Source: an optimization exercise on an open RTL-to-GDS flow (aim: small area and a short achievable clock period). Production flows keep margins and buffers that such runs may drop.
Function was checked by simulation only, so behaviour that the tests miss may differ from the original.
The series may have gaps, and a smaller design here may also do less where the tests do not look.
Power is estimated from default activity; no workload was simulated.

===== flow/design.v =====
`timescale 1ns / 1ps
module AddrAdd(input [11:0] a, input [11:0] b, output [11:0] s);
    wire g1, t2, p3, g7, t8, p9, g13, t14, p15, g19, t20, p21, g25, t26, p27, g31, t32, p33, g37, t38, p39, g43, t44, p45, g49, t50, p51, g55, t56, p57, g61, t62, p63, g67, t68, p69, G73, G75, T77, G79, T81, G83, T85, G87, T89, G91, T93, n95, n97, G99, G101, n103, n105, G107, T109, G111, T113, n115, n117, G119, T121, G123, T125, G127, n129, n131, G133, G135, G137, n139, n141, G143, G145, n147, n149, G151, n153, n155, G157;
    g_nand2 u4 (.a(a[0]), .b(b[0]), .y(g1));
    g_nor2 u5 (.a(a[0]), .b(b[0]), .y(t2));
    g_xor2 u6 (.a(a[0]), .b(b[0]), .y(p3));
    g_nand2 u10 (.a(a[1]), .b(b[1]), .y(g7));
    g_nor2 u11 (.a(a[1]), .b(b[1]), .y(t8));
    g_xor2 u12 (.a(a[1]), .b(b[1]), .y(p9));
    g_nand2 u16 (.a(a[2]), .b(b[2]), .y(g13));
    g_nor2 u17 (.a(a[2]), .b(b[2]), .y(t14));
    g_xor2 u18 (.a(a[2]), .b(b[2]), .y(p15));
    g_nand2 u22 (.a(a[3]), .b(b[3]), .y(g19));
    g_nor2 u23 (.a(a[3]), .b(b[3]), .y(t20));
    g_xor2 u24 (.a(a[3]), .b(b[3]), .y(p21));
    g_nand2 u28 (.a(a[4]), .b(b[4]), .y(g25));
    g_nor2 u29 (.a(a[4]), .b(b[4]), .y(t26));
    g_xor2 u30 (.a(a[4]), .b(b[4]), .y(p27));
    g_nand2 u34 (.a(a[5]), .b(b[5]), .y(g31));
    g_nor2 u35 (.a(a[5]), .b(b[5]), .y(t32));
    g_xor2 u36 (.a(a[5]), .b(b[5]), .y(p33));
    g_nand2 u40 (.a(a[6]), .b(b[6]), .y(g37));
    g_nor2 u41 (.a(a[6]), .b(b[6]), .y(t38));
    g_xor2 u42 (.a(a[6]), .b(b[6]), .y(p39));
    g_nand2 u46 (.a(a[7]), .b(b[7]), .y(g43));
    g_nor2 u47 (.a(a[7]), .b(b[7]), .y(t44));
    g_xor2 u48 (.a(a[7]), .b(b[7]), .y(p45));
    g_nand2 u52 (.a(a[8]), .b(b[8]), .y(g49));
    g_nor2 u53 (.a(a[8]), .b(b[8]), .y(t50));
    g_xor2 u54 (.a(a[8]), .b(b[8]), .y(p51));
    g_nand2 u58 (.a(a[9]), .b(b[9]), .y(g55));
    g_nor2 u59 (.a(a[9]), .b(b[9]), .y(t56));
    g_xor2 u60 (.a(a[9]), .b(b[9]), .y(p57));
    g_nand2 u64 (.a(a[10]), .b(b[10]), .y(g61));
    g_nor2 u65 (.a(a[10]), .b(b[10]), .y(t62));
    g_xor2 u66 (.a(a[10]), .b(b[10]), .y(p63));
    g_nand2 u70 (.a(a[11]), .b(b[11]), .y(g67));
    g_nor2 u71 (.a(a[11]), .b(b[11]), .y(t68));
    g_xor2 u72 (.a(a[11]), .b(b[11]), .y(p69));
    g_oai21 u74 (.a1(t8), .a2(g1), .b1(g7), .y(G73));
    g_oai21 u76 (.a1(t20), .a2(g13), .b1(g19), .y(G75));
    g_nor2 u78 (.a(t20), .b(t14), .y(T77));
    g_oai21 u80 (.a1(t32), .a2(g25), .b1(g31), .y(G79));
    g_nor2 u82 (.a(t32), .b(t26), .y(T81));
    g_oai21 u84 (.a1(t44), .a2(g37), .b1(g43), .y(G83));
    g_nor2 u86 (.a(t44), .b(t38), .y(T85));
    g_oai21 u88 (.a1(t56), .a2(g49), .b1(g55), .y(G87));
    g_nor2 u90 (.a(t56), .b(t50), .y(T89));
    g_oai21 u92 (.a1(t68), .a2(g61), .b1(g67), .y(G91));
    g_nor2 u94 (.a(t68), .b(t62), .y(T93));
    g_inv u96 (.a(g13), .y(n95));
    g_inv u98 (.a(t14), .y(n97));
    g_aoi21 u100 (.a1(n97), .a2(G73), .b1(n95), .y(G99));
    g_aoi21 u102 (.a1(T77), .a2(G73), .b1(G75), .y(G101));
    g_inv u104 (.a(g37), .y(n103));
    g_inv u106 (.a(t38), .y(n105));
    g_aoi21 u108 (.a1(n105), .a2(G79), .b1(n103), .y(G107));
    g_nand2 u110 (.a(n105), .b(T81), .y(T109));
    g_aoi21 u112 (.a1(T85), .a2(G79), .b1(G83), .y(G111));
    g_nand2 u114 (.a(T85), .b(T81), .y(T113));
    g_inv u116 (.a(g61), .y(n115));
    g_inv u118 (.a(t62), .y(n117));
    g_aoi21 u120 (.a1(n117), .a2(G87), .b1(n115), .y(G119));
    g_nand2 u122 (.a(n117), .b(T89), .y(T121));
    g_aoi21 u124 (.a1(T93), .a2(G87), .b1(G91), .y(G123));
    g_nand2 u126 (.a(T93), .b(T89), .y(T125));
    g_oai21 u128 (.a1(t26), .a2(G101), .b1(g25), .y(G127));
    g_inv u130 (.a(G79), .y(n129));
    g_inv u132 (.a(T81), .y(n131));
    g_oai21 u134 (.a1(n131), .a2(G101), .b1(n129), .y(G133));
    g_oai21 u136 (.a1(T109), .a2(G101), .b1(G107), .y(G135));
    g_oai21 u138 (.a1(T113), .a2(G101), .b1(G111), .y(G137));
    g_inv u140 (.a(g49), .y(n139));
    g_inv u142 (.a(t50), .y(n141));
    g_aoi21 u144 (.a1(n141), .a2(G137), .b1(n139), .y(G143));
    g_aoi21 u146 (.a1(T89), .a2(G137), .b1(G87), .y(G145));
    g_inv u148 (.a(G119), .y(n147));
    g_inv u150 (.a(T121), .y(n149));
    g_aoi21 u152 (.a1(n149), .a2(G137), .b1(n147), .y(G151));
    g_inv u154 (.a(G123), .y(n153));
    g_inv u156 (.a(T125), .y(n155));
    g_aoi21 u158 (.a1(n155), .a2(G137), .b1(n153), .y(G157));
    g_xnor2 u159 (.a(p9), .b(g1), .y(s[1]));
    g_xor2 u160 (.a(p15), .b(G73), .y(s[2]));
    g_xnor2 u161 (.a(p21), .b(G99), .y(s[3]));
    g_xnor2 u162 (.a(p27), .b(G101), .y(s[4]));
    g_xor2 u163 (.a(p33), .b(G127), .y(s[5]));
    g_xor2 u164 (.a(p39), .b(G133), .y(s[6]));
    g_xor2 u165 (.a(p45), .b(G135), .y(s[7]));
    g_xor2 u166 (.a(p51), .b(G137), .y(s[8]));
    g_xnor2 u167 (.a(p57), .b(G143), .y(s[9]));
    g_xnor2 u168 (.a(p63), .b(G145), .y(s[10]));
    g_xnor2 u169 (.a(p69), .b(G151), .y(s[11]));
    assign s[0] = p3;
endmodule
module AluAdd(input [31:0] a, input [31:0] b, input cin, output [31:0] s, output co, output [31:0] pp, output [31:0] gn, output [31:0] tn);
    wire n1, g3, t4, p5, g9, t10, p11, g15, t16, p17, g21, t22, p23, g27, t28, p29, g33, t34, p35, g39, t40, p41, g45, t46, p47, g51, t52, p53, g57, t58, p59, g63, t64, p65, g69, t70, p71, g75, t76, p77, g81, t82, p83, g87, t88, p89, g93, t94, p95, g99, t100, p101, g105, t106, p107, g111, t112, p113, g117, t118, p119, g123, t124, p125, g129, t130, p131, g135, t136, p137, g141, t142, p143, g147, t148, p149, g153, t154, p155, g159, t160, p161, g165, t166, p167, g171, t172, p173, g177, t178, p179, g183, t184, p185, g189, t190, p191, G195, G197, T199, G201, T203, G205, T207, G209, T211, G213, T215, G217, T219, G221, T223, G225, T227, G229, T231, G233, T235, G237, T239, G241, T243, G245, T247, G249, T251, G253, T255, n257, n259, G261, G263, n265, n267, G269, T271, G273, T275, n277, n279, G281, T283, G285, T287, n289, n291, G293, T295, G297, T299, n301, n303, G305, T307, G309, T311, n313, n315, G317, T319, G321, T323, n325, n327, G329, T331, G333, T335, n337, n339, G341, T343, G345, T347, G349, n351, n353, G355, G357, G359, G361, T363, n365, n367, G369, T371, G373, T375, G377, T379, G381, T383, n385, n387, G389, T391, G393, T395, G397, T399, G401, T403, n405, n407, G409, T411, G413, T415, G417, T419, n421, n423, G425, G427, n429, n431, G433, n435, n437, G439, G441, G443, G445, G447, n449, n451, G453, T455, G457, T459, n461, n463, G465, T467, n469, n471, G473, T475, G477, T479, G481, T483, G485, T487, G489, T491, G493, n495, n497, G499, G501, G503, n505, n507, G509, n511, n513, G515, n517, n519, G521, n523, n525, G527, G529, G531, G533, G535, G537, G539, G541, G543, n545, n547, G549;
    g_inv u2 (.a(cin), .y(n1));
    g_nand2 u6 (.a(a[0]), .b(b[0]), .y(g3));
    g_nor2 u7 (.a(a[0]), .b(b[0]), .y(t4));
    g_xor2 u8 (.a(a[0]), .b(b[0]), .y(p5));
    assign pp[0] = p5; assign gn[0] = g3; assign tn[0] = t4;
    g_nand2 u12 (.a(a[1]), .b(b[1]), .y(g9));
    g_nor2 u13 (.a(a[1]), .b(b[1]), .y(t10));
    g_xor2 u14 (.a(a[1]), .b(b[1]), .y(p11));
    assign pp[1] = p11; assign gn[1] = g9; assign tn[1] = t10;
    g_nand2 u18 (.a(a[2]), .b(b[2]), .y(g15));
    g_nor2 u19 (.a(a[2]), .b(b[2]), .y(t16));
    g_xor2 u20 (.a(a[2]), .b(b[2]), .y(p17));
    assign pp[2] = p17; assign gn[2] = g15; assign tn[2] = t16;
    g_nand2 u24 (.a(a[3]), .b(b[3]), .y(g21));
    g_nor2 u25 (.a(a[3]), .b(b[3]), .y(t22));
    g_xor2 u26 (.a(a[3]), .b(b[3]), .y(p23));
    assign pp[3] = p23; assign gn[3] = g21; assign tn[3] = t22;
    g_nand2 u30 (.a(a[4]), .b(b[4]), .y(g27));
    g_nor2 u31 (.a(a[4]), .b(b[4]), .y(t28));
    g_xor2 u32 (.a(a[4]), .b(b[4]), .y(p29));
    assign pp[4] = p29; assign gn[4] = g27; assign tn[4] = t28;
    g_nand2 u36 (.a(a[5]), .b(b[5]), .y(g33));
    g_nor2 u37 (.a(a[5]), .b(b[5]), .y(t34));
    g_xor2 u38 (.a(a[5]), .b(b[5]), .y(p35));
    assign pp[5] = p35; assign gn[5] = g33; assign tn[5] = t34;
    g_nand2 u42 (.a(a[6]), .b(b[6]), .y(g39));
    g_nor2 u43 (.a(a[6]), .b(b[6]), .y(t40));
    g_xor2 u44 (.a(a[6]), .b(b[6]), .y(p41));
    assign pp[6] = p41; assign gn[6] = g39; assign tn[6] = t40;
    g_nand2 u48 (.a(a[7]), .b(b[7]), .y(g45));
    g_nor2 u49 (.a(a[7]), .b(b[7]), .y(t46));
    g_xor2 u50 (.a(a[7]), .b(b[7]), .y(p47));
    assign pp[7] = p47; assign gn[7] = g45; assign tn[7] = t46;
    g_nand2 u54 (.a(a[8]), .b(b[8]), .y(g51));
    g_nor2 u55 (.a(a[8]), .b(b[8]), .y(t52));
    g_xor2 u56 (.a(a[8]), .b(b[8]), .y(p53));
    assign pp[8] = p53; assign gn[8] = g51; assign tn[8] = t52;
    g_nand2 u60 (.a(a[9]), .b(b[9]), .y(g57));
    g_nor2 u61 (.a(a[9]), .b(b[9]), .y(t58));
    g_xor2 u62 (.a(a[9]), .b(b[9]), .y(p59));
    assign pp[9] = p59; assign gn[9] = g57; assign tn[9] = t58;
    g_nand2 u66 (.a(a[10]), .b(b[10]), .y(g63));
    g_nor2 u67 (.a(a[10]), .b(b[10]), .y(t64));
    g_xor2 u68 (.a(a[10]), .b(b[10]), .y(p65));
    assign pp[10] = p65; assign gn[10] = g63; assign tn[10] = t64;
    g_nand2 u72 (.a(a[11]), .b(b[11]), .y(g69));
    g_nor2 u73 (.a(a[11]), .b(b[11]), .y(t70));
    g_xor2 u74 (.a(a[11]), .b(b[11]), .y(p71));
    assign pp[11] = p71; assign gn[11] = g69; assign tn[11] = t70;
    g_nand2 u78 (.a(a[12]), .b(b[12]), .y(g75));
    g_nor2 u79 (.a(a[12]), .b(b[12]), .y(t76));
    g_xor2 u80 (.a(a[12]), .b(b[12]), .y(p77));
    assign pp[12] = p77; assign gn[12] = g75; assign tn[12] = t76;
    g_nand2 u84 (.a(a[13]), .b(b[13]), .y(g81));
    g_nor2 u85 (.a(a[13]), .b(b[13]), .y(t82));
    g_xor2 u86 (.a(a[13]), .b(b[13]), .y(p83));
    assign pp[13] = p83; assign gn[13] = g81; assign tn[13] = t82;
    g_nand2 u90 (.a(a[14]), .b(b[14]), .y(g87));
    g_nor2 u91 (.a(a[14]), .b(b[14]), .y(t88));
    g_xor2 u92 (.a(a[14]), .b(b[14]), .y(p89));
    assign pp[14] = p89; assign gn[14] = g87; assign tn[14] = t88;
    g_nand2 u96 (.a(a[15]), .b(b[15]), .y(g93));
    g_nor2 u97 (.a(a[15]), .b(b[15]), .y(t94));
    g_xor2 u98 (.a(a[15]), .b(b[15]), .y(p95));
    assign pp[15] = p95; assign gn[15] = g93; assign tn[15] = t94;
    g_nand2 u102 (.a(a[16]), .b(b[16]), .y(g99));
    g_nor2 u103 (.a(a[16]), .b(b[16]), .y(t100));
    g_xor2 u104 (.a(a[16]), .b(b[16]), .y(p101));
    assign pp[16] = p101; assign gn[16] = g99; assign tn[16] = t100;
    g_nand2 u108 (.a(a[17]), .b(b[17]), .y(g105));
    g_nor2 u109 (.a(a[17]), .b(b[17]), .y(t106));
    g_xor2 u110 (.a(a[17]), .b(b[17]), .y(p107));
    assign pp[17] = p107; assign gn[17] = g105; assign tn[17] = t106;
    g_nand2 u114 (.a(a[18]), .b(b[18]), .y(g111));
    g_nor2 u115 (.a(a[18]), .b(b[18]), .y(t112));
    g_xor2 u116 (.a(a[18]), .b(b[18]), .y(p113));
    assign pp[18] = p113; assign gn[18] = g111; assign tn[18] = t112;
    g_nand2 u120 (.a(a[19]), .b(b[19]), .y(g117));
    g_nor2 u121 (.a(a[19]), .b(b[19]), .y(t118));
    g_xor2 u122 (.a(a[19]), .b(b[19]), .y(p119));
    assign pp[19] = p119; assign gn[19] = g117; assign tn[19] = t118;
    g_nand2 u126 (.a(a[20]), .b(b[20]), .y(g123));
    g_nor2 u127 (.a(a[20]), .b(b[20]), .y(t124));
    g_xor2 u128 (.a(a[20]), .b(b[20]), .y(p125));
    assign pp[20] = p125; assign gn[20] = g123; assign tn[20] = t124;
    g_nand2 u132 (.a(a[21]), .b(b[21]), .y(g129));
    g_nor2 u133 (.a(a[21]), .b(b[21]), .y(t130));
    g_xor2 u134 (.a(a[21]), .b(b[21]), .y(p131));
    assign pp[21] = p131; assign gn[21] = g129; assign tn[21] = t130;
    g_nand2 u138 (.a(a[22]), .b(b[22]), .y(g135));
    g_nor2 u139 (.a(a[22]), .b(b[22]), .y(t136));
    g_xor2 u140 (.a(a[22]), .b(b[22]), .y(p137));
    assign pp[22] = p137; assign gn[22] = g135; assign tn[22] = t136;
    g_nand2 u144 (.a(a[23]), .b(b[23]), .y(g141));
    g_nor2 u145 (.a(a[23]), .b(b[23]), .y(t142));
    g_xor2 u146 (.a(a[23]), .b(b[23]), .y(p143));
    assign pp[23] = p143; assign gn[23] = g141; assign tn[23] = t142;
    g_nand2 u150 (.a(a[24]), .b(b[24]), .y(g147));
    g_nor2 u151 (.a(a[24]), .b(b[24]), .y(t148));
    g_xor2 u152 (.a(a[24]), .b(b[24]), .y(p149));
    assign pp[24] = p149; assign gn[24] = g147; assign tn[24] = t148;
    g_nand2 u156 (.a(a[25]), .b(b[25]), .y(g153));
    g_nor2 u157 (.a(a[25]), .b(b[25]), .y(t154));
    g_xor2 u158 (.a(a[25]), .b(b[25]), .y(p155));
    assign pp[25] = p155; assign gn[25] = g153; assign tn[25] = t154;
    g_nand2 u162 (.a(a[26]), .b(b[26]), .y(g159));
    g_nor2 u163 (.a(a[26]), .b(b[26]), .y(t160));
    g_xor2 u164 (.a(a[26]), .b(b[26]), .y(p161));
    assign pp[26] = p161; assign gn[26] = g159; assign tn[26] = t160;
    g_nand2 u168 (.a(a[27]), .b(b[27]), .y(g165));
    g_nor2 u169 (.a(a[27]), .b(b[27]), .y(t166));
    g_xor2 u170 (.a(a[27]), .b(b[27]), .y(p167));
    assign pp[27] = p167; assign gn[27] = g165; assign tn[27] = t166;
    g_nand2 u174 (.a(a[28]), .b(b[28]), .y(g171));
    g_nor2 u175 (.a(a[28]), .b(b[28]), .y(t172));
    g_xor2 u176 (.a(a[28]), .b(b[28]), .y(p173));
    assign pp[28] = p173; assign gn[28] = g171; assign tn[28] = t172;
    g_nand2 u180 (.a(a[29]), .b(b[29]), .y(g177));
    g_nor2 u181 (.a(a[29]), .b(b[29]), .y(t178));
    g_xor2 u182 (.a(a[29]), .b(b[29]), .y(p179));
    assign pp[29] = p179; assign gn[29] = g177; assign tn[29] = t178;
    g_nand2 u186 (.a(a[30]), .b(b[30]), .y(g183));
    g_nor2 u187 (.a(a[30]), .b(b[30]), .y(t184));
    g_xor2 u188 (.a(a[30]), .b(b[30]), .y(p185));
    assign pp[30] = p185; assign gn[30] = g183; assign tn[30] = t184;
    g_nand2 u192 (.a(a[31]), .b(b[31]), .y(g189));
    g_nor2 u193 (.a(a[31]), .b(b[31]), .y(t190));
    g_xor2 u194 (.a(a[31]), .b(b[31]), .y(p191));
    assign pp[31] = p191; assign gn[31] = g189; assign tn[31] = t190;
    g_oai21 u196 (.a1(t4), .a2(n1), .b1(g3), .y(G195));
    g_oai21 u198 (.a1(t16), .a2(g9), .b1(g15), .y(G197));
    g_nor2 u200 (.a(t16), .b(t10), .y(T199));
    g_oai21 u202 (.a1(t28), .a2(g21), .b1(g27), .y(G201));
    g_nor2 u204 (.a(t28), .b(t22), .y(T203));
    g_oai21 u206 (.a1(t40), .a2(g33), .b1(g39), .y(G205));
    g_nor2 u208 (.a(t40), .b(t34), .y(T207));
    g_oai21 u210 (.a1(t52), .a2(g45), .b1(g51), .y(G209));
    g_nor2 u212 (.a(t52), .b(t46), .y(T211));
    g_oai21 u214 (.a1(t64), .a2(g57), .b1(g63), .y(G213));
    g_nor2 u216 (.a(t64), .b(t58), .y(T215));
    g_oai21 u218 (.a1(t76), .a2(g69), .b1(g75), .y(G217));
    g_nor2 u220 (.a(t76), .b(t70), .y(T219));
    g_oai21 u222 (.a1(t88), .a2(g81), .b1(g87), .y(G221));
    g_nor2 u224 (.a(t88), .b(t82), .y(T223));
    g_oai21 u226 (.a1(t100), .a2(g93), .b1(g99), .y(G225));
    g_nor2 u228 (.a(t100), .b(t94), .y(T227));
    g_oai21 u230 (.a1(t112), .a2(g105), .b1(g111), .y(G229));
    g_nor2 u232 (.a(t112), .b(t106), .y(T231));
    g_oai21 u234 (.a1(t124), .a2(g117), .b1(g123), .y(G233));
    g_nor2 u236 (.a(t124), .b(t118), .y(T235));
    g_oai21 u238 (.a1(t136), .a2(g129), .b1(g135), .y(G237));
    g_nor2 u240 (.a(t136), .b(t130), .y(T239));
    g_oai21 u242 (.a1(t148), .a2(g141), .b1(g147), .y(G241));
    g_nor2 u244 (.a(t148), .b(t142), .y(T243));
    g_oai21 u246 (.a1(t160), .a2(g153), .b1(g159), .y(G245));
    g_nor2 u248 (.a(t160), .b(t154), .y(T247));
    g_oai21 u250 (.a1(t172), .a2(g165), .b1(g171), .y(G249));
    g_nor2 u252 (.a(t172), .b(t166), .y(T251));
    g_oai21 u254 (.a1(t184), .a2(g177), .b1(g183), .y(G253));
    g_nor2 u256 (.a(t184), .b(t178), .y(T255));
    g_inv u258 (.a(g9), .y(n257));
    g_inv u260 (.a(t10), .y(n259));
    g_aoi21 u262 (.a1(n259), .a2(G195), .b1(n257), .y(G261));
    g_aoi21 u264 (.a1(T199), .a2(G195), .b1(G197), .y(G263));
    g_inv u266 (.a(g33), .y(n265));
    g_inv u268 (.a(t34), .y(n267));
    g_aoi21 u270 (.a1(n267), .a2(G201), .b1(n265), .y(G269));
    g_nand2 u272 (.a(n267), .b(T203), .y(T271));
    g_aoi21 u274 (.a1(T207), .a2(G201), .b1(G205), .y(G273));
    g_nand2 u276 (.a(T207), .b(T203), .y(T275));
    g_inv u278 (.a(g57), .y(n277));
    g_inv u280 (.a(t58), .y(n279));
    g_aoi21 u282 (.a1(n279), .a2(G209), .b1(n277), .y(G281));
    g_nand2 u284 (.a(n279), .b(T211), .y(T283));
    g_aoi21 u286 (.a1(T215), .a2(G209), .b1(G213), .y(G285));
    g_nand2 u288 (.a(T215), .b(T211), .y(T287));
    g_inv u290 (.a(g81), .y(n289));
    g_inv u292 (.a(t82), .y(n291));
    g_aoi21 u294 (.a1(n291), .a2(G217), .b1(n289), .y(G293));
    g_nand2 u296 (.a(n291), .b(T219), .y(T295));
    g_aoi21 u298 (.a1(T223), .a2(G217), .b1(G221), .y(G297));
    g_nand2 u300 (.a(T223), .b(T219), .y(T299));
    g_inv u302 (.a(g105), .y(n301));
    g_inv u304 (.a(t106), .y(n303));
    g_aoi21 u306 (.a1(n303), .a2(G225), .b1(n301), .y(G305));
    g_nand2 u308 (.a(n303), .b(T227), .y(T307));
    g_aoi21 u310 (.a1(T231), .a2(G225), .b1(G229), .y(G309));
    g_nand2 u312 (.a(T231), .b(T227), .y(T311));
    g_inv u314 (.a(g129), .y(n313));
    g_inv u316 (.a(t130), .y(n315));
    g_aoi21 u318 (.a1(n315), .a2(G233), .b1(n313), .y(G317));
    g_nand2 u320 (.a(n315), .b(T235), .y(T319));
    g_aoi21 u322 (.a1(T239), .a2(G233), .b1(G237), .y(G321));
    g_nand2 u324 (.a(T239), .b(T235), .y(T323));
    g_inv u326 (.a(g153), .y(n325));
    g_inv u328 (.a(t154), .y(n327));
    g_aoi21 u330 (.a1(n327), .a2(G241), .b1(n325), .y(G329));
    g_nand2 u332 (.a(n327), .b(T243), .y(T331));
    g_aoi21 u334 (.a1(T247), .a2(G241), .b1(G245), .y(G333));
    g_nand2 u336 (.a(T247), .b(T243), .y(T335));
    g_inv u338 (.a(g177), .y(n337));
    g_inv u340 (.a(t178), .y(n339));
    g_aoi21 u342 (.a1(n339), .a2(G249), .b1(n337), .y(G341));
    g_nand2 u344 (.a(n339), .b(T251), .y(T343));
    g_aoi21 u346 (.a1(T255), .a2(G249), .b1(G253), .y(G345));
    g_nand2 u348 (.a(T255), .b(T251), .y(T347));
    g_oai21 u350 (.a1(t22), .a2(G263), .b1(g21), .y(G349));
    g_inv u352 (.a(G201), .y(n351));
    g_inv u354 (.a(T203), .y(n353));
    g_oai21 u356 (.a1(n353), .a2(G263), .b1(n351), .y(G355));
    g_oai21 u358 (.a1(T271), .a2(G263), .b1(G269), .y(G357));
    g_oai21 u360 (.a1(T275), .a2(G263), .b1(G273), .y(G359));
    g_oai21 u362 (.a1(t70), .a2(G285), .b1(g69), .y(G361));
    g_nor2 u364 (.a(t70), .b(T287), .y(T363));
    g_inv u366 (.a(G217), .y(n365));
    g_inv u368 (.a(T219), .y(n367));
    g_oai21 u370 (.a1(n367), .a2(G285), .b1(n365), .y(G369));
    g_nor2 u372 (.a(n367), .b(T287), .y(T371));
    g_oai21 u374 (.a1(T295), .a2(G285), .b1(G293), .y(G373));
    g_nor2 u376 (.a(T295), .b(T287), .y(T375));
    g_oai21 u378 (.a1(T299), .a2(G285), .b1(G297), .y(G377));
    g_nor2 u380 (.a(T299), .b(T287), .y(T379));
    g_oai21 u382 (.a1(t118), .a2(G309), .b1(g117), .y(G381));
    g_nor2 u384 (.a(t118), .b(T311), .y(T383));
    g_inv u386 (.a(G233), .y(n385));
    g_inv u388 (.a(T235), .y(n387));
    g_oai21 u390 (.a1(n387), .a2(G309), .b1(n385), .y(G389));
    g_nor2 u392 (.a(n387), .b(T311), .y(T391));
    g_oai21 u394 (.a1(T319), .a2(G309), .b1(G317), .y(G393));
    g_nor2 u396 (.a(T319), .b(T311), .y(T395));
    g_oai21 u398 (.a1(T323), .a2(G309), .b1(G321), .y(G397));
    g_nor2 u400 (.a(T323), .b(T311), .y(T399));
    g_oai21 u402 (.a1(t166), .a2(G333), .b1(g165), .y(G401));
    g_nor2 u404 (.a(t166), .b(T335), .y(T403));
    g_inv u406 (.a(G249), .y(n405));
    g_inv u408 (.a(T251), .y(n407));
    g_oai21 u410 (.a1(n407), .a2(G333), .b1(n405), .y(G409));
    g_nor2 u412 (.a(n407), .b(T335), .y(T411));
    g_oai21 u414 (.a1(T343), .a2(G333), .b1(G341), .y(G413));
    g_nor2 u416 (.a(T343), .b(T335), .y(T415));
    g_oai21 u418 (.a1(T347), .a2(G333), .b1(G345), .y(G417));
    g_nor2 u420 (.a(T347), .b(T335), .y(T419));
    g_inv u422 (.a(g45), .y(n421));
    g_inv u424 (.a(t46), .y(n423));
    g_aoi21 u426 (.a1(n423), .a2(G359), .b1(n421), .y(G425));
    g_aoi21 u428 (.a1(T211), .a2(G359), .b1(G209), .y(G427));
    g_inv u430 (.a(G281), .y(n429));
    g_inv u432 (.a(T283), .y(n431));
    g_aoi21 u434 (.a1(n431), .a2(G359), .b1(n429), .y(G433));
    g_inv u436 (.a(G285), .y(n435));
    g_inv u438 (.a(T287), .y(n437));
    g_aoi21 u440 (.a1(n437), .a2(G359), .b1(n435), .y(G439));
    g_aoi21 u442 (.a1(T363), .a2(G359), .b1(G361), .y(G441));
    g_aoi21 u444 (.a1(T371), .a2(G359), .b1(G369), .y(G443));
    g_aoi21 u446 (.a1(T375), .a2(G359), .b1(G373), .y(G445));
    g_aoi21 u448 (.a1(T379), .a2(G359), .b1(G377), .y(G447));
    g_inv u450 (.a(g141), .y(n449));
    g_inv u452 (.a(t142), .y(n451));
    g_aoi21 u454 (.a1(n451), .a2(G397), .b1(n449), .y(G453));
    g_nand2 u456 (.a(n451), .b(T399), .y(T455));
    g_aoi21 u458 (.a1(T243), .a2(G397), .b1(G241), .y(G457));
    g_nand2 u460 (.a(T243), .b(T399), .y(T459));
    g_inv u462 (.a(G329), .y(n461));
    g_inv u464 (.a(T331), .y(n463));
    g_aoi21 u466 (.a1(n463), .a2(G397), .b1(n461), .y(G465));
    g_nand2 u468 (.a(n463), .b(T399), .y(T467));
    g_inv u470 (.a(G333), .y(n469));
    g_inv u472 (.a(T335), .y(n471));
    g_aoi21 u474 (.a1(n471), .a2(G397), .b1(n469), .y(G473));
    g_nand2 u476 (.a(n471), .b(T399), .y(T475));
    g_aoi21 u478 (.a1(T403), .a2(G397), .b1(G401), .y(G477));
    g_nand2 u480 (.a(T403), .b(T399), .y(T479));
    g_aoi21 u482 (.a1(T411), .a2(G397), .b1(G409), .y(G481));
    g_nand2 u484 (.a(T411), .b(T399), .y(T483));
    g_aoi21 u486 (.a1(T415), .a2(G397), .b1(G413), .y(G485));
    g_nand2 u488 (.a(T415), .b(T399), .y(T487));
    g_aoi21 u490 (.a1(T419), .a2(G397), .b1(G417), .y(G489));
    g_nand2 u492 (.a(T419), .b(T399), .y(T491));
    g_oai21 u494 (.a1(t94), .a2(G447), .b1(g93), .y(G493));
    g_inv u496 (.a(G225), .y(n495));
    g_inv u498 (.a(T227), .y(n497));
    g_oai21 u500 (.a1(n497), .a2(G447), .b1(n495), .y(G499));
    g_oai21 u502 (.a1(T307), .a2(G447), .b1(G305), .y(G501));
    g_oai21 u504 (.a1(T311), .a2(G447), .b1(G309), .y(G503));
    g_inv u506 (.a(G381), .y(n505));
    g_inv u508 (.a(T383), .y(n507));
    g_oai21 u510 (.a1(n507), .a2(G447), .b1(n505), .y(G509));
    g_inv u512 (.a(G389), .y(n511));
    g_inv u514 (.a(T391), .y(n513));
    g_oai21 u516 (.a1(n513), .a2(G447), .b1(n511), .y(G515));
    g_inv u518 (.a(G393), .y(n517));
    g_inv u520 (.a(T395), .y(n519));
    g_oai21 u522 (.a1(n519), .a2(G447), .b1(n517), .y(G521));
    g_inv u524 (.a(G397), .y(n523));
    g_inv u526 (.a(T399), .y(n525));
    g_oai21 u528 (.a1(n525), .a2(G447), .b1(n523), .y(G527));
    g_oai21 u530 (.a1(T455), .a2(G447), .b1(G453), .y(G529));
    g_oai21 u532 (.a1(T459), .a2(G447), .b1(G457), .y(G531));
    g_oai21 u534 (.a1(T467), .a2(G447), .b1(G465), .y(G533));
    g_oai21 u536 (.a1(T475), .a2(G447), .b1(G473), .y(G535));
    g_oai21 u538 (.a1(T479), .a2(G447), .b1(G477), .y(G537));
    g_oai21 u540 (.a1(T483), .a2(G447), .b1(G481), .y(G539));
    g_oai21 u542 (.a1(T487), .a2(G447), .b1(G485), .y(G541));
    g_oai21 u544 (.a1(T491), .a2(G447), .b1(G489), .y(G543));
    g_inv u546 (.a(g189), .y(n545));
    g_inv u548 (.a(t190), .y(n547));
    g_aoi21 u550 (.a1(n547), .a2(G543), .b1(n545), .y(G549));
    g_xnor2 u551 (.a(p5), .b(n1), .y(s[0]));
    g_xor2 u552 (.a(p11), .b(G195), .y(s[1]));
    g_xnor2 u553 (.a(p17), .b(G261), .y(s[2]));
    g_xnor2 u554 (.a(p23), .b(G263), .y(s[3]));
    g_xor2 u555 (.a(p29), .b(G349), .y(s[4]));
    g_xor2 u556 (.a(p35), .b(G355), .y(s[5]));
    g_xor2 u557 (.a(p41), .b(G357), .y(s[6]));
    g_xor2 u558 (.a(p47), .b(G359), .y(s[7]));
    g_xnor2 u559 (.a(p53), .b(G425), .y(s[8]));
    g_xnor2 u560 (.a(p59), .b(G427), .y(s[9]));
    g_xnor2 u561 (.a(p65), .b(G433), .y(s[10]));
    g_xnor2 u562 (.a(p71), .b(G439), .y(s[11]));
    g_xnor2 u563 (.a(p77), .b(G441), .y(s[12]));
    g_xnor2 u564 (.a(p83), .b(G443), .y(s[13]));
    g_xnor2 u565 (.a(p89), .b(G445), .y(s[14]));
    g_xnor2 u566 (.a(p95), .b(G447), .y(s[15]));
    g_xor2 u567 (.a(p101), .b(G493), .y(s[16]));
    g_xor2 u568 (.a(p107), .b(G499), .y(s[17]));
    g_xor2 u569 (.a(p113), .b(G501), .y(s[18]));
    g_xor2 u570 (.a(p119), .b(G503), .y(s[19]));
    g_xor2 u571 (.a(p125), .b(G509), .y(s[20]));
    g_xor2 u572 (.a(p131), .b(G515), .y(s[21]));
    g_xor2 u573 (.a(p137), .b(G521), .y(s[22]));
    g_xor2 u574 (.a(p143), .b(G527), .y(s[23]));
    g_xor2 u575 (.a(p149), .b(G529), .y(s[24]));
    g_xor2 u576 (.a(p155), .b(G531), .y(s[25]));
    g_xor2 u577 (.a(p161), .b(G533), .y(s[26]));
    g_xor2 u578 (.a(p167), .b(G535), .y(s[27]));
    g_xor2 u579 (.a(p173), .b(G537), .y(s[28]));
    g_xor2 u580 (.a(p179), .b(G539), .y(s[29]));
    g_xor2 u581 (.a(p185), .b(G541), .y(s[30]));
    g_xor2 u582 (.a(p191), .b(G543), .y(s[31]));
    g_inv u583 (.a(G549), .y(co));
endmodule
module g_inv(input a, output y);  assign y = ~a; endmodule
module g_nand2(input a, b, output y);  assign y = ~(a & b); endmodule
module g_nor2(input a, b, output y);  assign y = ~(a | b); endmodule
module g_xor2(input a, b, output y);  assign y = a ^ b; endmodule
module g_xnor2(input a, b, output y);  assign y = ~(a ^ b); endmodule
module g_aoi21(input a1, a2, b1, output y);  assign y = ~((a1 & a2) | b1); endmodule
module g_oai21(input a1, a2, b1, output y);  assign y = ~((a1 | a2) & b1); endmodule
`timescale 1ns / 1ps
module RegRead(
    input  [31:0]   sel,
    input  [1023:0] q,
    output [31:0]   r
    );
    genvar b, k;
    generate
        for (b = 0; b < 32; b = b + 1) begin : bt
            wire [10:0] p;
            for (k = 0; k < 10; k = k + 1) begin : t
                aoi222 u (.a1(sel[3*k]),   .a2(q[(3*k)*32 + b]),
                          .b1(sel[3*k+1]), .b2(q[(3*k+1)*32 + b]),
                          .c1(sel[3*k+2]), .c2(q[(3*k+2)*32 + b]),
                          .y(p[k]));
            end
            aoi222 u10 (.a1(sel[30]), .a2(q[30*32 + b]),
                        .b1(sel[31]), .b2(q[31*32 + b]),
                        .c1(sel[31]), .c2(q[31*32 + b]), .y(p[10]));
            nand11 un (.p(p), .y(r[b]));
        end
    endgenerate
endmodule
module aoi222(input a1, a2, b1, b2, c1, c2, output y);
    assign y = ~((a1 & a2) | (b1 & b2) | (c1 & c2));
endmodule
module aoi22(input a1, a2, b1, b2, output y);
    assign y = ~((a1 & a2) | (b1 & b2));
endmodule
module nand11(input [10:0] p, output y);
    wire [2:0] a;
    and4g u0 (.a(p[0]), .b(p[1]), .c(p[2]), .d(p[3]), .y(a[0]));
    and4g u1 (.a(p[4]), .b(p[5]), .c(p[6]), .d(p[7]), .y(a[1]));
    and3g u2 (.a(p[8]), .b(p[9]), .c(p[10]), .y(a[2]));
    nand3g u3 (.a(a[0]), .b(a[1]), .c(a[2]), .y(y));
endmodule
module and4g(input a, b, c, d, output y);
    assign y = a & b & c & d;
endmodule
module and3g(input a, b, c, output y);
    assign y = a & b & c;
endmodule
module nand3g(input a, b, c, output y);
    assign y = ~(a & b & c);
endmodule
`timescale 1ns / 1ps
module CountNext(
    input  [31:0] q,
    input  inc,
    output [31:0] d
    );
    wire [31:0] all1;
    assign all1[0] = 1'b1;
    genvar i;
    generate
        for (i = 1; i < 32; i = i + 1) begin : c
            assign all1[i] = all1[i-1] & q[i-1];
        end
    endgenerate
    assign d = q ^ ({32{inc}} & all1);
endmodule
`timescale 1ns / 1ps
module MIPS_CPU(clr, Go, clk, Leddata, Count_cycle, Count_branch, Count_jmp,
    imem_addr, imem_data, dmem_addr, dmem_we, dmem_be, dmem_wdata, dmem_rdata);
    input clr, clk, Go;
    output reg [31:0] Leddata;
    output reg [31:0] Count_cycle, Count_branch, Count_jmp;
    output [31:0] imem_addr;
    input  [31:0] imem_data;
    output [9:0]  dmem_addr;
    output        dmem_we;
    output [3:0]  dmem_be;
    output [31:0] dmem_wdata;
    input  [31:0] dmem_rdata;
    reg [31:0] PC;
    wire [31:0] instr = imem_data;
    wire [5:0] op = instr[31:26];
    wire [5:0] fn = instr[5:0];
    wire [4:0] rs = instr[25:21];
    wire [4:0] rt = instr[20:16];
    wire [4:0] rd = instr[15:11];
    wire [4:0] sa = instr[10:6];
    wire [15:0] imm16 = instr[15:0];
    wire opR    = (op == 6'd0);
    wire SYSCALL = opR & (fn == 6'd12);
    wire R_type = opR & ~(fn == 6'd12);
    wire JR     = opR & (fn == 6'd8);
    wire J      = (op == 6'd2);
    wire JAL    = (op == 6'd3);
    wire BEQ    = (op == 6'd4);
    wire BNE    = (op == 6'd5);
    wire BGTZ   = (op == 6'd7);
    wire ADDI   = (op == 6'd8);
    wire ADDIU  = (op == 6'd9);
    wire SLTI   = (op == 6'd10);
    wire SLTIU  = (op == 6'd11);
    wire ANDI   = (op == 6'd12);
    wire ORI    = (op == 6'd13);
    wire LW     = (op == 6'd35);
    wire SH     = (op == 6'd41);
    wire SW     = (op == 6'd43);
    wire sel_add  = opR & (fn == 6'd32 | fn == 6'd33) | ADDI | ADDIU;
    wire sel_sub  = opR & (fn == 6'd34);
    wire sel_and  = opR & (fn == 6'd36) | ANDI;
    wire sel_or   = opR & (fn == 6'd37) | ORI;
    wire sel_nor  = opR & (fn == 6'd39);
    wire sel_slt  = opR & (fn == 6'd42) | SLTI;
    wire sel_sltu = opR & (fn == 6'd43) | SLTIU;
    wire sel_sll  = opR & (fn == 6'd0 | fn == 6'd4);
    wire sel_srl  = opR & (fn == 6'd2);
    wire sel_sra  = opR & (fn == 6'd3);
    wire SLLV     = opR & (fn == 6'd4);
    wire alu_imm  = op[3];                       
    wire imm_zext = ANDI | ORI | SLTIU;
    wire [31:0] immx = {{16{imm16[15] & ~imm_zext}}, imm16};
    wire regwrite = R_type | JAL | ADDI | ADDIU | SLTI | SLTIU | ANDI | ORI | LW;
    wire [4:0] W = R_type ? rd : (JAL ? 5'd31 : rt);
    reg  [1023:0] q;
    wire [31:0]   dec_rs = 32'd1 << rs;
    wire [31:0]   dec_rt = 32'd1 << rt;
    wire [31:0]   dec_w  = {32{clr}} | ({32{regwrite}} & (32'd1 << W));
    wire [31:0]   r1, r2;
    integer i;
    RegRead rd1 (.sel(dec_rs), .q(q), .r(r1));
    RegRead rd2 (.sel(dec_rt), .q(q), .r(r2));
    wire [31:0] din;
    genvar g;
    generate
        for (g = 0; g < 32; g = g + 1) begin : rf
            always @(posedge clk)
                if (dec_w[g]) q[g*32 +: 32] <= din;
        end
    endgenerate
    wire [31:0] v2 = q[2*32 +: 32];
    wire [31:0] v4 = q[4*32 +: 32];
    wire is34 = (v2 == 32'd34);
    wire show = SYSCALL & is34;
    wire run  = ~SYSCALL | is34;
    wire [31:0] X = r1;
    wire [31:0] Y = alu_imm ? immx : r2;
    wire subop = sel_sub | sel_slt | sel_sltu;
    wire [32:0] sum;
    wire [31:0] pp, gn, tn;
    AluAdd add (.a(X), .b(Y ^ {32{subop}}), .cin(subop), .s(sum[31:0]), .co(sum[32]),
        .pp(pp), .gn(gn), .tn(tn));
    wire lt_u = ~sum[32];
    wire lt_s = (X[31] ^ Y[31]) ? X[31] : sum[31];
    wire [4:0] shamt = SLLV ? X[4:0] : sa;
    reg  [31:0] y_rev, sh_rev;
    always @(*)
        for (i = 0; i < 32; i = i + 1) y_rev[i] = r2[31 - i];
    wire [31:0] sh_in = sel_sll ? y_rev : r2;
    wire fill = sel_sra & r2[31];
    wire [63:0] sh_wide = {{32{fill}}, sh_in} >> shamt;
    wire [31:0] sh_out = sh_wide[31:0];
    always @(*)
        for (i = 0; i < 32; i = i + 1) sh_rev[i] = sh_out[31 - i];
    wire [31:0] alu =
          ({32{sel_add | sel_sub}} & sum[31:0])
        | ({32{sel_and}} & ~gn)
        | ({32{sel_or}}  & ~tn)
        | ({32{sel_nor}} & tn)
        | {31'd0, (sel_slt & lt_s) | (sel_sltu & lt_u)}
        | ({32{sel_sll}} & sh_rev)
        | ({32{sel_srl | sel_sra}} & sh_out);
    wire [29:0] pc4_hi = PC[31:2] + 30'd1;
    wire [31:0] pc4 = {pc4_hi, PC[1:0]};
    wire [29:0] br_hi = pc4_hi + {{14{imm16[15]}}, imm16};
    wire eq = ~|pp;
    wire taken = (BEQ & eq) | (BNE & ~eq) | (BGTZ & ~r1[31] & (r1 != 32'd0));
    wire jump = J | JAL | JR;
    wire [31:0] pc_next = JR ? r1 :
                          (J | JAL) ? {PC[31:28], instr[25:0], 2'b00} :
                          taken ? {br_hi, PC[1:0]} : pc4;
    always @(posedge clk or posedge clr)
        if (clr) PC <= 32'd0;
        else if (run | Go) PC <= pc_next;
    wire din_lw  = LW & ~clr;
    wire din_jal = JAL & ~clr;
    wire din_alu = ~LW & ~JAL & ~clr;
    assign din = ({32{din_lw}} & dmem_rdata) | ({32{din_jal}} & pc4) | ({32{din_alu}} & alu);
    wire [11:0] maddr;
    AddrAdd aadd (.a(r1[11:0]), .b(imm16[11:0]), .s(maddr));
    assign dmem_addr = maddr[11:2];
    assign dmem_we = SW | SH;
    assign dmem_be = {SW | maddr[1], SW | maddr[1], SW | ~maddr[1], SW | ~maddr[1]};
    assign dmem_wdata = {SH ? r2[15:0] : r2[31:16], r2[15:0]};
    assign imem_addr = PC;
    always @(posedge clk or posedge clr)
        if (clr) Leddata <= 32'd0;
        else if (show) Leddata <= v4;
    wire [31:0] cc_next, cb_next, cj_next;
    CountNext c_cyc (.q(Count_cycle),  .inc(run),   .d(cc_next));
    CountNext c_br  (.q(Count_branch), .inc(taken), .d(cb_next));
    CountNext c_jmp (.q(Count_jmp),    .inc(jump),  .d(cj_next));
    always @(posedge clk or posedge clr)
        if (clr) begin
            Count_cycle <= 32'd0;
            Count_branch <= 32'd0;
            Count_jmp <= 32'd0;
        end else begin
            Count_cycle <= cc_next;
            Count_branch <= cb_next;
            Count_jmp <= cj_next;
        end
endmodule

===== flow/flow/run.sh =====
#!/bin/bash
# Standard layout, with plain buffers (buf_1) on the ports instead of the
# delay-cell buffers buffer_ports picks by default, and timing repair aimed
# at a 5.5 ns setup margin.
set -euo pipefail
bash standard.sh BUFFER_PORTS_ARGS="-buffer_cell sky130_fd_sc_hd__buf_1" SETUP_SLACK_MARGIN=5.5 finish > flow_make.log 2>&1

===== flow/standard.sh =====
#!/bin/bash
# synth_recipe.tcl (not shown) runs the flow's synth.tcl, then flattens the netlist and writes it again
# the make line also repeats each setting of config.mk as NAME=value (left out here)
make -C /OpenROAD-flow-scripts/flow DESIGN_CONFIG=/design/flow/config.mk WORK_HOME=/design/flow/orfs CLKGATE_MAP_FILE= SYNTH_SCRIPT=/design/flow/synth_recipe.tcl "${@:-finish}"

===== flow/config.mk =====
export PLATFORM = sky130hd
export DESIGN_NAME = MIPS_CPU
export DESIGN_NICKNAME = MIPS_CPU
export VERILOG_FILES = /design/flow/design.v
export SDC_FILE = /design/flow/constraint.sdc
export NUM_CORES = 4
export LEC_CHECK = 0
export CAP_MARGIN = 20
export CELL_PAD_IN_SITES_DETAIL_PLACEMENT = 1
export CORE_MARGIN = 2
export CORE_UTILIZATION = 50
export CTS_CLUSTER_DIAMETER = 100
export CTS_CLUSTER_SIZE = 20
export PLACE_DENSITY = 0.65
export SETUP_SLACK_MARGIN = 5
export SLEW_MARGIN = 20
export SYNTH_HIERARCHICAL = 1

===== flow/constraint.sdc =====
create_clock -name core_clock -period 14.0 [get_ports {clk}]
set_input_delay 2.8000 -clock core_clock [delete_from_list [all_inputs] [get_ports {clk}]]
set_output_delay 2.8000 -clock core_clock [all_outputs]
set_load 0.01 [all_outputs]

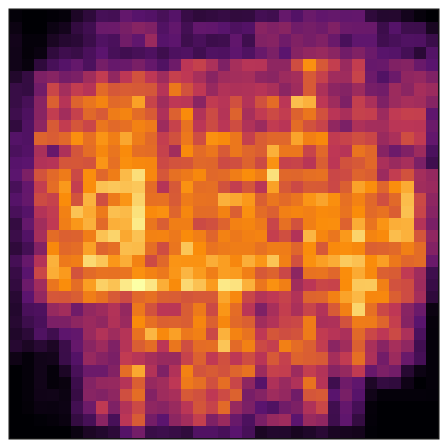
Figure 1: run 1, wire density map.
The die is cut into 35 by 35 equal tiles; black is low, pale yellow is high, scaled to the fullest tile. Values are wire area over tile area, all layers added.
- densest ninth of the die: middle
- fullest tile: 0.93
- tiles over half the peak: 49%
- nearly empty tiles: 5.1%

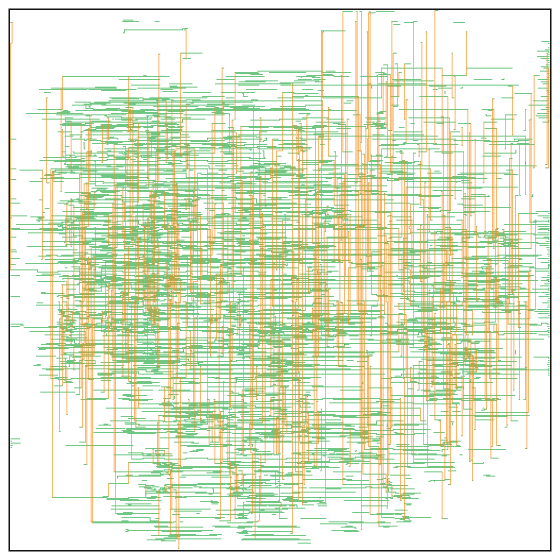
Figure 2: run 1, routed metal, one color a layer.
Only two layers are drawn.
- orange: M4 (wire length 27.5 mm)
- green: M3 (wire length 41.6 mm)

==> implementation parameters, run 1 <==
Parameter                              Value

Worst setup path
  Critical path arrival ... 5.87 ns
  Critical R2R Capture ... q[605]$_DFFE_PP_
  Worst setup slack for register-to-register paths ... 7.96 ns
  Setup Crit Path Kind ... input pin to output pin
  Crit path cell chain ... buf_6, clkinvlp_4, nand2_2, nor2_2, buf_4, a222oi_1, and4_1, nand3_2, mux2_2, buf_1
  Reg2reg path depth ... 14
  Maximum fanout encountered on the critical timing path ... 32
  R2r startpoint ... q[129]$_DFFE_PP_

Synth
  Synthesized cell area ... 58300 µm²
  Yosys warning count ... 7

Floorplanning
  DIE AREA ... 119000 µm²
  Number of well taps ... 1524
  Width of the die ... 346 µm

Cells and area
  Fraction of standard cell area in multi-input logic ... 35.2%
  Ant diodes ... 9
  Utilization of the core after routing ... 57.9%
  Multi-input logic area ... 23600 µm²
  Area added between synthesis and finish ... 15.0%
  Largest register FFs ... 1024
  Cell kind with the greatest summed area ... sequential cells
  Clock network area share ... 3.12%

Clock network
  Clock insertion delay at the later pin of the skew report ... 0.72 ns
  Clock transition at the registers of the reported paths ... 0.09 ns

Timing
  Worst slew margin relative to its limit ... 15.6%
  Fmax ... 0.115 GHz

Job
  Number of maximum-capacitance constraint violations ... 0

Global route
  Overall fraction of global-route tracks in use ... 44.6%
  First-pass GRT wire length ... 380000 µm
  Pin count of the biggest net entering global routing ... 68

Status
  Status ... no timing/DRC/antenna violations

Power
  Switch Pwr ... 0.00330 W
  Design internal power ... 0.00610 W
  Part of the power in registers ... 49.8%
  Combinational share of power ... 26.6%

Placed design
  Placed standard-cell area ... 62300 µm²
  Post-placement worst setup slack ... 3.46 ns

Drt
  Top routing layer used ... met5
  Per-cell via count in the routed design ... 7.98
  Met2 wire length ... 119000 µm

Worst hold path
  Origin of the worst min-delay path ... Count_jmp[31]$_DFF_PP0_
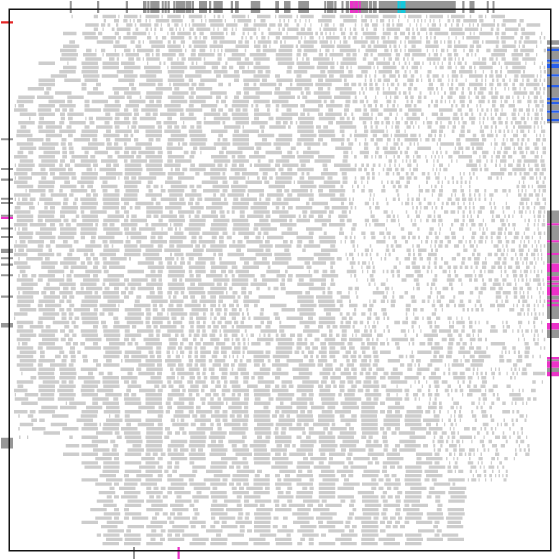
Figure 3: run 1, pin map.
Pins as bars across the die edge, other pins in gray.
- magenta: dmem_wdata (pins 32; direction output; edge 25 right, 5 top, 1 left, 1 bottom)
- cyan: dmem_be (pins 4; direction output; edge top)
- blue: dmem_addr (pins 10; direction output; edge right)
- red: clk (pins 1; direction input; edge left)

==> run 2, diff against run 1 <==
--- a/flow/config.mk
+++ b/flow/config.mk
@@ -15,3 +15,4 @@
 export SETUP_SLACK_MARGIN = 5
 export SLEW_MARGIN = 20
 export SYNTH_HIERARCHICAL = 1
+export TNS_END_PERCENT = 5
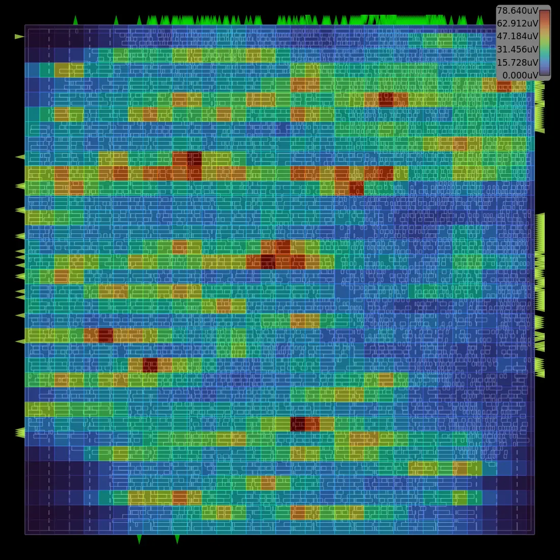
Figure 4: run 2, IR drop map.
Switch Pwr: 0.00322 W
pwr/cell area: 141 nW/µm²
design internal power: 0.00609 W
PnR Total Power: 0.00931 W

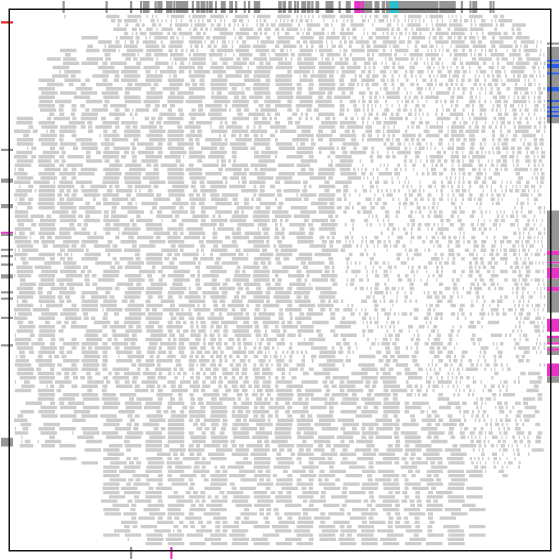
Figure 5: run 2, pin map.
Pins as bars across the die edge, other pins in gray.
- magenta: dmem_wdata (pins 32; direction output; edge 25 right, 5 top, 1 left, 1 bottom)
- cyan: dmem_be (pins 4; direction output; edge top)
- red: clk (pins 1; direction input; edge left)
- blue: dmem_addr (pins 10; direction output; edge right)
- all pins by edge: 143 top, 108 right, 21 left, 2 bottom

==> run 2 against run 1 <==
  * Critical endpoint is now dmem_wdata[29]
  * Sequential share of layout area rose by 0.76 points
  * Sequential power barely moved
  * Via count fell by 2.6%
  * Global-route usage fell by 2.1 points
  * Power fell by 0.87%
==> implementation parameters, run 2 <==
Parameter                              Value

Synth
  Yosys warning count ... 7

Worst setup path
  Critical path arrival ... 6.03 ns
  R2r startpoint ... q[289]$_DFFE_PP_
  Critical R2R Capture ... q[797]$_DFFE_PP_
  Crit path cell chain ... buf_2, nor2b_1, nand2_2, nor2_4, buf_4, a222oi_1, and4_4, nand3_2, mux2_2, buf_1
  Reg2reg path depth ... 13
  Setup Crit Path Kind ... input pin to output pin
  Maximum fanout encountered on the critical timing path ... 32

Global route
  Overall fraction of global-route tracks in use ... 42.5%
  Pin count of the biggest net entering global routing ... 76
  First-pass GRT wire length ... 365000 µm

Placed design
  Placed standard-cell area ... 62300 µm²
  Post-placement worst setup slack ... 3.53 ns

Cells and area
  Cell kind with the greatest summed area ... sequential cells
  Clock network area share ... 3.22%
  Largest register FFs ... 1024
  Area added between synthesis and finish ... 13.3%
  Multi-input logic area ... 23400 µm²
  Ant diodes ... 8

Floorplanning
  Width of the die ... 346 µm
  DIE AREA ... 119000 µm²
  Number of well taps ... 1524

Worst hold path
  Origin of the worst min-delay path ... Count_jmp[31]$_DFF_PP0_

Clock network
  Clock insertion delay at the later pin of the skew report ... 0.70 ns
  Clock transition at the registers of the reported paths ... 0.08 ns

Timing
  Worst slew margin relative to its limit ... 17.7%

Power
  Combinational share of power ... 26.1%
  Part of the power in registers ... 50.1%

Drt
  Top routing layer used ... met5
  Per-cell via count in the routed design ... 7.83

Job
  Number of maximum-capacitance constraint violations ... 0

Status
  Status ... no timing/DRC/antenna violations
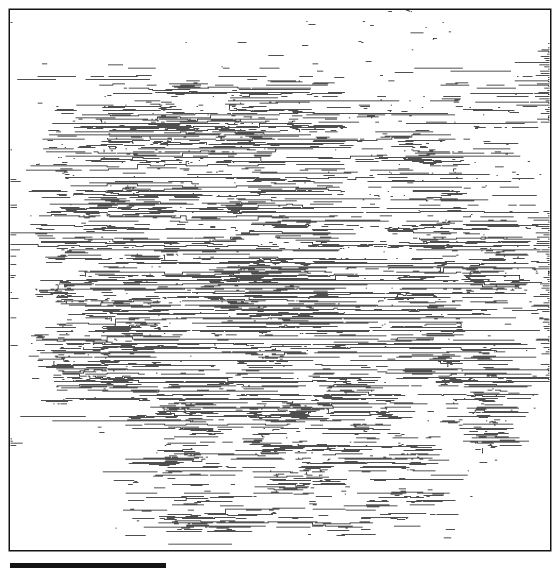
Figure 6: run 2, M3 wires.
The bar under the picture is 100 µm long.
- nets with wire on the layer: 1134
- main direction: horizontal
- wire length on this layer: 37.0 mm
- share of all routed wire: 14%
- longest straight run: 251 µm

--- run 3: outline of the changes from run 2 ---
flow/design.v: 651 -> 615 lines; modules unchanged: 15
  AddrAdd: edited, 94 -> 93 lines
  AluAdd: edited, 343 -> 311 lines
  removed: aoi22
==> module AddrAdd as of run 3 <==
module AddrAdd(input [11:0] a, input [11:0] b, output [11:0] s);
    wire g1, t2, g6, t7, p8, g12, t13, p14, g18, t19, p20, g24, t25, p26, g30, t31, p32, g36, t37, p38, g42, t43, p44, g48, t49, p50, g54, t55, p56, g60, t61, p62, g66, t67, p68, G72, G74, T76, G78, T80, G82, T84, G86, T88, G90, T92, n94, n96, G98, G100, n102, n104, G106, T108, G110, T112, n114, n116, G118, T120, G122, T124, G126, n128, n130, G132, G134, G136, n138, n140, G142, G144, n146, n148, G150, n152, n154, G156;
    g_nand2 u3 (.a(a[0]), .b(b[0]), .y(g1));
    g_nor2 u4 (.a(a[0]), .b(b[0]), .y(t2));
    g_xor2 u5 (.a(a[0]), .b(b[0]), .y(s[0]));
    g_nand2 u9 (.a(a[1]), .b(b[1]), .y(g6));
    g_nor2 u10 (.a(a[1]), .b(b[1]), .y(t7));
    g_xor2 u11 (.a(a[1]), .b(b[1]), .y(p8));
    g_nand2 u15 (.a(a[2]), .b(b[2]), .y(g12));
    g_nor2 u16 (.a(a[2]), .b(b[2]), .y(t13));
    g_xor2 u17 (.a(a[2]), .b(b[2]), .y(p14));
    g_nand2 u21 (.a(a[3]), .b(b[3]), .y(g18));
    g_nor2 u22 (.a(a[3]), .b(b[3]), .y(t19));
    g_xor2 u23 (.a(a[3]), .b(b[3]), .y(p20));
    g_nand2 u27 (.a(a[4]), .b(b[4]), .y(g24));
    g_nor2 u28 (.a(a[4]), .b(b[4]), .y(t25));
    g_xor2 u29 (.a(a[4]), .b(b[4]), .y(p26));
    g_nand2 u33 (.a(a[5]), .b(b[5]), .y(g30));
    g_nor2 u34 (.a(a[5]), .b(b[5]), .y(t31));
    g_xor2 u35 (.a(a[5]), .b(b[5]), .y(p32));
    g_nand2 u39 (.a(a[6]), .b(b[6]), .y(g36));
    g_nor2 u40 (.a(a[6]), .b(b[6]), .y(t37));
    g_xor2 u41 (.a(a[6]), .b(b[6]), .y(p38));
    g_nand2 u45 (.a(a[7]), .b(b[7]), .y(g42));
    g_nor2 u46 (.a(a[7]), .b(b[7]), .y(t43));
    g_xor2 u47 (.a(a[7]), .b(b[7]), .y(p44));
    g_nand2 u51 (.a(a[8]), .b(b[8]), .y(g48));
    g_nor2 u52 (.a(a[8]), .b(b[8]), .y(t49));
    g_xor2 u53 (.a(a[8]), .b(b[8]), .y(p50));
    g_nand2 u57 (.a(a[9]), .b(b[9]), .y(g54));
    g_nor2 u58 (.a(a[9]), .b(b[9]), .y(t55));
    g_xor2 u59 (.a(a[9]), .b(b[9]), .y(p56));
    g_nand2 u63 (.a(a[10]), .b(b[10]), .y(g60));
    g_nor2 u64 (.a(a[10]), .b(b[10]), .y(t61));
    g_xor2 u65 (.a(a[10]), .b(b[10]), .y(p62));
    g_nand2 u69 (.a(a[11]), .b(b[11]), .y(g66));
    g_nor2 u70 (.a(a[11]), .b(b[11]), .y(t67));
    g_xor2 u71 (.a(a[11]), .b(b[11]), .y(p68));
    g_oai21 u73 (.a1(t7), .a2(g1), .b1(g6), .y(G72));
    g_oai21 u75 (.a1(t19), .a2(g12), .b1(g18), .y(G74));
    g_nor2 u77 (.a(t19), .b(t13), .y(T76));
    g_oai21 u79 (.a1(t31), .a2(g24), .b1(g30), .y(G78));
    g_nor2 u81 (.a(t31), .b(t25), .y(T80));
    g_oai21 u83 (.a1(t43), .a2(g36), .b1(g42), .y(G82));
    g_nor2 u85 (.a(t43), .b(t37), .y(T84));
    g_oai21 u87 (.a1(t55), .a2(g48), .b1(g54), .y(G86));
    g_nor2 u89 (.a(t55), .b(t49), .y(T88));
    g_oai21 u91 (.a1(t67), .a2(g60), .b1(g66), .y(G90));
    g_nor2 u93 (.a(t67), .b(t61), .y(T92));
    g_inv u95 (.a(g12), .y(n94));
    g_inv u97 (.a(t13), .y(n96));
    g_aoi21 u99 (.a1(n96), .a2(G72), .b1(n94), .y(G98));
    g_aoi21 u101 (.a1(T76), .a2(G72), .b1(G74), .y(G100));
    g_inv u103 (.a(g36), .y(n102));
    g_inv u105 (.a(t37), .y(n104));
    g_aoi21 u107 (.a1(n104), .a2(G78), .b1(n102), .y(G106));
    g_nand2 u109 (.a(n104), .b(T80), .y(T108));
    g_aoi21 u111 (.a1(T84), .a2(G78), .b1(G82), .y(G110));
    g_nand2 u113 (.a(T84), .b(T80), .y(T112));
    g_inv u115 (.a(g60), .y(n114));
    g_inv u117 (.a(t61), .y(n116));
    g_aoi21 u119 (.a1(n116), .a2(G86), .b1(n114), .y(G118));
    g_nand2 u121 (.a(n116), .b(T88), .y(T120));
    g_aoi21 u123 (.a1(T92), .a2(G86), .b1(G90), .y(G122));
    g_nand2 u125 (.a(T92), .b(T88), .y(T124));
    g_oai21 u127 (.a1(t25), .a2(G100), .b1(g24), .y(G126));
    g_inv u129 (.a(G78), .y(n128));
    g_inv u131 (.a(T80), .y(n130));
    g_oai21 u133 (.a1(n130), .a2(G100), .b1(n128), .y(G132));
    g_oai21 u135 (.a1(T108), .a2(G100), .b1(G106), .y(G134));
    g_oai21 u137 (.a1(T112), .a2(G100), .b1(G110), .y(G136));
    g_inv u139 (.a(g48), .y(n138));
    g_inv u141 (.a(t49), .y(n140));
    g_aoi21 u143 (.a1(n140), .a2(G136), .b1(n138), .y(G142));
    g_aoi21 u145 (.a1(T88), .a2(G136), .b1(G86), .y(G144));
    g_inv u147 (.a(G118), .y(n146));
    g_inv u149 (.a(T120), .y(n148));
    g_aoi21 u151 (.a1(n148), .a2(G136), .b1(n146), .y(G150));
    g_inv u153 (.a(G122), .y(n152));
    g_inv u155 (.a(T124), .y(n154));
    g_aoi21 u157 (.a1(n154), .a2(G136), .b1(n152), .y(G156));
    g_xnor2 u158 (.a(p8), .b(g1), .y(s[1]));
    g_xor2 u159 (.a(p14), .b(G72), .y(s[2]));
    g_xnor2 u160 (.a(p20), .b(G98), .y(s[3]));
    g_xnor2 u161 (.a(p26), .b(G100), .y(s[4]));
    g_xor2 u162 (.a(p32), .b(G126), .y(s[5]));
    g_xor2 u163 (.a(p38), .b(G132), .y(s[6]));
    g_xor2 u164 (.a(p44), .b(G134), .y(s[7]));
    g_xor2 u165 (.a(p50), .b(G136), .y(s[8]));
    g_xnor2 u166 (.a(p56), .b(G142), .y(s[9]));
    g_xnor2 u167 (.a(p62), .b(G144), .y(s[10]));
    g_xnor2 u168 (.a(p68), .b(G150), .y(s[11]));
endmodule
==> flow/config.mk (replaced) <==
export PLATFORM = sky130hd
export DESIGN_NAME = MIPS_CPU
export DESIGN_NICKNAME = MIPS_CPU
export VERILOG_FILES = /design/flow/design.v
export SDC_FILE = /design/flow/constraint.sdc
export NUM_CORES = 4
export LEC_CHECK = 0
export CAP_MARGIN = 20
export CORE_MARGIN = 2
export CORE_UTILIZATION = 55
export CTS_CLUSTER_DIAMETER = 100
export CTS_CLUSTER_SIZE = 20
export PLACE_DENSITY = 0.7
export SETUP_SLACK_MARGIN = 5
export SLEW_MARGIN = 20
export SYNTH_HIERARCHICAL = 1
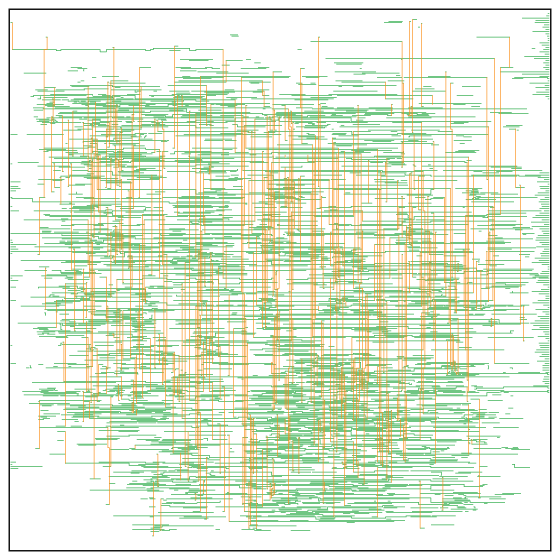
Figure 7: run 3, routed metal, one color a layer.
Only two layers are drawn.
- orange: M4 (wire length 17200 µm)
- green: M3 (wire length 41.8 mm)

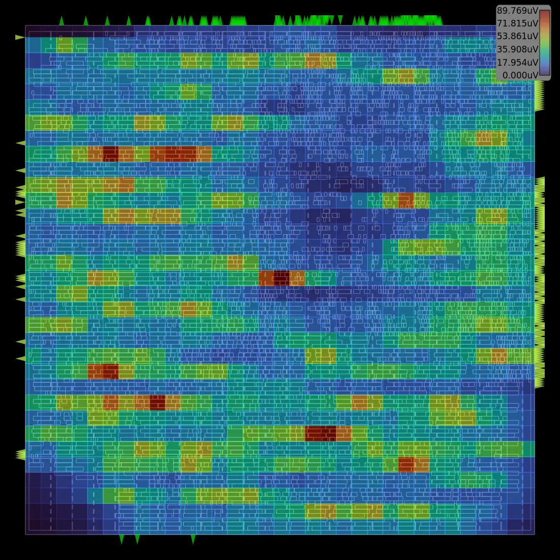
Figure 8: run 3, IR drop map.
PnR Total Power: 0.00910 W
design internal power: 0.00603 W
pwr/cell area: 138 nW/µm²
Switch Pwr: 0.00308 W

==> run 3 against run 2 <==
  * Still clean
  * First-iteration DRC count rose by 19%
  * Sequential share of layout area rose by 0.24 points
  * Clock skew fell by 0.0031 ns
  * Setup slack improved by 0.19 ns
  * Register-to-register slack got worse by 0.07 ns
  * Combinational power fell by 5%
  * Sequential cell count did not move
  * Wire length fell by 6.5%
  * Hold slack got worse by 0.00095 ns
  * Non-clock buffer count fell by 8
  * Global-route usage rose by 1.2 points
  * Critical endpoint unchanged
  * Largest cell class unchanged
==> implementation parameters, run 3 <==
Parameter                              Value

Status
  Status ... no timing/DRC/antenna violations

Worst setup path
  Number of buffer and inverter instances along the worst setup path ... 4
  Critical path arrival ... 5.84 ns
  Critical R2R Capture ... q[311]$_DFFE_PP_
  Worst setup startpoint ... imem_data[16]
  Setup Crit Path Kind ... input pin to output pin
  Maximum fanout encountered on the critical timing path ... 32
  R2r startpoint ... q[289]$_DFFE_PP_
  Worst setup slack for register-to-register paths ... 7.98 ns
  Reg2reg path depth ... 12
  Crit path cell chain ... buf_2, inv_1, nand3_1, nor2_4, buf_4, a222oi_1, and4_1, nand3_4, mux2_2, buf_1

Cells and area
  Fraction of standard cell area in multi-input logic ... 35.6%
  Flip-flop and latch share of the layout cell area ... 52.8%
  Largest register FFs ... 1024
  Utilization of the core after routing ... 63.5%
  Multi-input logic area ... 23400 µm²
  Layout buffering overhead excluding clock cells ... 5.30%
  Ant diodes ... 5
  Clock network area share ... 3.10%
  Seq_cells ... 1184
  Count of filler cells inserted in the layout ... 7855
  Cell kind with the greatest summed area ... sequential cells
  Area added between synthesis and finish ... 14.2%

Drt
  Top routing layer used ... met5
  Violation count after the first detailed-route iteration ... 13599
  Met2 wire length ... 102000 µm
  Per-cell via count in the routed design ... 7.96
  Wirelength, routed ... 245000 µm

Timing
  Post-Route Hold Slack ... 0.473 ns
  Worst slew margin relative to its limit ... 16.0%
  Portion of the clock cycle consumed by the worst path in the final layout ... 61.7%
  Fmax ... 0.116 GHz

Power
  Part of the power in registers ... 51.0%
  Max IR drop VDD ... 106 µV

Placed design
  Post-placement worst setup slack ... 3.86 ns
  Placed standard-cell area ... 61900 µm²
  Sum of net half-perimeters after detailed placement ... 158000 µm
  Cells after DPL ... 6032

Floorplanning
  DIE AREA ... 107000 µm²
  Number of well taps ... 1380
  Width of the die ... 328 µm
  Ports ... 274

Synth
  Synthesized cell area ... 57600 µm²
  Synth Instances ... 4333
  Yosys warning count ... 7

Clock network
  Total of cells resized after clock tree synthesis ... 150
  Clock transition at the registers of the reported paths ... 0.09 ns
  Hold buffers post-CTS ... 0
  Clock insertion delay at the later pin of the skew report ... 0.71 ns
  CTS tree ... yes

Global route
  Via count of the first global-routing pass ... 44362
  Pin count of the biggest net entering global routing ... 74
  First-pass GRT wire length ... 334000 µm
  Overall fraction of global-route tracks in use ... 43.7%

Worst hold path
  Origin of the worst min-delay path ... Count_cycle[31]$_DFF_PP0_

Job
  Number of maximum-capacitance constraint violations ... 0
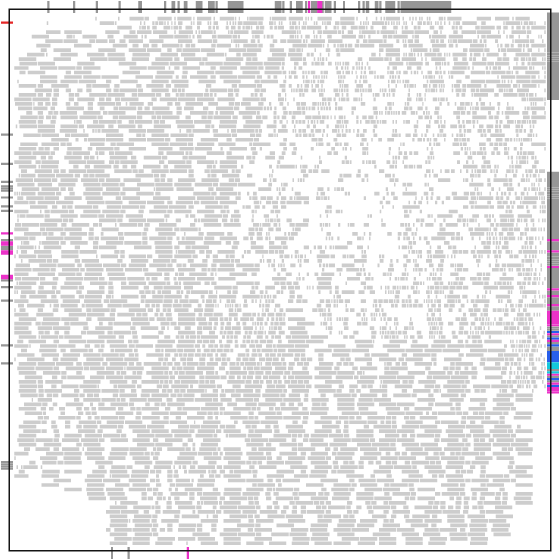
Figure 9: run 3, pin map.
Pins as bars across the die edge, other pins in gray.
- magenta: dmem_wdata (pins 32; direction output; edge 20 right, 7 left, 4 top, 1 bottom)
- cyan: dmem_be (pins 4; direction output; edge right)
- blue: dmem_addr (pins 10; direction output; edge right)
- red: clk (pins 1; direction input; edge left)
- all pins by edge: 138 right, 104 top, 29 left, 3 bottom

==> run 4, diff against run 3 <==
--- a/flow/config.mk
+++ b/flow/config.mk
@@ -14,3 +14,4 @@
 export SETUP_SLACK_MARGIN = 5
 export SLEW_MARGIN = 20
 export SYNTH_HIERARCHICAL = 1
+export TNS_END_PERCENT = 5
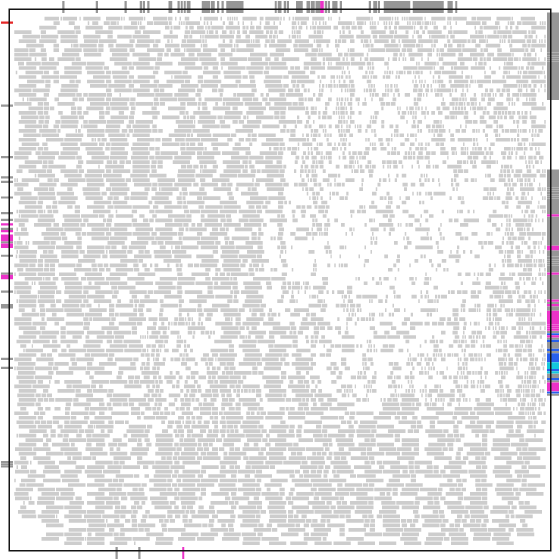
Figure 10: run 4, pin map.
Pins as bars across the die edge, other pins in gray.
- magenta: dmem_wdata (pins 32; direction output; edge 20 right, 9 left, 2 top, 1 bottom)
- red: clk (pins 1; direction input; edge left)
- cyan: dmem_be (pins 4; direction output; edge right)
- blue: dmem_addr (pins 10; direction output; edge right)
- all pins by edge: 140 right, 102 top, 29 left, 3 bottom

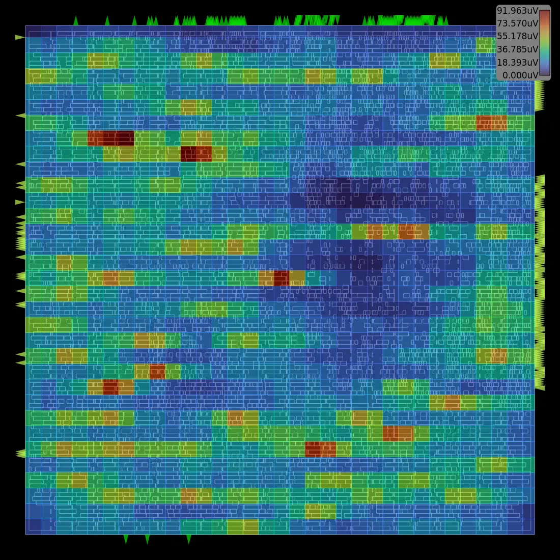
Figure 11: run 4, IR drop map.
Switch Pwr: 0.00311 W
PnR Total Power: 0.00917 W
pwr/cell area: 139 nW/µm²
design internal power: 0.00606 W

==> run 4 against run 3 <==
  * Die area unchanged
  * Setup slack lost 0.065 ns
  * Critical path depth unchanged
  * Register-to-register slack better by 0.14 ns
  * Synthesized cell count unchanged
  * Design area rose by 0.42%
  * Hold slack improved by 0.015 ns
  * Clock power increased by 3%
  * First-iteration DRC count fell by 8.3%
  * Clock-buffer cell count decreased by 3
==> implementation parameters, run 4 <==
Parameter                              Value

Cells and area
  Ant diodes ... 8
  Count of filler cells inserted in the layout ... 7845
  Area added between synthesis and finish ... 14.7%
  Clock network area share ... 3.20%
  Cell kind with the greatest summed area ... sequential cells
  Seq_cells ... 1184
  Layout buffering overhead excluding clock cells ... 5.42%
  Largest register FFs ... 1024
  Multi-input logic area ... 23500 µm²
  Flip-flop and latch share of the layout cell area ... 52.6%
  Inverter count ... 98
  Fraction of standard cell area in multi-input logic ... 35.6%

Worst setup path
  Setup Crit Path Kind ... input pin to output pin
  Maximum fanout encountered on the critical timing path ... 32
  Critical path arrival ... 5.90 ns
  Worst setup slack for register-to-register paths ... 8.12 ns
  Number of buffer and inverter instances along the worst setup path ... 4

Timing
  Fmax ... 0.115 GHz
  Portion of the clock cycle consumed by the worst path in the final layout ... 62.2%
  Final hold viol count ... 0
  Worst slew margin relative to its limit ... 18.6%

Power
  Max IR drop VDD ... 122 µV
  Combinational share of power ... 25.5%
  Clock group share of total power ... 23.9%
  Part of the power in registers ... 50.6%

Drt
  Violation count after the first detailed-route iteration ... 12467
  Met2 wire length ... 105000 µm
  Count of unresolved DRC violations after routing ... 0
  Top routing layer used ... met5
  Per-cell via count in the routed design ... 7.94

Global route
  Pin count of the biggest net entering global routing ... 107
  Overall fraction of global-route tracks in use ... 45.8%
  Via count of the first global-routing pass ... 45693
  First-pass GRT wire length ... 346000 µm

Placed design
  Post-placement worst setup slack ... 3.28 ns
  Sum of net half-perimeters after detailed placement ... 163000 µm
  Placed standard-cell area ... 61900 µm²
  Placer Congestion ... 1.05

Floorplanning
  DIE AREA ... 107000 µm²
  Number of well taps ... 1380
  Ports ... 274

Synth
  Synth Instances ... 4333

Clock network
  Total of cells resized after clock tree synthesis ... 232
  Clock transition at the registers of the reported paths ... 0.09 ns
  Clock insertion delay at the later pin of the skew report ... 0.71 ns

Status
  Status ... no timing/DRC/antenna violations

Worst hold path
  Origin of the worst min-delay path ... Count_cycle[31]$_DFF_PP0_

Job
  Number of maximum-capacitance constraint violations ... 0
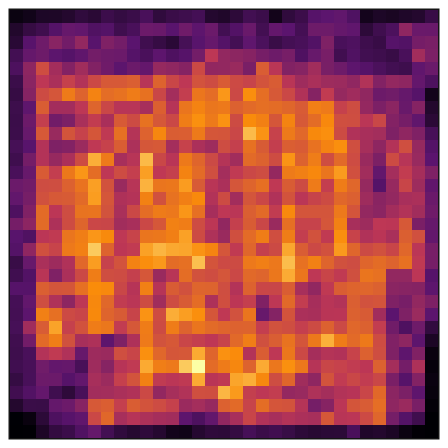
Figure 12: run 4, wire density map.
The die is cut into 33 by 33 equal tiles; black is low, pale yellow is high, scaled to the fullest tile. Values are wire area over tile area, all layers added.
- tiles over half the peak: 49%
- densest ninth of the die: middle
- fullest tile: 0.94
- mean over tiles: 0.44

==> run 5, diff against run 4 <==
--- a/flow/config.mk
+++ b/flow/config.mk
@@ -8,10 +8,9 @@
 export CAP_MARGIN = 20
 export CORE_MARGIN = 2
 export CORE_UTILIZATION = 55
-export CTS_CLUSTER_DIAMETER = 100
-export CTS_CLUSTER_SIZE = 20
+export CTS_CLUSTER_DIAMETER = 110
+export CTS_CLUSTER_SIZE = 24
 export PLACE_DENSITY = 0.7
 export SETUP_SLACK_MARGIN = 5
 export SLEW_MARGIN = 20
 export SYNTH_HIERARCHICAL = 1
-export TNS_END_PERCENT = 5
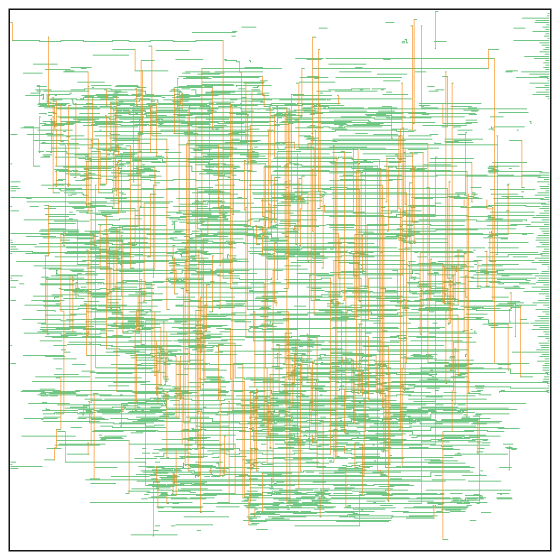
Figure 13: run 5, routed metal, one color a layer.
Only two layers are drawn.
- green: M3 (wire length 42.5 mm)
- orange: M4 (wire length 17500 µm)

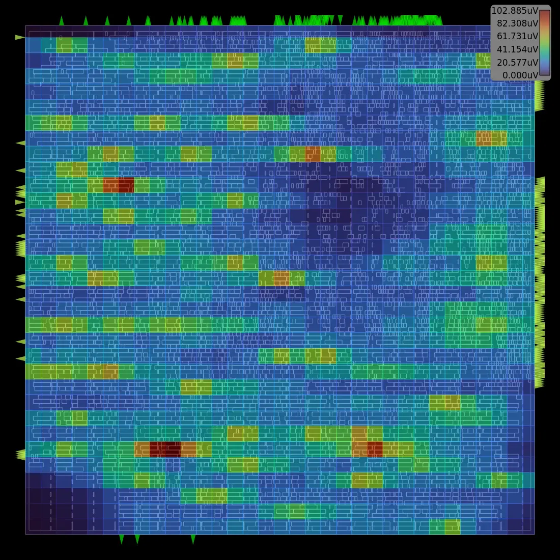
Figure 14: run 5, IR drop map.
design internal power: 0.00587 W
pwr/cell area: 136 nW/µm²
Switch Pwr: 0.00302 W
PnR Total Power: 0.00889 W

==> run 5 against run 4 <==
  * Register-to-register slack lost 0.05 ns
  * Die area stayed put
  * Sequential cell count is the same
  * Critical endpoint is now dmem_wdata[30]
  * Largest power group unchanged
==> implementation parameters, run 5 <==
Parameter                              Value

Synth
  Synth Instances ... 4333
  Synthesized cell area ... 57600 µm²
  Yosys warning count ... 7

Placed design
  Post-placement worst setup slack ... 3.86 ns
  Placer Congestion ... 1.08
  Placed standard-cell area ... 61900 µm²
  Sum of net half-perimeters after detailed placement ... 158000 µm

Power
  Part of the power in registers ... 52.2%
  Max IR drop VDD ... 120 µV
  Clock group share of total power ... 21.4%
  Combinational share of power ... 26.4%

Drt
  Met2 wire length ... 102000 µm
  Wirelength, routed ... 245000 µm
  Per-cell via count in the routed design ... 7.96
  Top routing layer used ... met5
  Count of unresolved DRC violations after routing ... 0

Global route
  Overall fraction of global-route tracks in use ... 43.7%
  Pin count of the biggest net entering global routing ... 74
  First-pass GRT wire length ... 334000 µm
  Global-route met2 utilization ... 63.3%
  Via count of the first global-routing pass ... 44087

Worst setup path
  Worst setup SP type ... input pin
  Crit path cell chain ... buf_2, nor2_1, nand2_1, nor2_2, buf_4, a222oi_1, and4_1, nand3_2, mux2_2, buf_1
  Critical path arrival ... 5.96 ns
  Worst setup startpoint ... imem_data[17]
  Maximum fanout encountered on the critical timing path ... 32
  Setup Crit Path Kind ... input pin to output pin
  Reg2reg path depth ... 12
  Number of buffer and inverter instances along the worst setup path ... 3
  R2r startpoint ... q[289]$_DFFE_PP_

Cells and area
  Fraction of standard cell area in multi-input logic ... 35.8%
  Clock network area share ... 2.53%
  Cell kind with the greatest summed area ... sequential cells
  Count of filler cells inserted in the layout ... 7893
  Largest register FFs ... 1024
  Inverter count ... 98
  Seq_cells ... 1184
  Multi-input logic area ... 23500 µm²
  Ant diodes ... 6
  Layout buffering overhead excluding clock cells ... 5.45%
  Area added between synthesis and finish ... 13.8%
  Flip-flop and latch share of the layout cell area ... 53.0%
  Utilization of the core after routing ... 63.3%

Clock network
  Clock insertion delay at the later pin of the skew report ... 0.75 ns
  CTS tree ... yes
  Total of cells resized after clock tree synthesis ... 149

Timing
  Final hold viol count ... 0
  Worst slew margin relative to its limit ... 18.6%
  Fmax ... 0.114 GHz
  Post-Route Hold Slack ... 0.473 ns
  Portion of the clock cycle consumed by the worst path in the final layout ... 62.5%

Floorplanning
  DIE AREA ... 107000 µm²
  Ports ... 274
  Width of the die ... 328 µm

Status
  Status ... no timing/DRC/antenna violations

Job
  Number of maximum-capacitance constraint violations ... 0

Worst hold path
  Origin of the worst min-delay path ... Count_jmp[31]$_DFF_PP0_
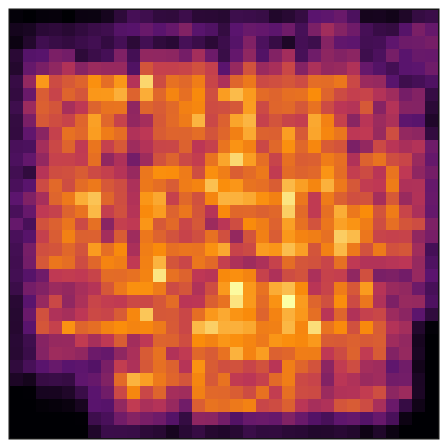
Figure 15: run 5, wire density map.
The die is cut into 33 by 33 equal tiles; black is low, pale yellow is high, scaled to the fullest tile. Values are wire area over tile area, all layers added.
- mean over tiles: 0.43
- tiles over half the peak: 53%
- emptiest ninth of the die: bottom left
- fullest tile: 0.90
- densest ninth of the die: middle
- nearly empty tiles: 3.2%

what the ideal ports hide:
In the flow no input, the clock included, has a driving cell. The finished layouts below were timed again as built, in two steps. Step 1 (the two cells are an assumption about what drives the block):
set clk [get_ports {clk}]
set_driving_cell -lib_cell sky130_fd_sc_hd__clkbuf_16 $clk
set_driving_cell -lib_cell sky130_fd_sc_hd__buf_2 [delete_from_list [all_inputs] $clk]
Step 2 times the ports against the registers' clock, not the clock port: input delays grow and output delays shrink by t, the midpoint of the rising clock arrivals with the driver on. Slacks: no drivers / after step 1 / after step 2; pairs: no drivers / after step 1.
run	shift t [ns]	slack for setup (ns)	worst setup path at the end	worst data-port slew with drivers (ns)	cell pins on the clock port's net
run 1	0.764	5.329 / 5.230 / 4.728	input to register	0.17	1
run 2	0.754	5.168 / 5.024 / 4.439	input to register	0.16	1
run 3	0.768	5.362 / 5.199 / 4.683	input to register	0.15	1
run 4	0.772	5.297 / 5.194 / 4.624	input to register	0.10	1
run 5	0.790	5.243 / 5.207 / 4.551	input to register	0.14	1
After both steps every run listed still meets setup and hold. The setup slack of run 2, which loses most, moves by -0.144 ns with the drivers and by -0.729 ns with both steps.
